This is an optimization exercise on Yosys and OpenROAD, whose aim is small area and a short achievable clock period, not a production implementation. RTL that was checked went through simulation tests only; none was proved equivalent to the original. The series may have gaps, and a smaller design here may also do less where the tests do not look. Only the layout flow was run in runs 6 and 7; the RTL was not checked for function there. Power is estimated from default activity; no workload was simulated.

`constraint.sdc`:
```
create_clock -name core_clock -period 16.0 [get_ports {clk}]
set_input_delay 3.2000 -clock core_clock [delete_from_list [all_inputs] [get_ports {clk}]]
set_output_delay 3.2000 -clock core_clock [all_outputs]
set_load 0.01 [all_outputs]
```
`run.sh`:
```
#!/bin/bash
# synth_recipe.tcl (not shown) runs the flow's synth.tcl, then flattens the netlist and writes it again
# the make line also repeats each setting of config.mk as NAME=value (left out here)
make -C /OpenROAD-flow-scripts/flow DESIGN_CONFIG=/design/flow/config.mk WORK_HOME=/design/flow/orfs CLKGATE_MAP_FILE= SYNTH_SCRIPT=/design/flow/synth_recipe.tcl finish
```
`config.mk`:
```
export PLATFORM = sky130hd
export DESIGN_NAME = Datapath
export DESIGN_NICKNAME = Datapath
export VERILOG_FILES = /design/flow/design.v
export SDC_FILE = /design/flow/constraint.sdc
export NUM_CORES = 4
export LEC_CHECK = 0
export CAP_MARGIN = 20
export CORE_MARGIN = 2
export CORE_UTILIZATION = 30
export CTS_BUF_LIST = sky130_fd_sc_hd__clkbuf_8 sky130_fd_sc_hd__clkbuf_16
export CTS_CLUSTER_DIAMETER = 80
export CTS_CLUSTER_SIZE = 20
export PLACE_DENSITY = 0.5
export SETUP_SLACK_MARGIN = 4
export SLEW_MARGIN = 20
```
`design.v`:
```
`timescale 1ns / 1ps
module Datapath(
	input clk,
	input rst,
	input [31:0]instr_in,
	output [31:0]pc_out,
	output MemRead,
	output MemWrite,
	output MemtoReg,
	output [3:0]opcode,
	output regwrite,
	output branchfinal,
	output [4:0]reg1,
	output [4:0]reg2,
	output [3:0]funcode,
	output [31:0]instru,
	output [31:0]doutreg1,
	output [31:0]doutreg2,
	output [31:0]result
    );
	wire [31:0] i = instr_in;
	wire [3:0] op = i[31:28];
	wire op0 = (op == 4'd0);
	wire op1 = (op == 4'd1);
	wire op2 = (op == 4'd2);
	wire op3 = (op == 4'd3);
	wire op4 = (op == 4'd4);
	wire op5 = (op == 4'd5);
	wire op6 = (op == 4'd6);
	wire op8 = (op == 4'd8);
	wire op10 = (op == 4'd10);
	wire op23 = op2 | op3;
	assign instru = i;
	assign opcode = op;
	assign MemRead = op2;
	assign MemWrite = ~op[2] & op[1] & op[0];
	assign MemtoReg = ~op[2] & op[1] & ~op[0];
	assign regwrite = ~op[2] & ~(op[1] & op[0]);
	wire rsel_a = op0 | op1 | op5 | op6;      
	assign reg1 = rsel_a ? i[27:23] : op23 ? i[22:18] : 5'd0;
	assign reg2 = op0 ? i[22:18] : op23 ? i[27:23] : 5'd0;
	assign funcode = op0 ? i[17:14] : (op1 | op6) ? i[6:3] : op4 ? i[11:8] : 4'd0;
	reg [31:0] pc;
	reg carry;
	reg [31:0] rf_v;
	reg [63:0] dm_v;
	wire [1023:0] rf;     
	wire [2047:0] dm;
	assign pc_out = pc;
	function [31:0] rd32;
		input [4:0] a;
		input [1023:0] m;
		reg [511:0] l1;
		reg [255:0] l2;
		reg [127:0] l3;
		reg [63:0] l4;
		integer j;
		begin
			for (j = 0; j < 16; j = j + 1) l1[j*32 +: 32] = a[0] ? m[(2*j+1)*32 +: 32] : m[(2*j)*32 +: 32];
			for (j = 0; j < 8; j = j + 1) l2[j*32 +: 32] = a[1] ? l1[(2*j+1)*32 +: 32] : l1[(2*j)*32 +: 32];
			for (j = 0; j < 4; j = j + 1) l3[j*32 +: 32] = a[2] ? l2[(2*j+1)*32 +: 32] : l2[(2*j)*32 +: 32];
			for (j = 0; j < 2; j = j + 1) l4[j*32 +: 32] = a[3] ? l3[(2*j+1)*32 +: 32] : l3[(2*j)*32 +: 32];
			rd32 = a[4] ? l4[63:32] : l4[31:0];
		end
	endfunction
	wire [4:0] ra = i[27:23];
	wire [4:0] rb = i[22:18];
	wire [31:0] A = rd32(ra, rf) & {32{rf_v[ra]}};
	wire [31:0] B = rd32(rb, rf) & {32{rf_v[rb]}};
	wire [31:0] R0 = rf[31:0] & {32{rf_v[0]}};
	assign doutreg1 = rsel_a ? A : op23 ? B : R0;
	assign doutreg2 = op0 ? B : op23 ? A : R0;
	wire [31:0] imm1 = {{16{i[22]}}, i[22:7]};    
	wire [31:0] imm2 = {{16{i[17]}}, i[17:2]};    
	wire [31:0] imm4 = {{16{i[27]}}, i[27:12]};   
	wire [31:0] extimm = (op1 | op6) ? imm1 : op23 ? imm2 : op4 ? imm4 : 32'd0;
	wire [3:0] f0 = i[17:14];
	wire [3:0] f1 = i[6:3];
	wire fn_add = (op0 & (f0 == 4'd0)) | (op1 & (f1 == 4'd0)) | (~op[2] & ~op0 & ~op1);
	wire fn_neg = (op0 & (f0 == 4'd1)) | (op1 & (f1 == 4'd1));
	wire fn_and = op0 & (f0 == 4'd2);
	wire fn_xor = op0 & (f0 == 4'd3);
	wire fn_shl = (op0 & (f0 == 4'd4)) | (op1 & (f1 == 4'd2));
	wire fn_shr = (op0 & (f0 == 4'd5)) | (op1 & (f1 == 4'd3));
	wire fn_sra = (op0 & (f0 > 4'd5)) | (op1 & (f1 > 4'd3));
	wire fn_sh = fn_shl | fn_shr | fn_sra;
	wire fn_imm = op[2];
	wire [31:0] ax = op23 ? B : (op0 | op1) ? A : R0;
	wire [31:0] ay = op0 ? B : op8 ? R0 : op1 ? imm1 : op23 ? imm2 : 32'd0;
	wire [32:0] sum;
	ks_add32 add0(.a(ax), .b(ay), .s(sum));
	wire [31:0] sb = op0 ? B : imm1;
	wire [31:0] neg = ~sb + 32'd1;
	reg [31:0] a_r;
	integer n;
	always @* for (n = 0; n < 32; n = n + 1) a_r[n] = A[31 - n];
	wire [31:0] s0 = fn_shl ? a_r : A;
	wire fill = fn_sra & A[31];
	wire big = op0 ? (|B[31:5]) : (|i[22:12]);
	wire [31:0] s1 = sb[0] ? {fill, s0[31:1]} : s0;
	wire [31:0] s2 = sb[1] ? {{2{fill}}, s1[31:2]} : s1;
	wire [31:0] s3 = sb[2] ? {{4{fill}}, s2[31:4]} : s2;
	wire [31:0] s4 = sb[3] ? {{8{fill}}, s3[31:8]} : s3;
	wire [31:0] s5 = sb[4] ? {{16{fill}}, s4[31:16]} : s4;
	wire [31:0] s6 = big ? {32{fill}} : s5;
	reg [31:0] s6_r;
	always @* for (n = 0; n < 32; n = n + 1) s6_r[n] = s6[31 - n];
	wire [31:0] shres = fn_shl ? s6_r : s6;
	assign result = ({32{fn_add}} & sum[31:0]) |
	                ({32{fn_neg}} & neg) |
	                ({32{fn_and}} & (A & B)) |
	                ({32{fn_xor}} & (A ^ B)) |
	                ({32{fn_sh}}  & shres) |
	                ({32{fn_imm}} & extimm);
	wire [3:0] bf4 = i[11:8];
	wire [3:0] bf6 = i[6:3];
	assign branchfinal =
		(op4 & ((bf4 == 4'd0) | (bf4 == 4'd1) | ((bf4 == 4'd3) ? ~carry : carry))) |
		op5 |
		(op6 & (((bf6 == 4'd0) & A[31]) | ((bf6 == 4'd1) & (A == 32'd0)) | ((bf6 == 4'd2) & (A != 32'd0))));
	wire [31:0] pc4 = pc + 32'd4;
	wire [5:0] maddr = op[3] ? R0[5:0] : (B[5:0] + i[7:2]);
	wire [31:0] mwd = op[3] ? R0 : A;
	wire mwe = MemWrite;
	reg [31:0] rdata;
	integer k;
	always @* begin
		rdata = 32'd0;
		for (k = 0; k < 64; k = k + 1)
			rdata = rdata | ({32{maddr == k}} & dm[k*32 +: 32]);
		rdata = rdata & {32{dm_v[maddr]}};
	end
	wire link = op4 & (bf4 == 4'd1);
	wire rwe = regwrite | link;
	wire [4:0] wa = link ? 5'd31 : (op0 | op1 | op2) ? i[27:23] : 5'd0;
	wire [31:0] wd = link ? pc4 : op2 ? rdata : op10 ? 32'd0 : result;
	always @(posedge clk or posedge rst) begin
		if (rst) begin
			pc <= 32'd0;
			carry <= 1'b0;
			rf_v <= 32'd0;
			dm_v <= 64'd0;
		end else begin
			pc <= branchfinal ? extimm : pc4;
			if (fn_add) carry <= sum[32];
			if (rwe) rf_v[wa] <= 1'b1;
			if (mwe) dm_v[maddr] <= 1'b1;
		end
	end
	genvar g;
	generate
		for (g = 0; g < 32; g = g + 1) begin : rfw
			reg [31:0] q;
			always @(posedge clk) if (rwe & (wa == g)) q <= wd;
			assign rf[g*32 +: 32] = q;
		end
		for (g = 0; g < 64; g = g + 1) begin : dmw
			reg [31:0] q;
			always @(posedge clk) if (mwe & (maddr == g)) q <= mwd;
			assign dm[g*32 +: 32] = q;
		end
	endgenerate
endmodule
module ks_add32(
	input [31:0] a,
	input [31:0] b,
	output [32:0] s
    );
	wire [31:0] p0 = a ^ b;
	wire [31:0] g0 = a & b;
	wire [31:0] g1, p1, g2, p2, g3, p3, g4, p4, g5;
	genvar n;
	generate
		for (n = 0; n < 32; n = n + 1) begin : lv
			if (n >= 1) begin
				assign g1[n] = g0[n] | (p0[n] & g0[n-1]);
				assign p1[n] = p0[n] & p0[n-1];
			end else begin
				assign g1[n] = g0[n];
				assign p1[n] = p0[n];
			end
			if (n >= 2) begin
				assign g2[n] = g1[n] | (p1[n] & g1[n-2]);
				assign p2[n] = p1[n] & p1[n-2];
			end else begin
				assign g2[n] = g1[n];
				assign p2[n] = p1[n];
			end
			if (n >= 4) begin
				assign g3[n] = g2[n] | (p2[n] & g2[n-4]);
				assign p3[n] = p2[n] & p2[n-4];
			end else begin
				assign g3[n] = g2[n];
				assign p3[n] = p2[n];
			end
			if (n >= 8) begin
				assign g4[n] = g3[n] | (p3[n] & g3[n-8]);
				assign p4[n] = p3[n] & p3[n-8];
			end else begin
				assign g4[n] = g3[n];
				assign p4[n] = p3[n];
			end
			if (n >= 16)
				assign g5[n] = g4[n] | (p4[n] & g4[n-16]);
			else
				assign g5[n] = g4[n];
		end
	endgenerate
	assign s[0] = p0[0];
	assign s[31:1] = p0[31:1] ^ g5[30:0];
	assign s[32] = g5[31];
endmodule
```
==> run_1/ff_map.png <==
(1 px per um)
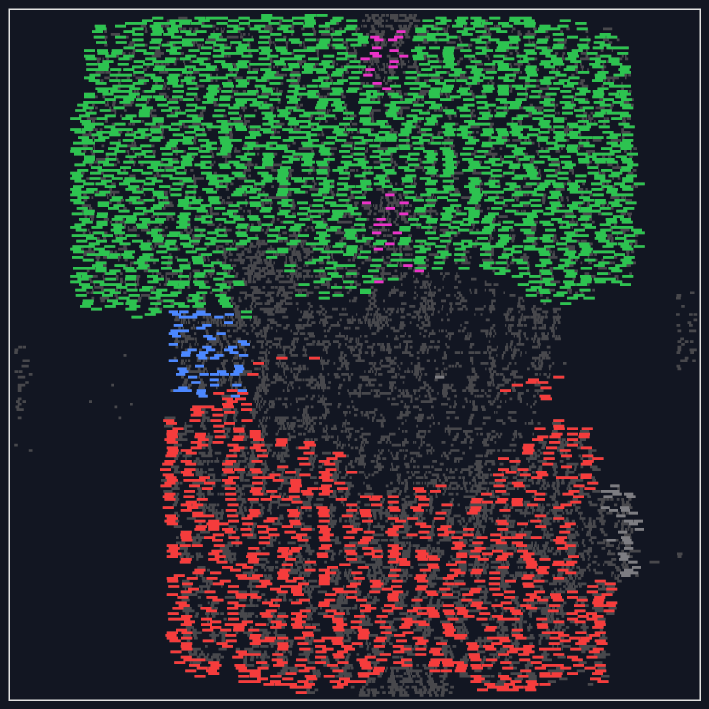
- pc: magenta (flops 32; where top middle)
- dm_v: blue (flops 64; where left middle)
- rfw.q: red (flops 1024)
- dmw.q: green (flops 2048)
- not coloured: 33

==> run_1/layers.png <==
(1 px per um)
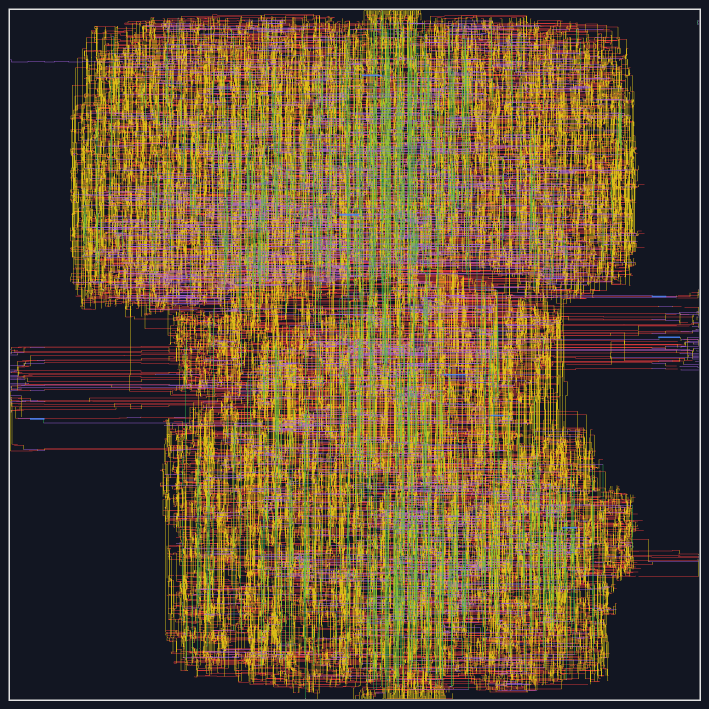
- M4: green (wire length 51.2 mm)
- M5: blue (wire length 128 um)
- M3: purple (wire length 83.3 mm)
- M1: red (wire length 276 mm)
- M2: yellow (wire length 307 mm)

==> run_1/cts.png <==
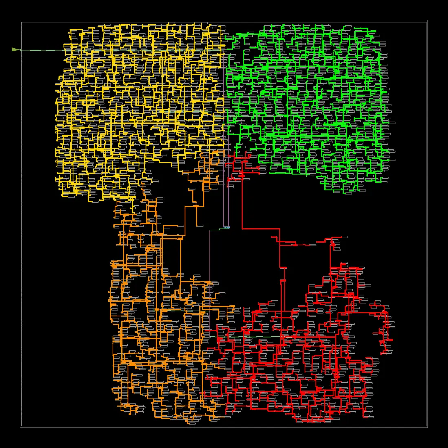
H-tree level count: 4
TritonCTS Sinks: 3201

==> run_1/m3.png <==
(1 px per um) Cells faint in the background.
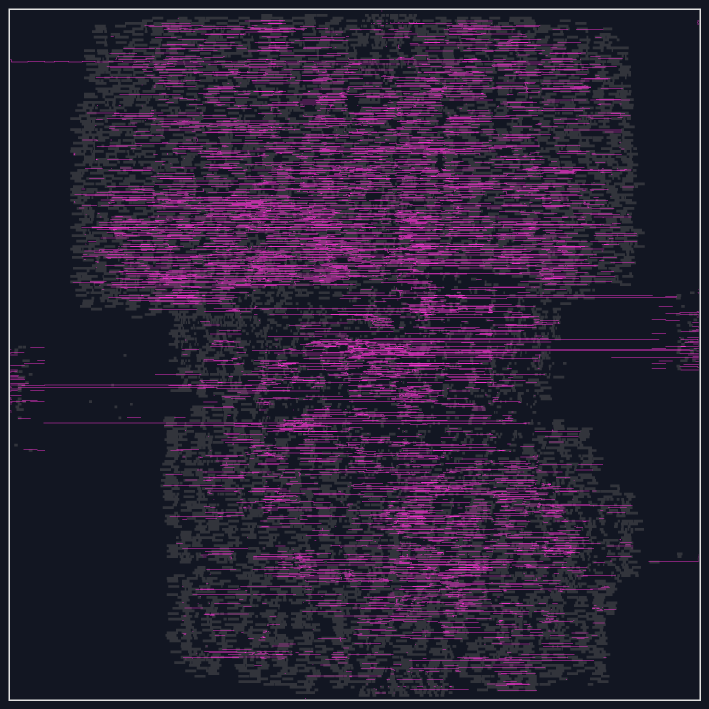
- nets with wire on the layer: 1543
- main direction: horizontal
- wire length on this layer: 83.3 mm
- longest straight run: 341 um
- share of all routed wire: 12%
Post-Route WL: 718000 um
met3 Resource Use GR: 0.0729

==> metrics.md, run 1 <==
| Metric | Value |
|---|---|
| Status | finished clean |
| Dominant kind of cell | flip-flops and latches |
| Syn Inst Count | between 9000 and 10000 |
| Synth-to-layout area growth | 15.9% |
| GR Util All Layers | 0.292 |
| Drt initial violations | ~19000 |
| Reg-to-Reg Start | rf_v[0]$_DFFE_PP0N_ |
| RSZ-0062 raised after global routing | true |
| R2R depth | 25 |
| Peak Freq | ~0.082 GHz |
| R2R Setup Slk | around 6.3 ns |
| Multi-input gate count | 5494 |
| Core Region | 468000 um2 |
| Non-Clock Buffer Count | 895 |
| Netlist cell types | roughly 110 |
| Crit-path max cell delay | 0.90 ns |
| Top Consumer | registers |
| DRC Markers | 0 |
| Power Density | ~110 nW/um2 |
| Largest delay contributor family on the critical path | compound AO/OA/AOI/OAI gates |
| CTS max path bufs | 4 |
| Dpl cells | 15700 |
| Setup Viol. Count Final | 0 |
| Initial core utilization | 0.301 |
| Commonest non-fill, non-tap cell in the layout | edfxtp_1 |
| Largest Register | dmw.q |
| Die footprint | 475000 um2 |
| Vias in the first global route | just under 100k |
| Worst hold path type | reg -> reg |
| Path length in cells of the critical path | 18 |
| WHS | 0.478 ns |
| Ranking of synthesized cells by area | edfxtp_1 65%, mux2i_1 4.9%, mux4_2 3.9% |
| Synth Area in Compound Gates | 0.134 |
| Dpl hpwl | 435000 um |
| Finished Core Util | 0.349 |
| Fin. Hold Viols | 0 |
| P_int | about 13 mW |
| FF+latch count, synth | about 3200 |
| Worst-Margin Slew | 1.29 ns |
| Synth top area share | 0.655 |
| Commonest cells after routing, fill and taps aside | 3072 x edfxtp_1, 704 x a22oi_1, 676 x nand2_1, 676 x mux2i_1, 533 x buf_4 |
| Synth Area in Simple Gates | 0.0606 |
| EDFF count, synth | about 3100 |
| Startpoint type of the worst setup path | primary input |
| Total leakage power | between 50 and 60 nW |
| Clk_skew | ~0.15 ns |
| Critical Path RT | 12.80 ns |
| Crit path setup slack, layout | between 3 and 4 ns |
| Top post-synthesis cells by count | 3072 x edfxtp_1, 714 x a22oi_1, 701 x nand2_1 |
| Mux contribution to synthesized area | 0.0906 |
| Buffer share of cell area | 0.0566 |
| CTS clk-pin slew, worst paths | ~0.090 ns |
| CP Capture Type | output port |
| Clock-net power | 5.28 mW |
| Ys async rst share | 0.0403 |
| Met1 Track Usage GR | 0.387 |
| Most frequent cell after synthesis | edfxtp_1 |
| Max FFs per register | a little over 2000 |
| Sequential power | between 9 and 10 mW |
| Comb. pwr | about 3.3 mW |
| WHS Path Cells | 1 |
| Routed len/inst | roughly 44 um |
| Cts bufs inserted | just under 200 |
| Die Ht | roughly 690 um |
| First-pass GRT wire length | between 900000 and 1000000 um |
| Final Non-Filler Cells | between 15000 and 20000 |
| Rel. slew slack | 0.136 |
| Xor/xnor share of the synthesized area | 0.00497 |
| Switching power | 5.41 mW |
| Switching share of power | 0.297 |
| Clk_buf instances | between 150 and 200 |
| Fraction of area in registers | 0.585 |
| Dpl ws | about 1.6 ns |
| CP dominant cell by count | o22ai_1 |
| Worst setup endpoint | result[0] |
| Clock Power Share | 0.290 |
| Boundary Pins | ~220 |
| Setup bufs post-CTS | approximately 120 |
| DR top layer | met5 |
| Non-CTS inverters | 72 |
| Synth Flop Type | edfxtp_1 |
| Clock root buffer | clkbuf_16 |
| Avg Inst Size Synth | approximately 15 um2 |
| Vias | about 100k |
| Post-DRT Antenna Nets | 0 |
| Worst skew pair latency | roughly 1.1 ns |
| Slew Viols, Final | 0 |
| Cells along the critical path | buf_8 > buf_12 > nand4b_1 > buf_4 > buf_4 > buf_12 > o22ai_1 > nor4_2 > nand3_1 > o22ai_1 > o32ai_1 > a22oi_1 > o22ai_1 > nor2_1 > nor2_1 > o22a_1 > a221o_1 > clkdlybuf4s50_1 |
| Sequential cell count | between 3000 and 4000 |
| Die W | roughly 690 um |
| Design Area, Final | around 160000 um2 |
--- run 2 (diff from run 1) ---
==> flow/run.sh (new file) <==
#!/bin/bash
set -euo pipefail
export BUFFER_PORTS_ARGS="-buffer_cell sky130_fd_sc_hd__buf_4"
bash standard.sh > standard_flow.log 2>&1
grep -h "input buffers\|output buffers" orfs/logs/*/Datapath/base/3_3_place_gp.log > port_buffers.log || true
==> standard.sh (new file) <==
#!/bin/bash
# synth_recipe.tcl (not shown) runs the flow's synth.tcl, then flattens the netlist and writes it again
# the make line also repeats each setting of config.mk as NAME=value (left out here)
make -C /OpenROAD-flow-scripts/flow DESIGN_CONFIG=/design/flow/config.mk WORK_HOME=/design/flow/orfs CLKGATE_MAP_FILE= SYNTH_SCRIPT=/design/flow/synth_recipe.tcl "${@:-finish}"
removed: run.sh
==> run 2 against run 1 <==
Compared with the run above:
- clock power hardly changed
- highest routed layer unchanged
- routed wire length grew 0.54%
- still clean on timing, DRC and antenna
- first-iteration DRC count down 1.1%
- fmax increased by 0.51%
- global-route usage about the same
- power fell by 0.25%
- final cell count shrank 0.35%
- core utilization decreased by 0.18 points
==> metrics.md, run 2 <==
| Metric | Value |
|---|---|
| Status | finished clean |
| Syn Inst Count | 9497 (unchanged) |
| Multi-input gate count | 5492 (-0.036%) |
| Commonest non-fill, non-tap cell in the layout | edfxtp_1 |
| Worst setup endpoint | result[9] |
| Dpl hpwl | 434000 um (-0.30%) |
| FF+latch count, synth | 3201 (unchanged) |
| GR Util All Layers | 0.292 (about the same) |
| Post-DRT Antenna Nets | 0 (unchanged) |
| P_int | 12.8 mW (about the same) |
| CTS clk-pin slew, worst paths | 0.09 ns (about the same) |
| EDFF count, synth | 3072 (unchanged) |
| Reg-to-Reg Start | rf_v[0]$_DFFE_PP0N_ |
| Sequential power | 9.66 mW (about the same) |
| Die footprint | 475000 um2 (unchanged) |
| CP Capture Type | output port |
| Total leakage power | 53.6 nW (about the same) |
| Dominant kind of cell | flip-flops and latches |
| Clock Power Share | 0.289 (about the same) |
| Synth-to-layout area growth | 15.3% |
| First-pass GRT wire length | 933000 um (about the same) |
| Startpoint type of the worst setup path | primary input |
| Rel. slew slack | 0.125 (-0.0116) |
| Sequential cell count | 3201 (unchanged) |
| Commonest cells after routing, fill and taps aside | 3072 x edfxtp_1, 705 x a22oi_1, 678 x mux2i_1, 677 x nand2_1, 677 x buf_4 |
| Boundary Pins | 217 (unchanged) |
| Worst skew pair latency | 0.99 ns (-0.07 ns) |
| Worst-Margin Slew | 1.31 ns (+0.0260 ns) |
| Core Region | 468000 um2 (unchanged) |
| H-tree level count | 4 (unchanged) |
| Non-CTS inverters | 72 (unchanged) |
| Largest delay contributor family on the critical path | compound AO/OA/AOI/OAI gates |
| Switching power | 5.38 mW (-0.61%) |
| Synth top area share | 0.655 (unchanged) |
| R2R depth | 25 (unchanged) |
| Path length in cells of the critical path | 18 (unchanged) |
| Vias in the first global route | 96400 (-0.80%) |
| Power Density | 112 nW/um2 (+0.27%) |
| Max FFs per register | 2048 (unchanged) |
| Clock root buffer | clkbuf_16 |
| Final Non-Filler Cells | 16100 (-0.35%) |
| Slew Viols, Final | 0 (unchanged) |
| Critical Path RT | 12.80 ns (about the same) |
| Met1 Track Usage GR | 0.391 (+0.00392) |
| Xor/xnor share of the synthesized area | 0.00497 (unchanged) |
| TritonCTS Sinks | 3201 (unchanged) |
| Dpl cells | 15600 (-0.27%) |
| Post-Route WL | 722000 um (+0.54%) |
| WHS | 0.465 ns (-0.0129 ns) |
| Largest Register | dmw.q |
| Mux contribution to synthesized area | 0.0906 (unchanged) |
| WHS Path Cells | 1 (unchanged) |
| Avg Inst Size Synth | 14.8 um2 (unchanged) |
| Most frequent cell after synthesis | edfxtp_1 |
| Synth Area in Simple Gates | 0.0606 (unchanged) |
| Finished Core Util | 0.347 (-0.00181) |
| Clk_buf instances | 204 (+3.6%) |
| Non-Clock Buffer Count | 845 (-5.6%) |
| Top post-synthesis cells by count | 3072 x edfxtp_1, 714 x a22oi_1, 701 x nand2_1 |
| Top Consumer | registers |
| Netlist cell types | 108 (unchanged) |
| Worst hold path type | reg -> reg |
| Ys async rst share | 0.0403 (unchanged) |
| Fraction of area in registers | 0.588 (+0.00305) |
| DRC Markers | 0 (unchanged) |
| WHS Endpoint | dm_v[56]$_DFFE_PP0P_ |
| Die W | 689 um (unchanged) |
| Routed len/inst | 44.8 um (+0.89%) |
| Comb power frac | 0.179 |
| Switching share of power | 0.296 (-0.00107) |
| Comb. pwr | 3.25 mW (about the same) |
| R2R Setup Slk | 6.10 ns (-0.15 ns) |
| Setup bufs post-CTS | 71 (-40%) |
| Setup Viol. Count Final | 0 (unchanged) |
| Design Area, Final | 162000 um2 (-0.52%) |
| Cts bufs inserted | 191 (-1.5%) |
| Crit path setup slack, layout | 3.85 ns (+0.0624 ns) |
| Crit-path max cell delay | 1.13 ns (+0.23 ns) |
| Synth Flop Type | edfxtp_1 |
| Clock-net power | 5.25 mW (about the same) |
==> run_2/layers.png <==
(1 px per um)
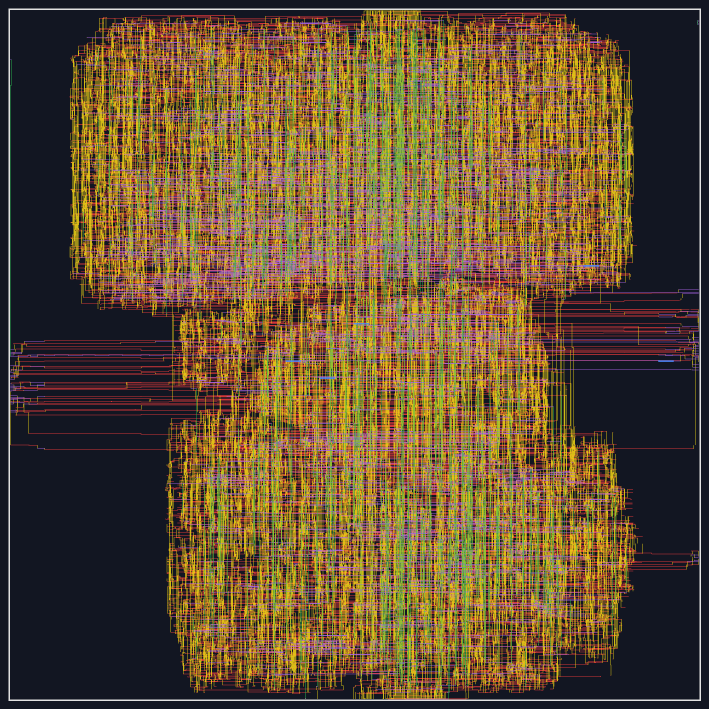
- M4: green (wire length 49.2 mm)
- M2: yellow (wire length 311 mm)
- M5: blue (wire length 69.0 um)
- M1: red (wire length 280 mm)
- M3: purple (wire length 82.2 mm)

==> run_2/m3.png <==
(1 px per um) Cells faint in the background.
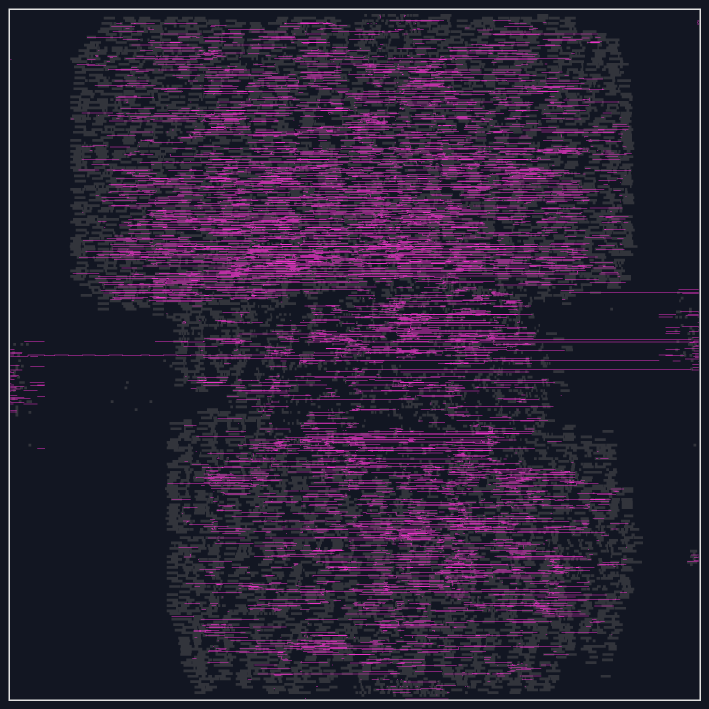
- nets with wire on the layer: 1589
- longest straight run: 332 um
- wire length on this layer: 82.2 mm
vias: 104000
met3 Resource Use GR: 0.0661

--- run 3 (diff from run 2) ---
--- a/design.v
+++ b/design.v
@@ -166,7 +166,7 @@
 	input [31:0] b,
 	output [32:0] s
     );
-	wire [31:0] p0 = a ^ b;
+	wire [31:0] p0 = a | b;
 	wire [31:0] g0 = a & b;
 	wire [31:0] g1, p1, g2, p2, g3, p3, g4, p4, g5;
 	genvar n;
@@ -206,7 +206,7 @@
 				assign g5[n] = g4[n];
 		end
 	endgenerate
-	assign s[0] = p0[0];
-	assign s[31:1] = p0[31:1] ^ g5[30:0];
+	assign s[0] = a[0] ^ b[0];
+	assign s[31:1] = a[31:1] ^ (b[31:1] ^ g5[30:0]);
 	assign s[32] = g5[31];
 endmodule
--- a/config.mk
+++ b/config.mk
@@ -12,5 +12,5 @@
 export CTS_CLUSTER_DIAMETER = 80
 export CTS_CLUSTER_SIZE = 20
 export PLACE_DENSITY = 0.5
-export SETUP_SLACK_MARGIN = 4
+export SETUP_SLACK_MARGIN = 5
 export SLEW_MARGIN = 20
==> run_3/route_heat.png <==
(0.5 px per um) 34 x 34 tiles, from black (low) to pale yellow (high), scaled to the fullest tile. Values are wire area over tile area, all layers added.
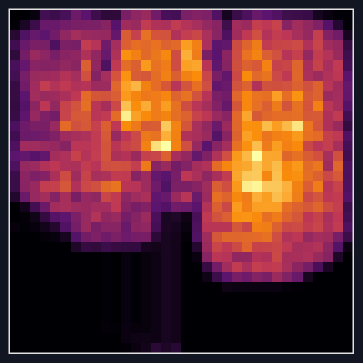
- fullest tile: 0.73
- nearly empty tiles: 24%
- mean over tiles: 0.25
routed len/inst: 44.1 um
Post-Route WL: 682000 um

==> run 3 against run 2 <==
Compared with the run above:
- still clean on timing, DRC and antenna
- die area down 1.2%
- global-route usage down 1.2 points
- setup slack better by 0.87 ns
- hold slack worse by 0.00051 ns
- register-to-register slack better by 1.1 ns
- clock-buffer cell count down 9
- routed wire length down 5.6%
- core utilization up 0.40 points
- power down 0.95%
- combinational power down 2%
- fmax up 7.7%
- non-clock buffer count up 105
- critical path type unchanged
- critical endpoint is now result[11]
- highest routed layer unchanged
==> metrics.md, run 3 <==
| Metric | Value |
|---|---|
| Switching share of power | 0.290 (-0.00596) |
| Comb. pwr | 3.17 mW (-2%) |
| Top Consumer | registers |
| Rel. slew slack | 0.164 (+0.0394) |
| Commonest non-fill, non-tap cell in the layout | edfxtp_1 |
| Mux contribution to synthesized area | 0.114 (+0.0237) |
| Final Cycle Share | 0.705 |
| Regs by FF count | dmw.q x2048, rfw.q x1024, dm_v x64 |
| Dominant kind of cell | flip-flops and latches |
| Design Area, Final | 163000 um2 (+0.13%) |
| Core Region | 463000 um2 (-1.0%) |
| WHS Path Cells | 1 (unchanged) |
| Setup Viol. Count Final | 0 (unchanged) |
| Synth-to-layout area growth | 16.9% |
| Max FFs per register | 2048 (unchanged) |
| R2R depth | 23 (-8.0%) |
| Dpl hpwl | 416000 um (-4.1%) |
| GR Util All Layers | 0.280 (-0.0118) |
| Synth top area share | 0.663 (+0.00816) |
| Synthesized area | 139000 um2 |
| Clock-net power | 5.12 mW (-2%) |
| Crit path DAT | around 8 ns |
| Avg Inst Size Synth | 16.0 um2 (+7.8%) |
| Number of fill cells | 44000 |
| Non-CTS inverters | 88 (+22%) |
| Sequential power | 9.69 mW (about the same) |
| Dpl cells | 15000 (-4.3%) |
| WHS Endpoint | dm_v[18]$_DFFE_PP0P_ |
| P_int | 12.8 mW (-0.11%) |
| Synth Area in Simple Gates | 0.0587 (-0.00189) |
| EDFF count, synth | 3072 (unchanged) |
| Switching power | 5.22 mW (-2.9%) |
| Die Ht | roughly 690 um |
| Non-Clock Buffer Count | 950 (+12%) |
| Fin crit period | 11.28 ns |
| Ys async rst share | 0.0403 (unchanged) |
| Startpoint type of the worst setup path | primary input |
| Power Density | 111 nW/um2 (-1.1%) |
| Boundary Pins | 217 (unchanged) |
| Most frequent cell after synthesis | edfxtp_1 |
| Comb power frac | 0.176 (-0.003) |
| Netlist cell types | 99 (-8.3%) |
| Critical Path RT | 12.80 ns (about the same) |
| Crit path setup slack, layout | 4.72 ns (+0.871 ns) |
| Worst hold path type | reg -> reg |
| Sequential cell count | 3201 (unchanged) |
| Top post-synthesis cells by count | 3072 x edfxtp_1, 632 x nand2_1, 568 x a22oi_1 |
| Fin. Hold Viols | 0 |
| Reg-to-Reg Start | rf_v[0]$_DFFE_PP0N_ |
| Slew Viols, Final | 0 (unchanged) |
| CTS clk-pin slew, worst paths | 0.08 ns (about the same) |
| Xor/xnor share of the synthesized area | 0.00639 (+0.00142) |
| Total leakage power | 52.6 nW (-1.9%) |
| Commonest cells after routing, fill and taps aside | 3072 x edfxtp_1, 797 x buf_4, 602 x nand2_1, 566 x a22oi_1, 555 x mux4_2 |
| Clock Power Share | 0.285 (-0.004) |
| Die footprint | 469000 um2 (-1.2%) |
| Ranking of synthesized cells by area | edfxtp_1 66%, mux4_2 9.0%, a22oi_1 3.1% |
| Clk_buf instances | 195 (-4.4%) |
| Clock root buffer | clkbuf_16 |
| Post-DRT Antenna Nets | 0 (unchanged) |
| Largest Register | dmw.q |
| Synth Flop Type | edfxtp_1 |
| Final Non-Filler Cells | 15500 (-4.0%) |
| CP Capture Type | output port |
| Tapcells inserted | 6174 |
| Worst skew pair latency | 0.99 ns (about the same) |
| Multi-input gate count | 4784 (-13%) |
| Syn Inst Count | 8701 (-8.4%) |
| R2R Setup Slk | 7.17 ns (+1.07 ns) |
| Cts bufs inserted | 190 (-0.52%) |
| Cts hold-fix bufs | 0 |
| Finished Core Util | 0.351 (+0.00397) |
| WHS | 0.464 ns (-0.000507 ns) |
| Vias | 97500 (-6.1%) |
| Post-layout nets | between 9000 and 10000 |
| Path length in cells of the critical path | 18 (unchanged) |
| Status | finished clean |
| Met3 Resource Use GR | 0.0495 (-0.0166) |
| FF+latch count, synth | 3201 (unchanged) |
| Vias in the first global route | 91700 (-4.9%) |
| Met1 Track Usage GR | 0.359 (-0.0322) |
| Clk_skew | between 0.1 and 0.15 ns |
| First-pass GRT wire length | 886000 um (-5.1%) |
| Worst setup endpoint | result[11] |
| Die W | 685 um (-0.61%) |
| Fraction of area in registers | 0.587 (-0.000762) |
| Post-Synth Adder-Cell Area | 0.00629 |
| TritonCTS Sinks | 3201 (unchanged) |
| Global routing's busiest layer | met2 |
| Crit-path max cell delay | 0.49 ns (-0.64 ns) |
| Setup bufs post-CTS | 107 (+51%) |
| H-tree level count | 4 (unchanged) |
| Largest delay contributor family on the critical path | simple AND/OR/NAND/NOR gates |
| Largest family of logic cells by synthesized area | multiplexers |
| Worst-Margin Slew | 1.25 ns (-0.0658 ns) |
| DRC Markers | 0 (unchanged) |
| IO buf count | around 210 |
==> run_3/ff_map.png <==
(1 px per um)
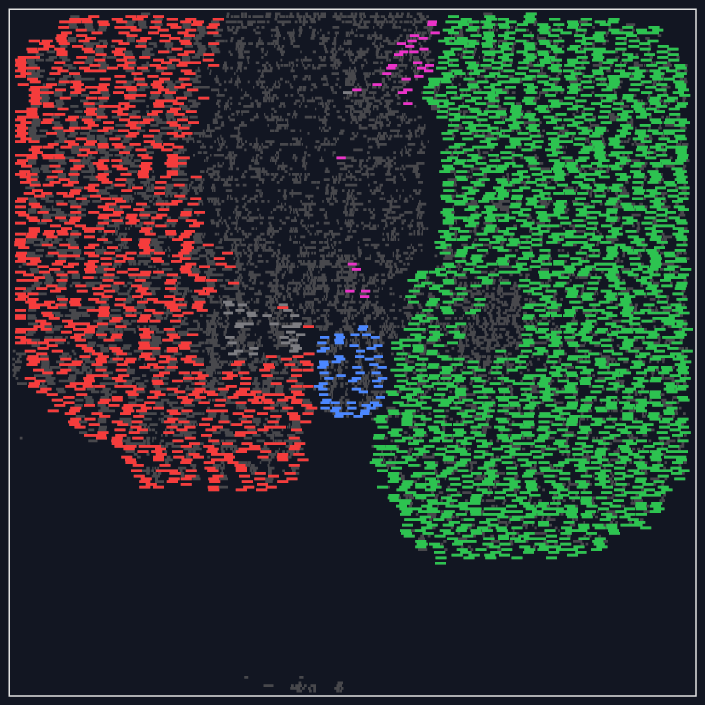
- pc: magenta (flops 32)
- dmw.q: green (flops 2048)
- rfw.q: red (flops 1024)
- dm_v: blue (flops 64; where middle)
- not coloured: 33

--- run 4 (diff from run 3) ---
--- a/design.v
+++ b/design.v
@@ -119,7 +119,27 @@
 		op5 |
 		(op6 & (((bf6 == 4'd0) & A[31]) | ((bf6 == 4'd1) & (A == 32'd0)) | ((bf6 == 4'd2) & (A != 32'd0))));
 	wire [31:0] pc4 = pc + 32'd4;
-	wire [5:0] maddr = op[3] ? R0[5:0] : (B[5:0] + i[7:2]);
+	wire [5:0] ma = B[5:0];
+	wire [5:0] mb = i[7:2];
+	wire [5:0] mg = ma & mb;
+	wire [5:0] mp = ma | mb;
+	wire [5:0] mc;
+	assign mc[0] = 1'b0;
+	assign mc[1] = mg[0];
+	assign mc[2] = mg[1] | (mp[1] & mg[0]);
+	assign mc[3] = mg[2] | (mp[2] & mg[1]) | (mp[2] & mp[1] & mg[0]);
+	assign mc[4] = mg[3] | (mp[3] & mc[3]);
+	assign mc[5] = mg[4] | (mp[4] & mg[3]) | (mp[4] & mp[3] & mc[3]);
+	wire [5:0] msum = ma ^ (mb ^ mc);
+	wire [5:0] maddr = op[3] ? R0[5:0] : msum;
+	wire [7:0] mlo, mhi;
+	genvar d;
+	generate
+		for (d = 0; d < 8; d = d + 1) begin : mdec
+			assign mlo[d] = (maddr[2:0] == d);
+			assign mhi[d] = (maddr[5:3] == d);
+		end
+	endgenerate
 	wire [31:0] mwd = op[3] ? R0 : A;
 	wire mwe = MemWrite;
 	reg [31:0] rdata;
@@ -127,13 +147,13 @@
 	always @* begin
 		rdata = 32'd0;
 		for (k = 0; k < 64; k = k + 1)
-			rdata = rdata | ({32{maddr == k}} & dm[k*32 +: 32]);
-		rdata = rdata & {32{dm_v[maddr]}};
+			rdata = rdata | ({32{mhi[k/8] & mlo[k%8] & dm_v[k]}} & dm[k*32 +: 32]);
 	end
 	wire link = op4 & (bf4 == 4'd1);
 	wire rwe = regwrite | link;
 	wire [4:0] wa = link ? 5'd31 : (op0 | op1 | op2) ? i[27:23] : 5'd0;
-	wire [31:0] wd = link ? pc4 : op2 ? rdata : op10 ? 32'd0 : result;
+	wire wd_res = ~link & ~op2 & ~op10;
+	wire [31:0] wd = ({32{link}} & pc4) | ({32{op2}} & rdata) | ({32{wd_res}} & result);
 	always @(posedge clk or posedge rst) begin
 		if (rst) begin
 			pc <= 32'd0;
@@ -144,7 +164,8 @@
 			pc <= branchfinal ? extimm : pc4;
 			if (fn_add) carry <= sum[32];
 			if (rwe) rf_v[wa] <= 1'b1;
-			if (mwe) dm_v[maddr] <= 1'b1;
+			for (k = 0; k < 64; k = k + 1)
+				if (mwe & mhi[k/8] & mlo[k%8]) dm_v[k] <= 1'b1;
 		end
 	end
 	genvar g;
@@ -156,7 +177,7 @@
 		end
 		for (g = 0; g < 64; g = g + 1) begin : dmw
 			reg [31:0] q;
-			always @(posedge clk) if (mwe & (maddr == g)) q <= mwd;
+			always @(posedge clk) if (mwe & mhi[g/8] & mlo[g%8]) q <= mwd;
 			assign dm[g*32 +: 32] = q;
 		end
 	endgenerate
@@ -172,41 +193,56 @@
 	genvar n;
 	generate
 		for (n = 0; n < 32; n = n + 1) begin : lv
-			if (n >= 1) begin
+			if (n == 1) begin
+				assign g1[n] = g0[n] | ((p0[n] & a[0]) & b[0]);
+				assign p1[n] = p0[n] & p0[n-1];
+			end else if (n >= 2) begin
 				assign g1[n] = g0[n] | (p0[n] & g0[n-1]);
 				assign p1[n] = p0[n] & p0[n-1];
 			end else begin
 				assign g1[n] = g0[n];
 				assign p1[n] = p0[n];
 			end
-			if (n >= 2) begin
+			if (n == 2) begin
+				assign g2[n] = g1[n] | ((p1[n] & a[0]) & b[0]);
+				assign p2[n] = p1[n] & p1[n-2];
+			end else if (n >= 2) begin
 				assign g2[n] = g1[n] | (p1[n] & g1[n-2]);
 				assign p2[n] = p1[n] & p1[n-2];
 			end else begin
 				assign g2[n] = g1[n];
 				assign p2[n] = p1[n];
 			end
-			if (n >= 4) begin
+			if (n == 4) begin
+				assign g3[n] = g2[n] | ((p2[n] & a[0]) & b[0]);
+				assign p3[n] = p2[n] & p2[n-4];
+			end else if (n >= 4) begin
 				assign g3[n] = g2[n] | (p2[n] & g2[n-4]);
 				assign p3[n] = p2[n] & p2[n-4];
 			end else begin
 				assign g3[n] = g2[n];
 				assign p3[n] = p2[n];
 			end
-			if (n >= 8) begin
+			if (n == 8) begin
+				assign g4[n] = g3[n] | ((p3[n] & a[0]) & b[0]);
+				assign p4[n] = p3[n] & p3[n-8];
+			end else if (n >= 8) begin
 				assign g4[n] = g3[n] | (p3[n] & g3[n-8]);
 				assign p4[n] = p3[n] & p3[n-8];
 			end else begin
 				assign g4[n] = g3[n];
 				assign p4[n] = p3[n];
 			end
-			if (n >= 16)
+			if (n == 16)
+				assign g5[n] = g4[n] | ((p4[n] & a[0]) & b[0]);
+			else if (n >= 16)
 				assign g5[n] = g4[n] | (p4[n] & g4[n-16]);
 			else
 				assign g5[n] = g4[n];
 		end
 	endgenerate
 	assign s[0] = a[0] ^ b[0];
-	assign s[31:1] = a[31:1] ^ (b[31:1] ^ g5[30:0]);
+	assign s[1] = a[1] ^ (b[1] ^ (a[0] & b[0]));
+	assign s[31:2] = a[31:2] ^ (b[31:2] ^ g5[30:1]);
 	assign s[32] = g5[31];
 endmodule
==> run_4/ff_map.png <==
(1 px per um)
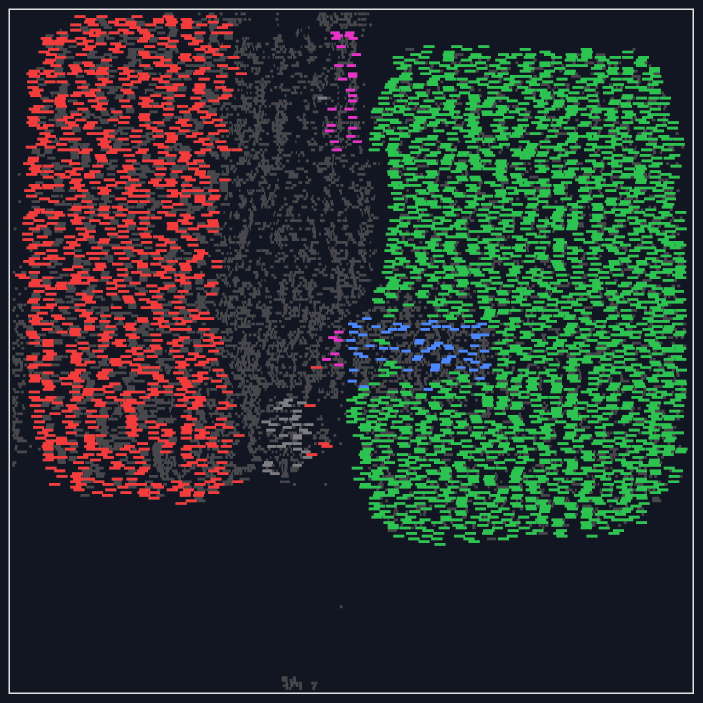
- dmw.q: green (flops 2048)
- pc: magenta (flops 32)
- dm_v: blue (flops 64; where middle)
- rfw.q: red (flops 1024)
- not coloured: 33
sequential power: 9.62 mW
fraction of area in registers: 0.589
Finished Core Util: 0.353
Register Area: 95500 um2

==> run_4/cts.png <==
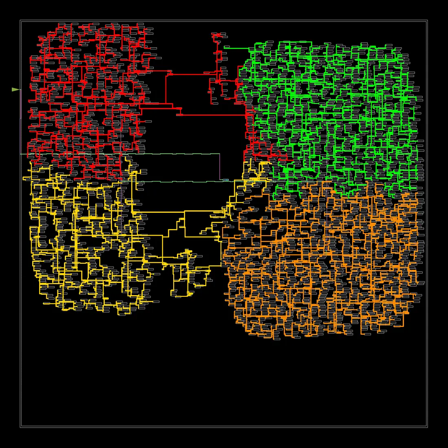
clock root buffer: clkbuf_16
cts bufs inserted: 190

==> run 4 against run 3 <==
Compared with the run above:
- critical endpoint is now result[24]
- clock skew down 0.012 ns
- clock-buffer cell count down 1
- core utilization grew 0.15 points
- hold slack got worse by 0.0021 ns
- critical path depth up 1
- sequential share of layout area rose by 0.22 points
- register-to-register slack gained 0.18 ns
- combinational power down about 20%
- largest power group unchanged
- still clean
- final area down 0.37%
- routed wire length decreased by 2.7%
==> metrics.md, run 4 <==
| Metric | Value |
|---|---|
| Status | finished clean |
| Core Region | 459000 um2 (-0.80%) |
| Fin crit period | 11.27 ns (-0.0122 ns) |
| Final Non-Filler Cells | 15000 (-3.0%) |
| Crit path DAT | 8.07 ns (about the same) |
| Met3 Resource Use GR | 0.0702 (+0.0207) |
| Most frequent cell after synthesis | edfxtp_1 |
| Global routing's busiest layer | met2 |
| Met1 Track Usage GR | 0.355 (-0.00370) |
| Startpoint type of the worst setup path | primary input |
| Slew Viols, Final | 0 (unchanged) |
| Worst setup endpoint | result[24] |
| Number of fill cells | 43300 (-1.6%) |
| Comb. pwr | 2.53 mW (-20%) |
| Dpl cells | 14400 (-3.5%) |
| Clk_buf instances | 194 (-0.51%) |
| Worst hold path type | reg -> reg |
| Setup crit start | instr_in[21] |
| Dpl ws | roughly 2.2 ns |
| EDFF count, synth | 3072 (unchanged) |
| R2R Setup Slk | 7.35 ns (+0.18 ns) |
| Clock-net power | 5.14 mW (about the same) |
| Design Area, Final | 162000 um2 (-0.37%) |
| GR Util All Layers | 0.275 (-0.00503) |
| Tapcells inserted | 6149 (-0.40%) |
| Total leakage power | 52.5 nW (-0.33%) |
| First-pass GRT wire length | 861000 um (-2.9%) |
| Max FO, Critical Path | 14 |
| Slowest CP cell | a221o_1 |
| Fin. Hold Viols | 0 (unchanged) |
| Largest family of logic cells by synthesized area | multiplexers |
| Crit path setup slack, layout | 4.73 ns (+0.0122 ns) |
| Reg-to-Reg Start | rfw[0].q[1]$_DFFE_PP_ |
| Commonest cells after routing, fill and taps aside | 3072 x edfxtp_1, 771 x buf_4, 564 x mux4_2, 517 x a22oi_1, 358 x nand2_1 |
| P_int | 12.6 mW (-1.3%) |
| WHS Path Cells | 1 (unchanged) |
| Final Cycle Share | 0.704 (-0.000763) |
| Worst skew pair latency | 0.99 ns (about the same) |
| Boundary Pins | 217 (unchanged) |
| Fraction of area in multi-input gates | 0.266 |
| R2R depth | 22 (-4.3%) |
| Non-CTS inverters | 54 (-39%) |
| H-tree level count | 4 (unchanged) |
| Switching share of power | 0.272 (-0.0187) |
| Netlist cell types | 106 (+7.1%) |
| WHS Endpoint | dm_v[48]$_DFFE_PP0P_ |
| Routed len/inst | 44.2 um (+0.34%) |
| Regs by FF count | dmw.q x2048, rfw.q x1024, dm_v x64 |
| Top post-synthesis cells by count | 3072 x edfxtp_1, 557 x mux4_2, 529 x a22oi_1 |
| Xor/xnor share of the synthesized area | 0.00596 (-0.000431) |
| Largest delay contributor family on the critical path | compound AO/OA/AOI/OAI gates |
| Multi-input gate count | 4379 (-8.5%) |
| Clk_skew | 0.106 ns (-0.0122 ns) |
| Setup Viol. Count Final | 0 (unchanged) |
| Peak Freq | roughly 0.089 GHz |
| Sequential cell count | 3201 (unchanged) |
| Crit Path Class | in -> out |
| Cts hold-fix bufs | 0 (unchanged) |
| Max Cap Violations | 0 |
| Mux contribution to synthesized area | 0.121 (+0.00700) |
| Synth-to-layout area growth | 17.3% |
| IO buf count | 212 (unchanged) |
| Crit-path max cell delay | 0.47 ns (-0.02 ns) |
| DRC Markers | 0 (unchanged) |
| Ranking of synthesized cells by area | edfxtp_1 67%, mux4_2 9.1%, a22oi_1 2.9% |
| Dpl hpwl | 385000 um (-7.5%) |
| Largest Register | dmw.q |
| Ys async rst share | 0.0403 (unchanged) |
| Dominant kind of cell | flip-flops and latches |
| Setup bufs post-CTS | 151 (+41%) |
| Die W | 683 um (-0.38%) |
| CP Capture Type | output port |
| TritonCTS Sinks | 3201 (unchanged) |
| Synthesized Nets | between 8000 and 9000 |
| Clock Power Share | 0.297 (+0.012) |
| Die Ht | 683 um (-0.38%) |
| Rel. slew slack | 0.143 (-0.0214) |
| Synth Flop Type | edfxtp_1 |
| Worst-Margin Slew | 1.29 ns (+0.0390 ns) |
| FF+latch count, synth | 3201 (unchanged) |
| Power Density | 107 nW/um2 (-3.5%) |
| Via/cell ratio | between 6 and 7 |
| Synth Area in Simple Gates | 0.0531 (-0.00561) |
| Post-DRT Antenna Nets | 0 (unchanged) |
| Commonest non-fill, non-tap cell in the layout | edfxtp_1 |
| Avg Inst Size Synth | 16.8 um2 (+4.8%) |
| Syn Inst Count | 8240 (-5.3%) |
| Comb power frac | 0.146 (-0.030) |
| Max FFs per register | 2048 (unchanged) |
| Post-Route WL | 664000 um (-2.7%) |
| Vias | 95100 (-2.4%) |
| Synthesized area | 138000 um2 (-0.76%) |
| Synth top area share | 0.668 (+0.00509) |
| WHS | 0.462 ns (-0.00211 ns) |
| Critical Path RT | 12.80 ns (about the same) |
| CTS clk-pin slew, worst paths | 0.08 ns (about the same) |
| Post-Synth Adder-Cell Area | 0.00538 (-0.000912) |
| Top Consumer | registers |
| Vias in the first global route | 89500 (-2.3%) |
| Post-layout nets | 8868 (-4.7%) |
| Switching power | 4.70 mW (-10%) |
| Non-Clock Buffer Count | 964 (+1.5%) |
| Path length in cells of the critical path | 19 (+1) |
| Die footprint | 466000 um2 (-0.76%) |
--- run 5 (diff from run 4) ---
==> config.mk (replaced) <==
export PLATFORM = sky130hd
export DESIGN_NAME = Datapath
export DESIGN_NICKNAME = Datapath
export VERILOG_FILES = /design/flow/design.v
export SDC_FILE = /design/flow/constraint.sdc
export NUM_CORES = 4
export LEC_CHECK = 0
export CAP_MARGIN = 20
export CORE_MARGIN = 2
export CORE_UTILIZATION = 35
export CTS_BUF_LIST = sky130_fd_sc_hd__clkbuf_16
export CTS_CLUSTER_DIAMETER = 100
export CTS_CLUSTER_SIZE = 25
export PLACE_DENSITY = 0.55
export SETUP_SLACK_MARGIN = 5
export SLEW_MARGIN = 20
==> run 5 against run 4 <==
Compared with the run above:
- area after synthesis stayed put
- power decreased by 3.8%
- final cell count shrank 6.7%
- final area is 1.4% lower
==> metrics.md, run 5 <==
| Metric | Value |
|---|---|
| Status | finished clean |
| Cts bufs inserted | 158 (-17%) |
| Rel. slew slack | 0.123 (-0.0202) |
| Clk_skew | 0.101 ns (-0.00558 ns) |
| Worst-Margin Slew | 1.32 ns (+0.0303 ns) |
| Top Consumer | registers |
| Largest Register | dmw.q |
| Synthesized area | 138000 um2 (unchanged) |
| Crit path DAT | 7.96 ns (-0.11 ns) |
| WHS Endpoint | dm_v[52]$_DFFE_PP0P_ |
| Tapcells inserted | 5220 (-15%) |
| Setup crit start | instr_in[23] |
| Comb. pwr | 2.44 mW (-4%) |
| CP Capture Type | output port |
| Commonest non-fill, non-tap cell in the layout | edfxtp_1 |
| Synth Area in Simple Gates | 0.0531 (unchanged) |
| Power Density | 104 nW/um2 (-2.4%) |
| R2R depth | 21 (-4.5%) |
| Met3 Resource Use GR | 0.0807 (+0.0105) |
| Clk_buf instances | 163 (-16%) |
| Dpl hpwl | 371000 um (-3.4%) |
| Avg Inst Size Synth | 16.8 um2 (unchanged) |
| Synthesized Nets | 8318 (unchanged) |
| Startpoint type of the worst setup path | primary input |
| Fin. Hold Viols | 0 (unchanged) |
| Synth Flop Type | edfxtp_1 |
| Regs by FF count | dmw.q x2048, rfw.q x1024, dm_v x64 |
| Die footprint | 400000 um2 (-14%) |
| EDFF count, synth | 3072 (unchanged) |
| Worst skew pair latency | 0.96 ns (-0.03 ns) |
| TritonCTS Sinks | 3201 (unchanged) |
| Multi-input gate count | 4380 (+0.023%) |
| Synth-to-layout area growth | 15.7% |
| Vias | 94900 (-0.22%) |
| Commonest cells after routing, fill and taps aside | 3072 x edfxtp_1, 727 x buf_4, 558 x mux4_2, 521 x a22oi_1, 360 x nand2_1 |
| WHS | 0.468 ns (+0.00650 ns) |
| First-pass GRT wire length | 833000 um (-3.2%) |
| Non-Clock Buffer Count | 929 (-3.6%) |
| Finished Core Util | 0.407 (+0.0538) |
| Clock root buffer | clkbuf_16 |
| IO buf count | 212 (unchanged) |
| R2R Setup Slk | 7.34 ns (about the same) |
| GR Util All Layers | 0.310 (+0.0345) |
| WHS Path Cells | 1 (unchanged) |
| Worst setup endpoint | result[28] |
| Die W | 632 um (-7.4%) |
| Crit-path max cell delay | 0.56 ns (+0.09 ns) |
| Ys async rst share | 0.0403 (unchanged) |
| DRC Markers | 0 (unchanged) |
| Max FO, Critical Path | 7 (-7) |
| Sequential power | 9.63 mW (about the same) |
| Reg-to-Reg Start | rfw[0].q[0]$_DFFE_PP_ |
| Via/cell ratio | 6.78 (+6.9%) |
| Crit path setup slack, layout | 4.84 ns (+0.109 ns) |
| Switching share of power | 0.268 (-0.00388) |
| Post-Route WL | 636000 um (-4.2%) |
| FF+latch count, synth | 3201 (unchanged) |
| Max FFs per register | 2048 (unchanged) |
| Crit Path Class | in -> out |
| Netlist cell types | 106 (unchanged) |
| Dpl ws | 2.49 ns (+0.333 ns) |
==> run_5/layers.png <==
(1 px per um)
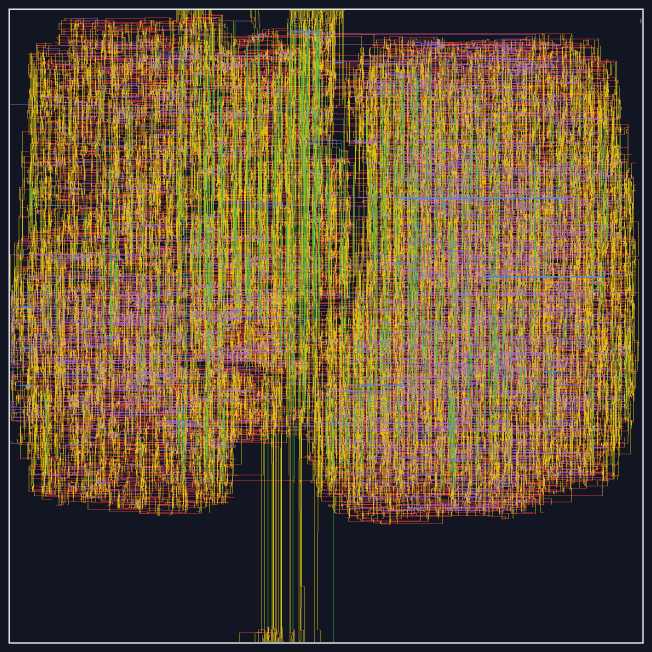
- M5: blue (wire length 405 um)
- M1: red (wire length 224 mm)
- M2: yellow (wire length 288 mm)
- M3: purple (wire length 81.1 mm)
- M4: green (wire length 41.8 mm)

==> run_5/ff_map.png <==
(1 px per um)
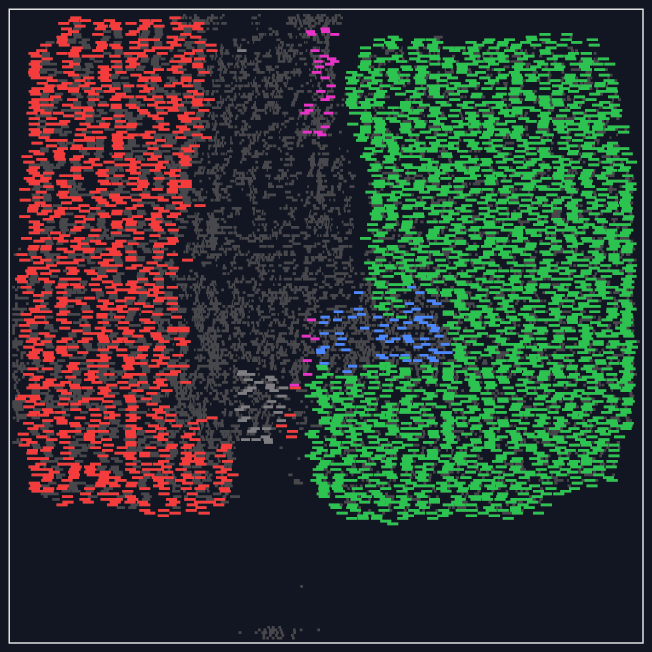
- rfw.q: red (flops 1024; where a vertical strip on the left)
- pc: magenta (flops 32)
- dm_v: blue (flops 64)
- dmw.q: green (flops 2048)
- not coloured: 33

## Run 6: files that changed since run 5, shown whole
removed: flow/run.sh
removed: standard.sh
==> design.v <==
`timescale 1ns / 1ps
module Datapath(
	input clk,
	input rst,
	input [31:0]instr_in,
	output [31:0]pc_out,
	output MemRead,
	output MemWrite,
	output MemtoReg,
	output [3:0]opcode,
	output regwrite,
	output branchfinal,
	output [4:0]reg1,
	output [4:0]reg2,
	output [3:0]funcode,
	output [31:0]instru,
	output [31:0]doutreg1,
	output [31:0]doutreg2,
	output [31:0]result
    );
	wire [31:0] i = instr_in;
	wire [3:0] op = i[31:28];
	wire op0 = (op == 4'd0);
	wire op1 = (op == 4'd1);
	wire op2 = (op == 4'd2);
	wire op3 = (op == 4'd3);
	wire op4 = (op == 4'd4);
	wire op5 = (op == 4'd5);
	wire op6 = (op == 4'd6);
	wire op8 = (op == 4'd8);
	wire op11 = (op == 4'd11);
	wire op23 = op2 | op3;
	assign instru = i;
	assign opcode = op;
	assign MemRead = op2;
	assign MemWrite = ~op[2] & op[1] & op[0];
	assign MemtoReg = ~op[2] & op[1] & ~op[0];
	assign regwrite = ~op[2] & ~(op[1] & op[0]);
	wire rsel_a = op0 | op1 | op5 | op6;      
	assign reg1 = rsel_a ? i[27:23] : op23 ? i[22:18] : 5'd0;
	assign reg2 = op0 ? i[22:18] : op23 ? i[27:23] : 5'd0;
	assign funcode = op0 ? i[17:14] : (op1 | op6) ? i[6:3] : op4 ? i[11:8] : 4'd0;
	reg [31:0] pc;
	reg carry;
	reg [31:0] rf [0:31];
	reg [31:0] rf_v;
	reg [31:0] dm [0:63];
	reg [63:0] dm_v;
	assign pc_out = pc;
	wire [4:0] ra = i[27:23];
	wire [4:0] rb = i[22:18];
	reg [31:0] A, B;
	integer k;
	always @* begin
		A = 32'd0;
		B = 32'd0;
		for (k = 0; k < 32; k = k + 1) begin
			A = A | ({32{(ra == k) & rf_v[k]}} & rf[k]);
			B = B | ({32{(rb == k) & rf_v[k]}} & rf[k]);
		end
	end
	wire [31:0] R0 = {32{rf_v[0]}} & rf[0];
	assign doutreg1 = rsel_a ? A : op23 ? B : R0;
	assign doutreg2 = op0 ? B : op23 ? A : R0;
	wire [31:0] imm1 = {{16{i[22]}}, i[22:7]};    
	wire [31:0] imm2 = {{16{i[17]}}, i[17:2]};    
	wire [31:0] imm4 = {{16{i[27]}}, i[27:12]};   
	wire [31:0] extimm = (op1 | op6) ? imm1 : op23 ? imm2 : op4 ? imm4 : 32'd0;
	wire [31:0] opa = doutreg1;
	wire [31:0] opb = (op0 | op8) ? doutreg2 : extimm;
	wire [32:0] sum = {1'b0, opa} + {1'b0, opb};
	wire [3:0] f = op0 ? i[17:14] : i[6:3];
	reg [2:0] fn;
	always @* begin
		if (op0) begin
			case (f)
				4'd0: fn = 3'd0;
				4'd1: fn = 3'd1;
				4'd2: fn = 3'd2;
				4'd3: fn = 3'd3;
				4'd4: fn = 3'd4;
				4'd5: fn = 3'd5;
				default: fn = 3'd6;
			endcase
		end else if (op1) begin
			case (f)
				4'd0: fn = 3'd0;
				4'd1: fn = 3'd1;
				4'd2: fn = 3'd4;
				4'd3: fn = 3'd5;
				default: fn = 3'd6;
			endcase
		end else
			fn = 3'd0;
	end
	reg [31:0] alu;
	always @* begin
		case (fn)
			3'd0: alu = sum[31:0];
			3'd1: alu = ~opb + 32'd1;
			3'd2: alu = opa & opb;
			3'd3: alu = opa ^ opb;
			3'd4: alu = opa << opb;
			3'd5: alu = opa >> opb;
			default: alu = $signed(opa) >>> opb;
		endcase
	end
	assign result = op[2] ? extimm : alu;
	wire carry_we = ~op[2] & (fn == 3'd0);
	wire [3:0] bf4 = i[11:8];
	wire [3:0] bf6 = i[6:3];
	assign branchfinal =
		(op4 & ((bf4 == 4'd0) | (bf4 == 4'd1) | ((bf4 == 4'd3) ? ~carry : carry))) |
		op5 |
		(op6 & (((bf6 == 4'd0) & A[31]) | ((bf6 == 4'd1) & (A == 32'd0)) | ((bf6 == 4'd2) & (A != 32'd0))));
	wire [31:0] pc4 = pc + 32'd4;
	wire [5:0] maddr = result[5:0];
	reg [31:0] rdata;
	always @* begin
		rdata = 32'd0;
		for (k = 0; k < 64; k = k + 1)
			rdata = rdata | ({32{(maddr == k) & dm_v[k]}} & dm[k]);
	end
	wire mwe = MemWrite;
	wire link = op4 & (bf4 == 4'd1);
	wire rwe = regwrite | link;
	wire [4:0] wa = link ? 5'd31 : (op0 | op1 | op2) ? i[27:23] : 5'd0;
	wire [31:0] wd = link ? pc4 : op2 ? rdata : MemtoReg ? 32'd0 : result;
	always @(posedge clk or posedge rst) begin
		if (rst) begin
			pc <= 32'd0;
			carry <= 1'b0;
			rf_v <= 32'd0;
			dm_v <= 64'd0;
		end else begin
			pc <= branchfinal ? result : pc4;
			if (carry_we) carry <= sum[32];
			if (rwe) rf_v[wa] <= 1'b1;
			if (mwe) dm_v[maddr] <= 1'b1;
		end
	end
	always @(posedge clk) begin
		if (rwe) rf[wa] <= wd;
		if (mwe) dm[maddr] <= doutreg2;
	end
endmodule
==> run.sh <==
#!/bin/bash
# synth_recipe.tcl (not shown) runs the flow's synth.tcl, then flattens the netlist and writes it again
# the make line also repeats each setting of config.mk as NAME=value (left out here)
make -C /OpenROAD-flow-scripts/flow DESIGN_CONFIG=/design/flow/config.mk WORK_HOME=/design/flow/orfs CLKGATE_MAP_FILE= SYNTH_SCRIPT=/design/flow/synth_recipe.tcl finish
==> config.mk <==
export PLATFORM = sky130hd
export DESIGN_NAME = Datapath
export DESIGN_NICKNAME = Datapath
export VERILOG_FILES = /design/flow/design.v
export SDC_FILE = /design/flow/constraint.sdc
export NUM_CORES = 4
export LEC_CHECK = 0
export CAP_MARGIN = 20
export CORE_MARGIN = 2
export CORE_UTILIZATION = 45
export PLACE_DENSITY = 0.6
export SETUP_SLACK_MARGIN = 4
export SLEW_MARGIN = 20
==> run_6/m3.png <==
(1 px per um) Cells faint in the background.
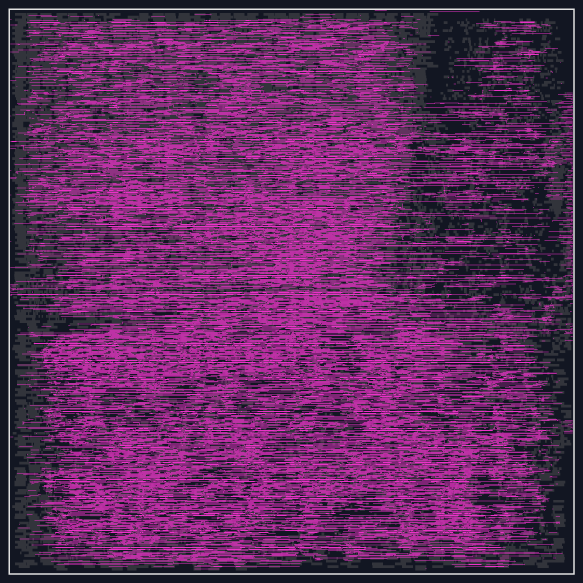
- wire length on this layer: 207 mm
- longest straight run: 274 um
Post-Route WL: 988000 um
vias: 143000
met3 Resource Use GR: 0.425

==> run 6 against run 5 <==
Compared with the run above:
- critical endpoint is now result[30]
- combinational power grew 73%
- synthesized cell count grew 30%
- sequential cell count is the same
- clock skew grew 0.048 ns
- critical path depth grew 9
- first-iteration DRC count grew 110%
- clock power grew 79%
- setup slack lost 1.7 ns
- still clean
- routed wire length grew 55%
- largest cell class unchanged
- core utilization grew 18 points
- global-route usage grew 29 points
- area after synthesis grew 1.9%
==> metrics.md, run 6 <==
| Metric | Value |
|---|---|
| Dpl hpwl | 648000 um (+74%) |
| Boundary Pins | between 200 and 250 |
| Rel. slew slack | 0.0327 (-0.0899) |
| Non-CTS inverters | 115 |
| Crit path DAT | 9.66 ns (+1.70 ns) |
| Post-route total power | approximately 22 mW |
| Worst-Margin Slew | 1.45 ns (+0.135 ns) |
| R2R Setup Slk | 5.14 ns (-2.20 ns) |
| Tapcells inserted | 4140 (-21%) |
| Via/cell ratio | 8.42 (+24%) |
| Netlist cell types | 107 (+0.94%) |
| GPL Wtd Cong | between 1 and 1.5 |
| EDFF count, synth | 3072 (unchanged) |
| First-pass DRT Iterations | 15 |
| WHS Path Cells | 1 (unchanged) |
| Sequential power | 9.73 mW (+1%) |
| Clock root buffer | clkbuf_16 |
| Crit path setup slack, layout | 3.14 ns (-1.71 ns) |
| Setup bufs post-CTS | 230 |
| Synth Flop Type | edfxtp_1 |
| Commonest non-fill, non-tap cell in the layout | edfxtp_1 |
| Synth top area share | 0.655 |
| Clk_skew | 0.149 ns (+0.0481 ns) |
| Fin. Hold Viols | 0 (unchanged) |
| Startpoint type of the worst setup path | primary input |
| Slew Viols, Final | 0 |
| Crit Path Class | in -> out |
| Die footprint | 317000 um2 (-21%) |
| WP buf/inv | 7 |
| Avg Inst Size Synth | 13.1 um2 (-22%) |
| Worst hold path type | reg -> reg |
| Power Density | 122 nW/um2 (+17%) |
| Yosys warns | 1 |
| Die W | 563 um (-11%) |
| Peak supply drop | ~0.00016 V |
| Switching share of power | 0.309 (+0.0412) |
| Finished Core Util | 0.582 (+0.175) |
| Cts bufs inserted | 336 (+110%) |
| IO buf count | 212 (unchanged) |
| Regs by FF count | dm x2048, rf x1024, dm_v x64 |
| Yosys top cell by area | edfxtp_1 |
| CTS max path bufs | 4 |
| Commonest cells after routing, fill and taps aside | 3072 x edfxtp_1, 1406 x buf_4, 1156 x nand2_1, 674 x nand4_1, 395 x a22oi_1 |
| Crit-path max cell delay | 0.51 ns (-0.05 ns) |
| First-pass GRT wire length | 1240000 um (+49%) |
| Met1 Track Usage GR | 0.698 |
| Comb. pwr | 4.21 mW (+73%) |
| FF+latch count, synth | 3201 (unchanged) |
| Synthesized Nets | 10800 (+30%) |
| Max FFs per register | 2048 (unchanged) |
| WHS Endpoint | dm_v[48]$_DFFE_PP0P_ |
| Post-Synth Adder-Cell Area | 0.00388 |
| Multi-input gate count | 6517 (+49%) |
| TritonCTS Sinks | 3201 (unchanged) |
| Worst setup endpoint | result[30] |
| Max FO, Critical Path | 31 (+24) |
| Met3 routed WL | just over 200000 um |
| Routed wl met2 | approximately 350000 um |
| Status | finished clean |
| Non-Clock Buffer Count | 2153 (+130%) |
| Total leakage power | approximately 60 nW |
| Post-CTS Resized | about 800 |
| Register area share after synthesis | 0.678 |
| Dominant kind of cell | flip-flops and latches |
| Dpl ws | 0.970 ns (-1.52 ns) |
| Slowest CP cell | a22oi_2 |
| Comb power frac | 0.191 |
| WHS | 0.453 ns (-0.0153 ns) |
| Fin crit period | between 10 and 15 ns |
| Ys async rst share | 0.0403 (unchanged) |
| CP Capture Type | output port |
| DRC Markers | 0 (unchanged) |
| Fraction of area in multi-input gates | 0.254 |
| Reg-to-Reg Start | rf_v[6]$_DFFE_PP0P_ |
| Setup crit start | instr_in[18] |
| Post-layout nets | around 12000 |
| Top Consumer | registers |
| Synth Area in Simple Gates | 0.135 (+0.0819) |
| Synthesized area | 141000 um2 (+1.9%) |
| R2R depth | 34 (+62%) |
| Largest Register | dm |
| Worst skew pair latency | 1.05 ns (+0.09 ns) |
| Synth-to-layout area growth | 28.9% |
| Clk_buf instances | 424 (+160%) |
==> run_6/routed.png <==
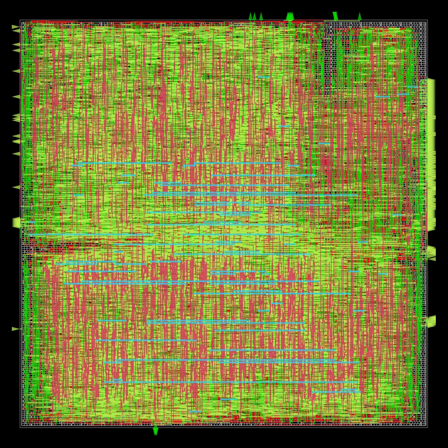
routed len/inst: 58.2 um
DRT met1 WL: 316000 um
GR Util All Layers: 0.602
DR top layer: met5

## Run 7: files that changed since run 6, shown whole
==> design.v <==
`timescale 1ns / 1ps
module cla_4bit_aug(
input [3:0]a,
input [3:0]b,
input cin,
output [3:0] sum,
output P,G);
wire [2:0]c;
wire [3:0]p,g;
assign p=a^b; 
assign g=a&b;  
assign c[0]= g[0]|(p[0]&cin);
assign c[1]= g[1] | (p[1]&g[0]) | p[1]&p[0]&cin;
assign c[2]= g[2] | (p[2]&g[1]) | p[2]&p[1]&g[0] | p[2]&p[1]&p[0]&cin;
assign P=p[0]&p[1]&p[2]&p[3];
assign G=g[3] | (p[3]&g[2]) | p[3]&p[2]&g[1] | p[3]&p[2]&p[1]&g[0];
xor x5(sum[0],p[0],cin),           
		 x6(sum[1],p[1],c[0]),
		 x7(sum[2],p[2],c[1]),
		 x8(sum[3],p[3],c[2]);
endmodule
`timescale 1ns / 1ps
module LCU(
input [3:0]p,
input [3:0]g,
input cin,
output [3:0]c
    );
assign c[0]= g[0]|(p[0]&cin);
assign c[1]= g[1] | (p[1]&g[0]) | p[1]&p[0]&cin;
assign c[2]= g[2] | (p[2]&g[1]) | p[2]&p[1]&g[0] | p[2]&p[1]&p[0]&cin;
assign c[3]=g[3] | (p[3]&g[2]) | p[3]&p[2]&g[1] | p[3]&p[2]&p[1]&g[0] | p[3]&p[2]&p[1]&p[0]&cin;
endmodule
`timescale 1ns / 1ps
module cla_16_bit(
    input [15:0] a,
    input [15:0] b,
    input cin,
    output [15:0] sum,
    output cout
    );
	wire [3:0]P,G;                            
	wire [3:0]c;
	LCU l1(P,G,cin,c);
	cla_4bit_aug c0(a[3:0],b[3:0],cin,sum[3:0],P[0],G[0]),
	 c1(a[7:4],b[7:4],c[0],sum[7:4],P[1],G[1]),
	 c2(a[11:8],b[11:8],c[1],sum[11:8],P[2],G[2]),
	 c3(a[15:12],b[15:12],c[2],sum[15:12],P[3],G[3]);
	assign cout=c[3];
endmodule
`timescale 1ns / 1ps
module cla_32_bit(
	 input [31:0] a,
    input [31:0] b,
    input cin,
    output [31:0] sum,
    output cout
    );
	wire carry1;
	cla_16_bit c1(a[15:0],b[15:0],cin,sum[15:0],carry1),
	c2(a[31:16],b[31:16],carry1,sum[31:16],cout);
endmodule
module ALU(
		input signed[31:0]reg1,
		input signed[31:0]reg2,
		input [2:0]x,
		input branch,
		input rst,
		input clk,
		output reg [1:0]sign,
		output reg cout,
		output reg [31:0]result
    );
	 wire [31:0]sum;
	 wire carry;
	 cla_32_bit add(reg1,reg2,1'b0,sum,carry);
	 always@(posedge rst or posedge clk)
		 begin
			if(rst) begin cout<=0;
			end
			else begin
				if(((~x[1])&(~x[0])&(~branch))) 
					begin 
					cout <=carry;
					end
			end
		 end
	 always@* begin
	 	if(~x[2]) begin
			if((~x[1])&(~x[0]))begin
				if(~branch) 
				begin
					result = sum;
				end else result=reg2;
				sign[1]=(reg1==0);
				sign[0]=(reg1[31]==1);
			end else if((~x[1])&(x[0]))
			begin
				result = ~reg2+1;
				sign[1]=(reg1==0);
				sign[0]=(reg1[31]==1);
			end else if((x[1])&(~x[0]))
			begin
				result = reg1&reg2;
				sign[1]=(reg1==0);
				sign[0]=(reg1[31]==1);
			end else
			begin
				 result=reg1^reg2;
				sign[1]=(reg1==0);
				sign[0]=(reg1[31]==1);
			end 
		end else begin 
			if((~x[1])&(x[0])) begin
				result = (reg1<<reg2);
				sign[1]=(reg1==0);
				sign[0]=(reg1[31]==1);
			end else if((x[1])&(x[0])) begin
				result = (reg1>>reg2);
				sign[1]=(reg1==0);
				sign[0]=(reg1[31]==1);
			end else begin
				result = (reg1>>>reg2);
				sign[1]=(reg1==0);
				sign[0]=(reg1[31]==1);
			end
		end
	end
endmodule
`timescale 1ns / 1ps
module alucontrol(
		input [3:0]funcode,
		input [3:0] aluop,
		output reg [5:0]control
    );
	 	 always@(*)
	 begin
		case(aluop)
				4'b0000:
				begin
						if(funcode==4'b0000) begin
								control=6'b000000;
						end else if (funcode==4'b0001)begin
								control=6'b001000;
						end else if(funcode==4'b0010) begin
								control=6'b010000;
						end else if(funcode==4'b0011) begin
								control=6'b011000;
						end else if(funcode==4'b0100) begin
									control=6'b101000;
						end else if(funcode==4'b0101) begin
									control=6'b111000;
						end else begin
									control=6'b110000;
							end
				end
				4'b0001:
				begin
						if(funcode==4'b0000) begin
								control=6'b000000;
						end else if (funcode==4'b0001) begin
								control=6'b001000;
						end else if (funcode==4'b0010) begin
								control=6'b101000;
						end else if (funcode==4'b0011) begin
								control=6'b111000;
						end else begin
									control=6'b110000;
							end
				end
				4'b0100:
				begin
						if(funcode==4'b0000) begin
								control=6'b000110;
						end else if(funcode==4'b0001) begin
								control=6'b000110;
						end else if(funcode==4'b0011) begin
								control=6'b000010;
						end else begin
								control=6'b000001;
							end
				end
				4'b0101:
				begin
						control=6'b000110;
				end
				4'b0110:
				begin
						if(funcode==4'b0000) begin
								control=6'b000011;
						end else if(funcode==4'b0001) begin
								control=6'b000100;
						end else if(funcode==4'b0010)	begin
								control=6'b000101;
						end else begin
								control=6'b000000;
							end
				end
				default:control=6'b000000;
			endcase
	 end
	endmodule
`timescale 1ns / 1ps
module branchlogic(
	input	[2:0]x,
	input carry,
	input [1:0]sign,
	output reg branch
    );
	 always @*
	 begin
			if(x==3'b110)
	 		begin
	 		branch=1;
			end else if(x==3'b001 &carry==1)
			begin
			branch=1;
			end else if(x==3'b010 &carry==0)
			begin
			branch=1;
			end else if(x==3'b011 &sign==2'b01)
			begin
			branch=1;
			end else if(x==3'b100 &sign==2'b10)
			begin
			branch=1;
			end else if(x==3'b101 & ~(sign==2'b10))
			begin
			branch=1;
			end else 
			begin
			branch=0;
			end
	 end
endmodule
`timescale 1ns / 1ps
module control(
	 input [3:0] opcode,
    output reg RegWrite, 
    output reg MemRead, 
    output reg MemWrite,
    output reg MemtoReg,  
	 output reg regbranch,
	 output reg AluSrc,
    output reg RegDst
    );
	 always@(*)
		begin
			MemWrite=((~opcode[2])&opcode[1]&opcode[0]);
			MemRead = (~opcode[2]) & (opcode[1]) & (~opcode[0])&(~opcode[3]);
			RegWrite = (~opcode[2]) & (~opcode[1] | (~opcode[0]));
			MemtoReg = (~opcode[2]) & (opcode[1]) & (~opcode[0]);
			RegDst = (~opcode[0])&opcode[1]&(~opcode[2]);
			regbranch = opcode[2];
			AluSrc = (opcode[2] | opcode[1] | opcode[0]);
		end
endmodule
`timescale 1ns / 1ps
module datamemory(
		input  memread,
		input  memwrite,
		input  clk,
		input  rst,
		input	 [31:0]writedata,
		input	 [31:0]address,
		output [31:0]readdata
    );
	integer i;
	reg[31:0]memreg[0:63];
assign readdata=memread?memreg[address[5:0]]:32'b0;	
always @(posedge clk or posedge rst) 
	begin
		if(rst)
		begin
			for(i=0;i<64;i=i+1)
				begin
					memreg[i]<=0;
				end
		end else begin 
			if(memwrite)
			begin
				memreg[address[5:0]]<=writedata;
			end
		end
	end
endmodule
`timescale 1ns / 1ps
module instructiondec(
		input [31:0]instr,
		output reg [3:0]opcode,
		output reg [4:0]reg1,
		output reg [4:0]reg2,
		output reg [15:0]imm,
		output reg [3:0]funcode
    );
	 wire [3:0]opc;
	 assign opc=instr[31:28];
	 always @*
	 begin
		if(opc==0000)
		begin
			reg1=instr[27:23];
			reg2=instr[22:18];
			 opcode=instr[31:28];
			funcode=instr[17:14];
			imm=0;
		end else if(opc==4'b0001)
		begin
			reg1=instr[27:23];
			reg2=0;
			 opcode=instr[31:28];
			imm=instr[22:7];
			funcode=instr[6:3];
		end else if(opc==4'b0010)
		begin
			reg2=instr[27:23];
			reg1=instr[22:18];
			imm=instr[17:2];
			 opcode=instr[31:28];
			funcode=0;
		end else if(opc==4'b0011)
		begin
			reg2=instr[27:23];
			reg1=instr[22:18];		
			imm=instr[17:2];
			 opcode=instr[31:28];
			funcode=0;
		end else if(opc==4'b0100)
		begin
			imm=instr[27:12];
			reg1=0;
			reg2=0;
			 opcode=instr[31:28];
			funcode=instr[11:8];
		end else if(opc==4'b0101)
		begin
			reg1=instr[27:23];
			imm=0;
			reg2=0;
			 opcode=instr[31:28];
			funcode=0;
		end else if(opc==4'b0110)
		begin
			reg1=instr[27:23];
			reg2=0;
			imm=instr[22:7];
			 opcode=instr[31:28];
			funcode=instr[6:3];
		end
		else 
		begin
			reg1=0;
			imm=0;
			reg2=0;
			funcode=0;
			 opcode=instr[31:28];
		end
	end
endmodule
`timescale 1ns / 1ps
module linker(
	input [3:0]opcode,
	input [3:0]funcode,
	output flag
    );
 assign flag=(opcode==4'b0100 & (funcode==0001));
endmodule
`timescale 1ns / 1ps
module mux_2_1_32bit(
	input switch,
	input [31:0]A, 
	input [31:0]B,
	output [31:0]out
    );
assign out=switch?B:A;
endmodule
`timescale 1ns / 1ps
module mux_2_1_5bit(
	input regdst,
	input [4:0]addreg1, 
	input [4:0]addreg2,
	output [4:0]writeaddress
    );
assign writeaddress=regdst?addreg2:addreg1;
endmodule
`timescale 1ns / 1ps
module program_counter(
    input clk,
    input rst,
    input Branch,
    input [31:0] L,
    output reg [31:0] pc
    );
	always @(posedge clk or posedge rst) 
	begin
		if(rst) begin
			pc<=32'd0;
		end
		else begin
			if(Branch)
				pc<=L; 
			else
				pc<=pc+4'b0100; 
		end
	end
endmodule
`timescale 1ns / 1ps
module reg_file(
  input clk,
  input write,
  input rst,
  input [4:0]writeaddress,
  input [4:0]addreg1,
  input [4:0]addreg2,
  input [31:0]dinreg,
  output [31:0]doutreg1,
  output [31:0]doutreg2
);
reg signed [31:0]register[31:0];
integer i;
	assign doutreg1=rst?32'b0:register[addreg1];
	assign doutreg2=rst?32'b0:register[addreg2];
	always @(posedge clk or posedge rst) 
	begin
		if(rst)
		begin
			for(i=0;i<32;i=i+1)
				begin
					register[i]<=0;
				end
		end else begin 
			if(write)
			begin
			register[writeaddress]<=dinreg;
			end 
		end
	end
endmodule
`timescale 1ns / 1ps
module sign16extn(
	input [15:0] imm,
	output [31:0]eimm
    );
assign eimm={{16{imm[15]}},imm};
endmodule
`timescale 1ns / 1ps
module Datapath(
	input clk,
	input rst,
	input [31:0]instr_in,
	output [31:0]pc_out,
	output MemRead,
	output MemWrite,
	output MemtoReg,
	output [3:0]opcode,
	output regwrite,
	output branchfinal,
	output [4:0]reg1,
	output [4:0]reg2,
	output [3:0]funcode,
	output [31:0]instru,
	output [31:0]doutreg1,
	output [31:0]doutreg2,
	output [31:0]result
    );
	 wire [1:0]sign;
	 wire cout;
	 wire [31:0]dinreg;
	 wire branch;
	 wire [5:0] control;
	 wire [31:0]pc;
	 wire [2:0]AluOp;
	 wire RegDst;
	 wire flag;
	 wire [4:0]finalwriteaddress;
	 wire [31:0]out;
	 wire [31:0]extimm;
	 wire [15:0]imm;
	 wire finalregwrite;
	 wire [31:0]readdata;
	 wire [31:0]writedata;
	 wire [4:0]writeaddress;
	program_counter p1(.clk(clk),.rst(rst),.Branch(branchfinal),.L(dinreg),.pc(pc));
	assign instru=instr_in;
	assign pc_out=pc;
	instructiondec dec1(instru,opcode,reg1,reg2,imm,funcode);
	mux_2_1_32bit m4(flag,dinreg,pc+4,writedata);
	mux_2_1_5bit m5(flag,writeaddress,5'b11111,finalwriteaddress);
	linker l1(opcode,funcode,flag);
	sign16extn ext1(imm,extimm);
	or(finalregwrite,regwrite,flag);
	control c1(opcode, regwrite, MemRead,  MemWrite,MemtoReg,branch,AluSrc, RegDst);
	alucontrol aluc1(funcode,opcode,control);
	mux_2_1_5bit m1(RegDst,reg1,reg2,writeaddress);
	mux_2_1_32bit m2(	AluSrc,doutreg2,extimm,out);
	mux_2_1_32bit m3(MemtoReg,result,readdata,dinreg);
	reg_file r1(clk,finalregwrite,rst,finalwriteaddress,reg1,reg2,writedata,doutreg1,doutreg2);
	ALU alu1(doutreg1,out,control[5:3],branch,rst,clk,sign,cout,result);
	branchlogic bl1(control[2:0],cout,sign,branchfinal);
	datamemory dm1(MemRead,MemWrite,clk,rst,doutreg2,result,readdata);
endmodule
==> config.mk <==
export PLATFORM = sky130hd
export DESIGN_NAME = Datapath
export DESIGN_NICKNAME = Datapath
export VERILOG_FILES = /design/flow/design.v
export SDC_FILE = /design/flow/constraint.sdc
export NUM_CORES = 4
export LEC_CHECK = 0
export CAP_MARGIN = 20
export CORE_MARGIN = 2
export CORE_UTILIZATION = 25
export PLACE_DENSITY = 0.45
export SETUP_SLACK_MARGIN = 0.5
export SLEW_MARGIN = 20
==> run 7 against run 6 <==
Compared with the run above:
- combinational power increased by 11%
- final area increased by 4.5%
- area after synthesis grew 7.8%
- clock-buffer cell count rose by 112
- sequential share of layout area is 12 points lower
- sequential cell count decreased by 96
- still clean
==> metrics.md, run 7 <==
| Metric | Value |
|---|---|
| IO buf count | 212 (unchanged) |
| Synth-to-layout area growth | 24.9% |
| Dominant kind of cell | flip-flops and latches |
| Synthesized area | 152000 um2 (+7.8%) |
| Crit-path max cell delay | 1.00 ns (+0.49 ns) |
| Fraction of area in multi-input gates | 0.361 (+0.107) |
| Max FFs per register | 2048 (unchanged) |
| Worst hold path type | reg -> reg |
| Commonest cells after routing, fill and taps aside | 3407 x nand2_1, 3105 x dfrtp_1, 2872 x o21ai_0, 1644 x buf_4, 781 x a22oi_1 |
| CP Capture Type | output port |
| Commonest non-fill, non-tap cell in the layout | nand2_1 |
| Die W | 783 um (+39%) |
| Synth top area share | 0.512 (-0.143) |
| Synth Area in Simple Gates | 0.182 (+0.0472) |
| Tapcells inserted | 8064 (+95%) |
| Slew Viols, Final | 0 (unchanged) |
| GPL Wtd Cong | 1.09 (-6.1%) |
| First-pass GRT wire length | 1510000 um (+22%) |
| Synth Flop Type | dfrtp_1 |
| Fin. Hold Viols | 0 (unchanged) |
| Status | finished clean |
| Worst setup endpoint | result[22] |
| TritonCTS Sinks | 3105 (-3.0%) |
| Crit path DAT | 12.30 ns (+2.64 ns) |
| Switching share of power | 0.358 (+0.0491) |
| WHS | 0.471 ns (+0.0179 ns) |
| Post-CTS Resized | 45 (-94%) |
| Clock root buffer | clkbuf_16 |
| Post-layout nets | 17800 (+43%) |
| FF+latch count, synth | 3105 (-3.0%) |
| Clk_buf instances | 536 (+26%) |
| Rel. slew slack | 0.107 (+0.0746) |
| Reg-to-Reg Start | r1.register[5][23]$_DFFE_PP0P_ |
| Routed wl met2 | 489000 um (+39%) |
| Setup crit start | instr_in[24] |
| Largest Register | dm1.memreg |
| WHS Path Cells | 2 (+1) |
| Cts bufs inserted | 366 (+8.9%) |
| Met1 Track Usage GR | 0.472 (-0.226) |
| Max FO, Critical Path | 22 (-29%) |
| Dpl hpwl | 859000 um (+33%) |
| Setup bufs post-CTS | 11 (-95%) |
| WHS Endpoint | dm1.memreg[8][0]$_DFFE_PP0P_ |
| Peak supply drop | 0.0000915 V (-42%) |
| Ys async rst share | 1.00 (+0.960) |
| Slowest CP cell | a2111oi_1 |
| Crit path setup slack, layout | 0.499 ns (-2.64 ns) |
| Dpl ws | -0.659 ns (-1.63 ns) |
| Worst-Margin Slew | 1.33 ns (-0.121 ns) |
| Power Density | 122 nW/um2 (-0.10%) |
| Clk_skew | 0.0809 ns (-0.0678 ns) |
| Die footprint | 613000 um2 (+93%) |
| EDFF count, synth | 0 (-100%) |
| Regs by FF count | dm1.memreg x2048, r1.register x1024, p1.pc x32 |
| Boundary Pins | 217 (unchanged) |
| First-pass DRT Iterations | 7 (-8) |
| R2R Setup Slk | 5.39 ns (+0.25 ns) |
| Yosys top cell by area | dfrtp_1 |
| Routed len/inst | 44.6 um (-23%) |
| Non-Clock Buffer Count | 2121 (-1.5%) |
| Worst skew pair latency | 1.08 ns (+0.03 ns) |
| Comb. pwr | 4.66 mW (+11%) |
| CTS max path bufs | 4 (unchanged) |
| Top Consumer | registers |
| Non-CTS inverters | 257 (+120%) |
==> run_7/m3.png <==
(1 px per um) Cells faint in the background.
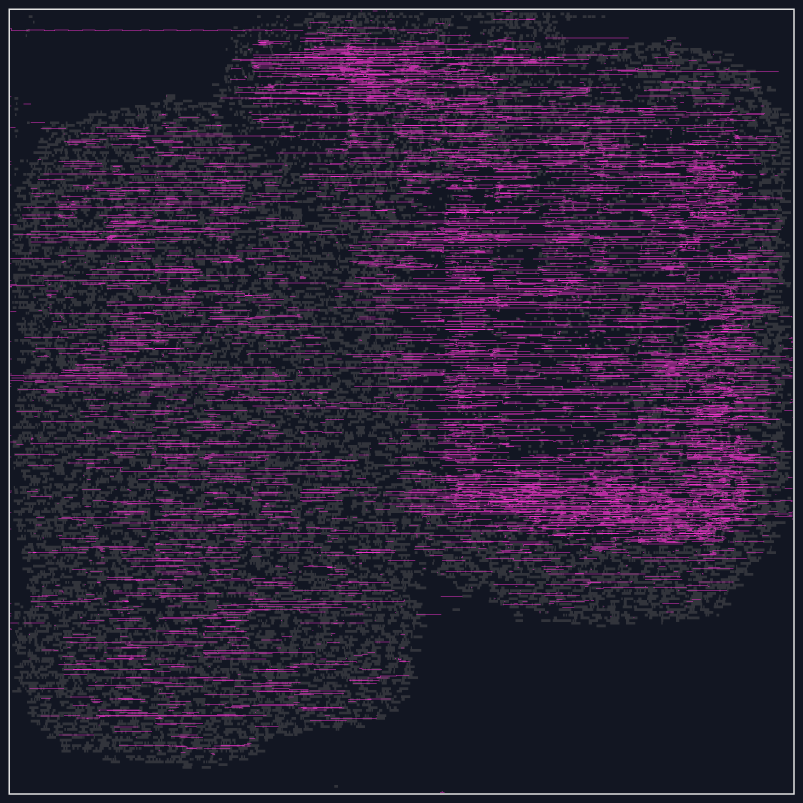
- main direction: horizontal
- longest straight run: 328 um
- share of all routed wire: 9.2%
- nets with wire on the layer: 2587
- wire length on this layer: 107 mm
met3 Resource Use GR: 0.0952
vias: 155000
Post-Route WL: 1170000 um

==> run_7/routed.png <==
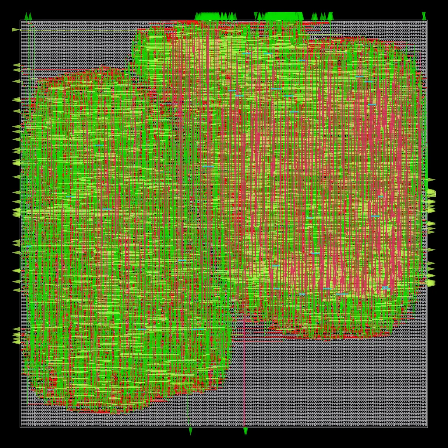
DRT met1 WL: 469000 um
met3 routed WL: 107000 um
GR Util All Layers: 0.369


==> notes/layouts.md <==
Pictures saved along the way, in no particular order.

Register map, names as in the netlist.
(1 px per um)
panel A
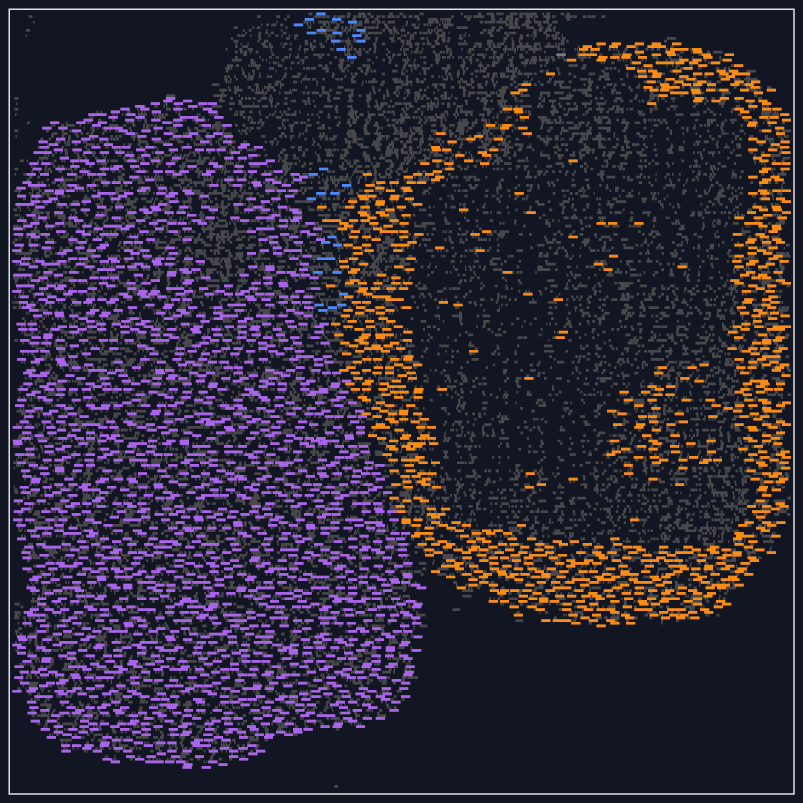
panel B
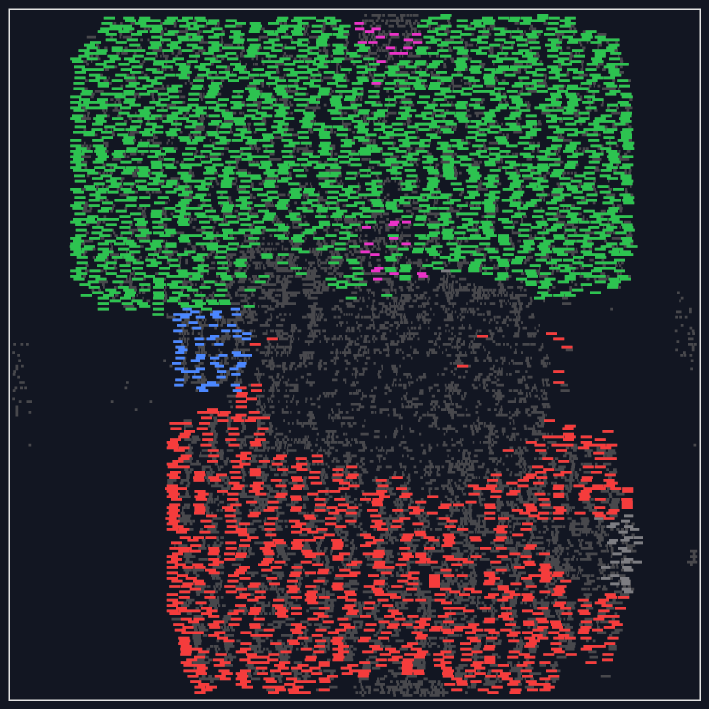
panel C
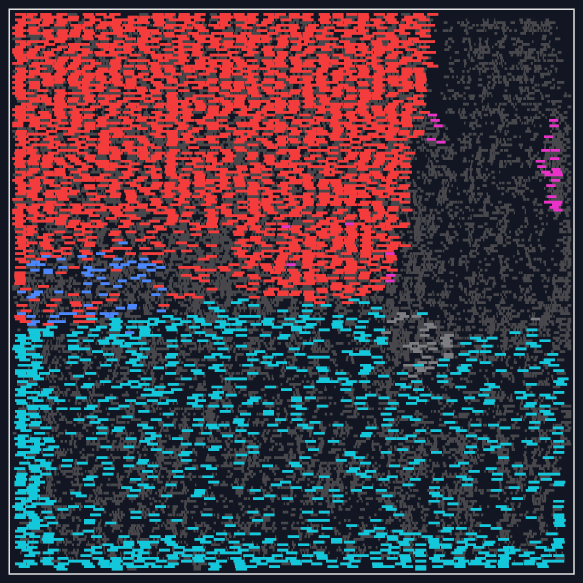
| from | picture |
|---|---|
| run 7 | panel A |
| run 2 | panel B |
| run 6 | panel C |
The one with the largest die is panel A.
The one with the most cells is panel A.

Key to panel B:
- pc: magenta (flops 32)
- dm_v: blue (flops 64)
- dmw.q: green (flops 2048)
- rfw.q: red (flops 1024)
- not coloured: 33

[afterwards: timing with drivers on the ports]
In the flow no input, the clock included, has a driving cell. The finished layouts below were timed again as built, in two steps.
Step 1 assumes that a clkbuf_16 drives the clock port and a buf_2 every other input.
Step 2 also shifts input and output timing later by t, the mid clock arrival at the registers, as if the neighbouring blocks saw the same clock.
Slacks: ideal ports / drivers / drivers and shift; pairs: ideal ports / drivers.
run | shift t [ns] | setup slack, ns | hold slack, ns | worst slew at a driven data input, ns
run 1 | 1.114 | 3.788 / 3.514 / 3.058 | 0.478 / 0.478 / 0.478 | 0.46
run 2 | 1.046 | 3.850 / 3.445 / 2.844 | 0.465 / 0.465 / 0.465 | 0.47
run 3 | 1.056 | 4.721 / 4.370 / 3.640 | 0.464 / 0.464 / 0.464 | 0.39
run 4 | 1.043 | 4.733 / 4.228 / 3.651 | 0.462 / 0.462 / 0.462 | 0.74
run 5 | 1.026 | 4.843 / 4.409 / 3.745 | 0.468 / 0.468 / 0.468 | 0.57
run 6 | 1.087 | 3.138 / 3.022 / 2.387 | 0.453 / 0.453 / 0.453 | 0.35
run 7 | 1.184 | 0.499 / 0.473 / 0.473 | 0.471 / 0.471 / 0.471 | 0.08
After both steps every run listed still meets setup and hold. The setup slack of run 5, which loses most, moves by -0.434 ns with the drivers and by -1.098 ns with both steps.
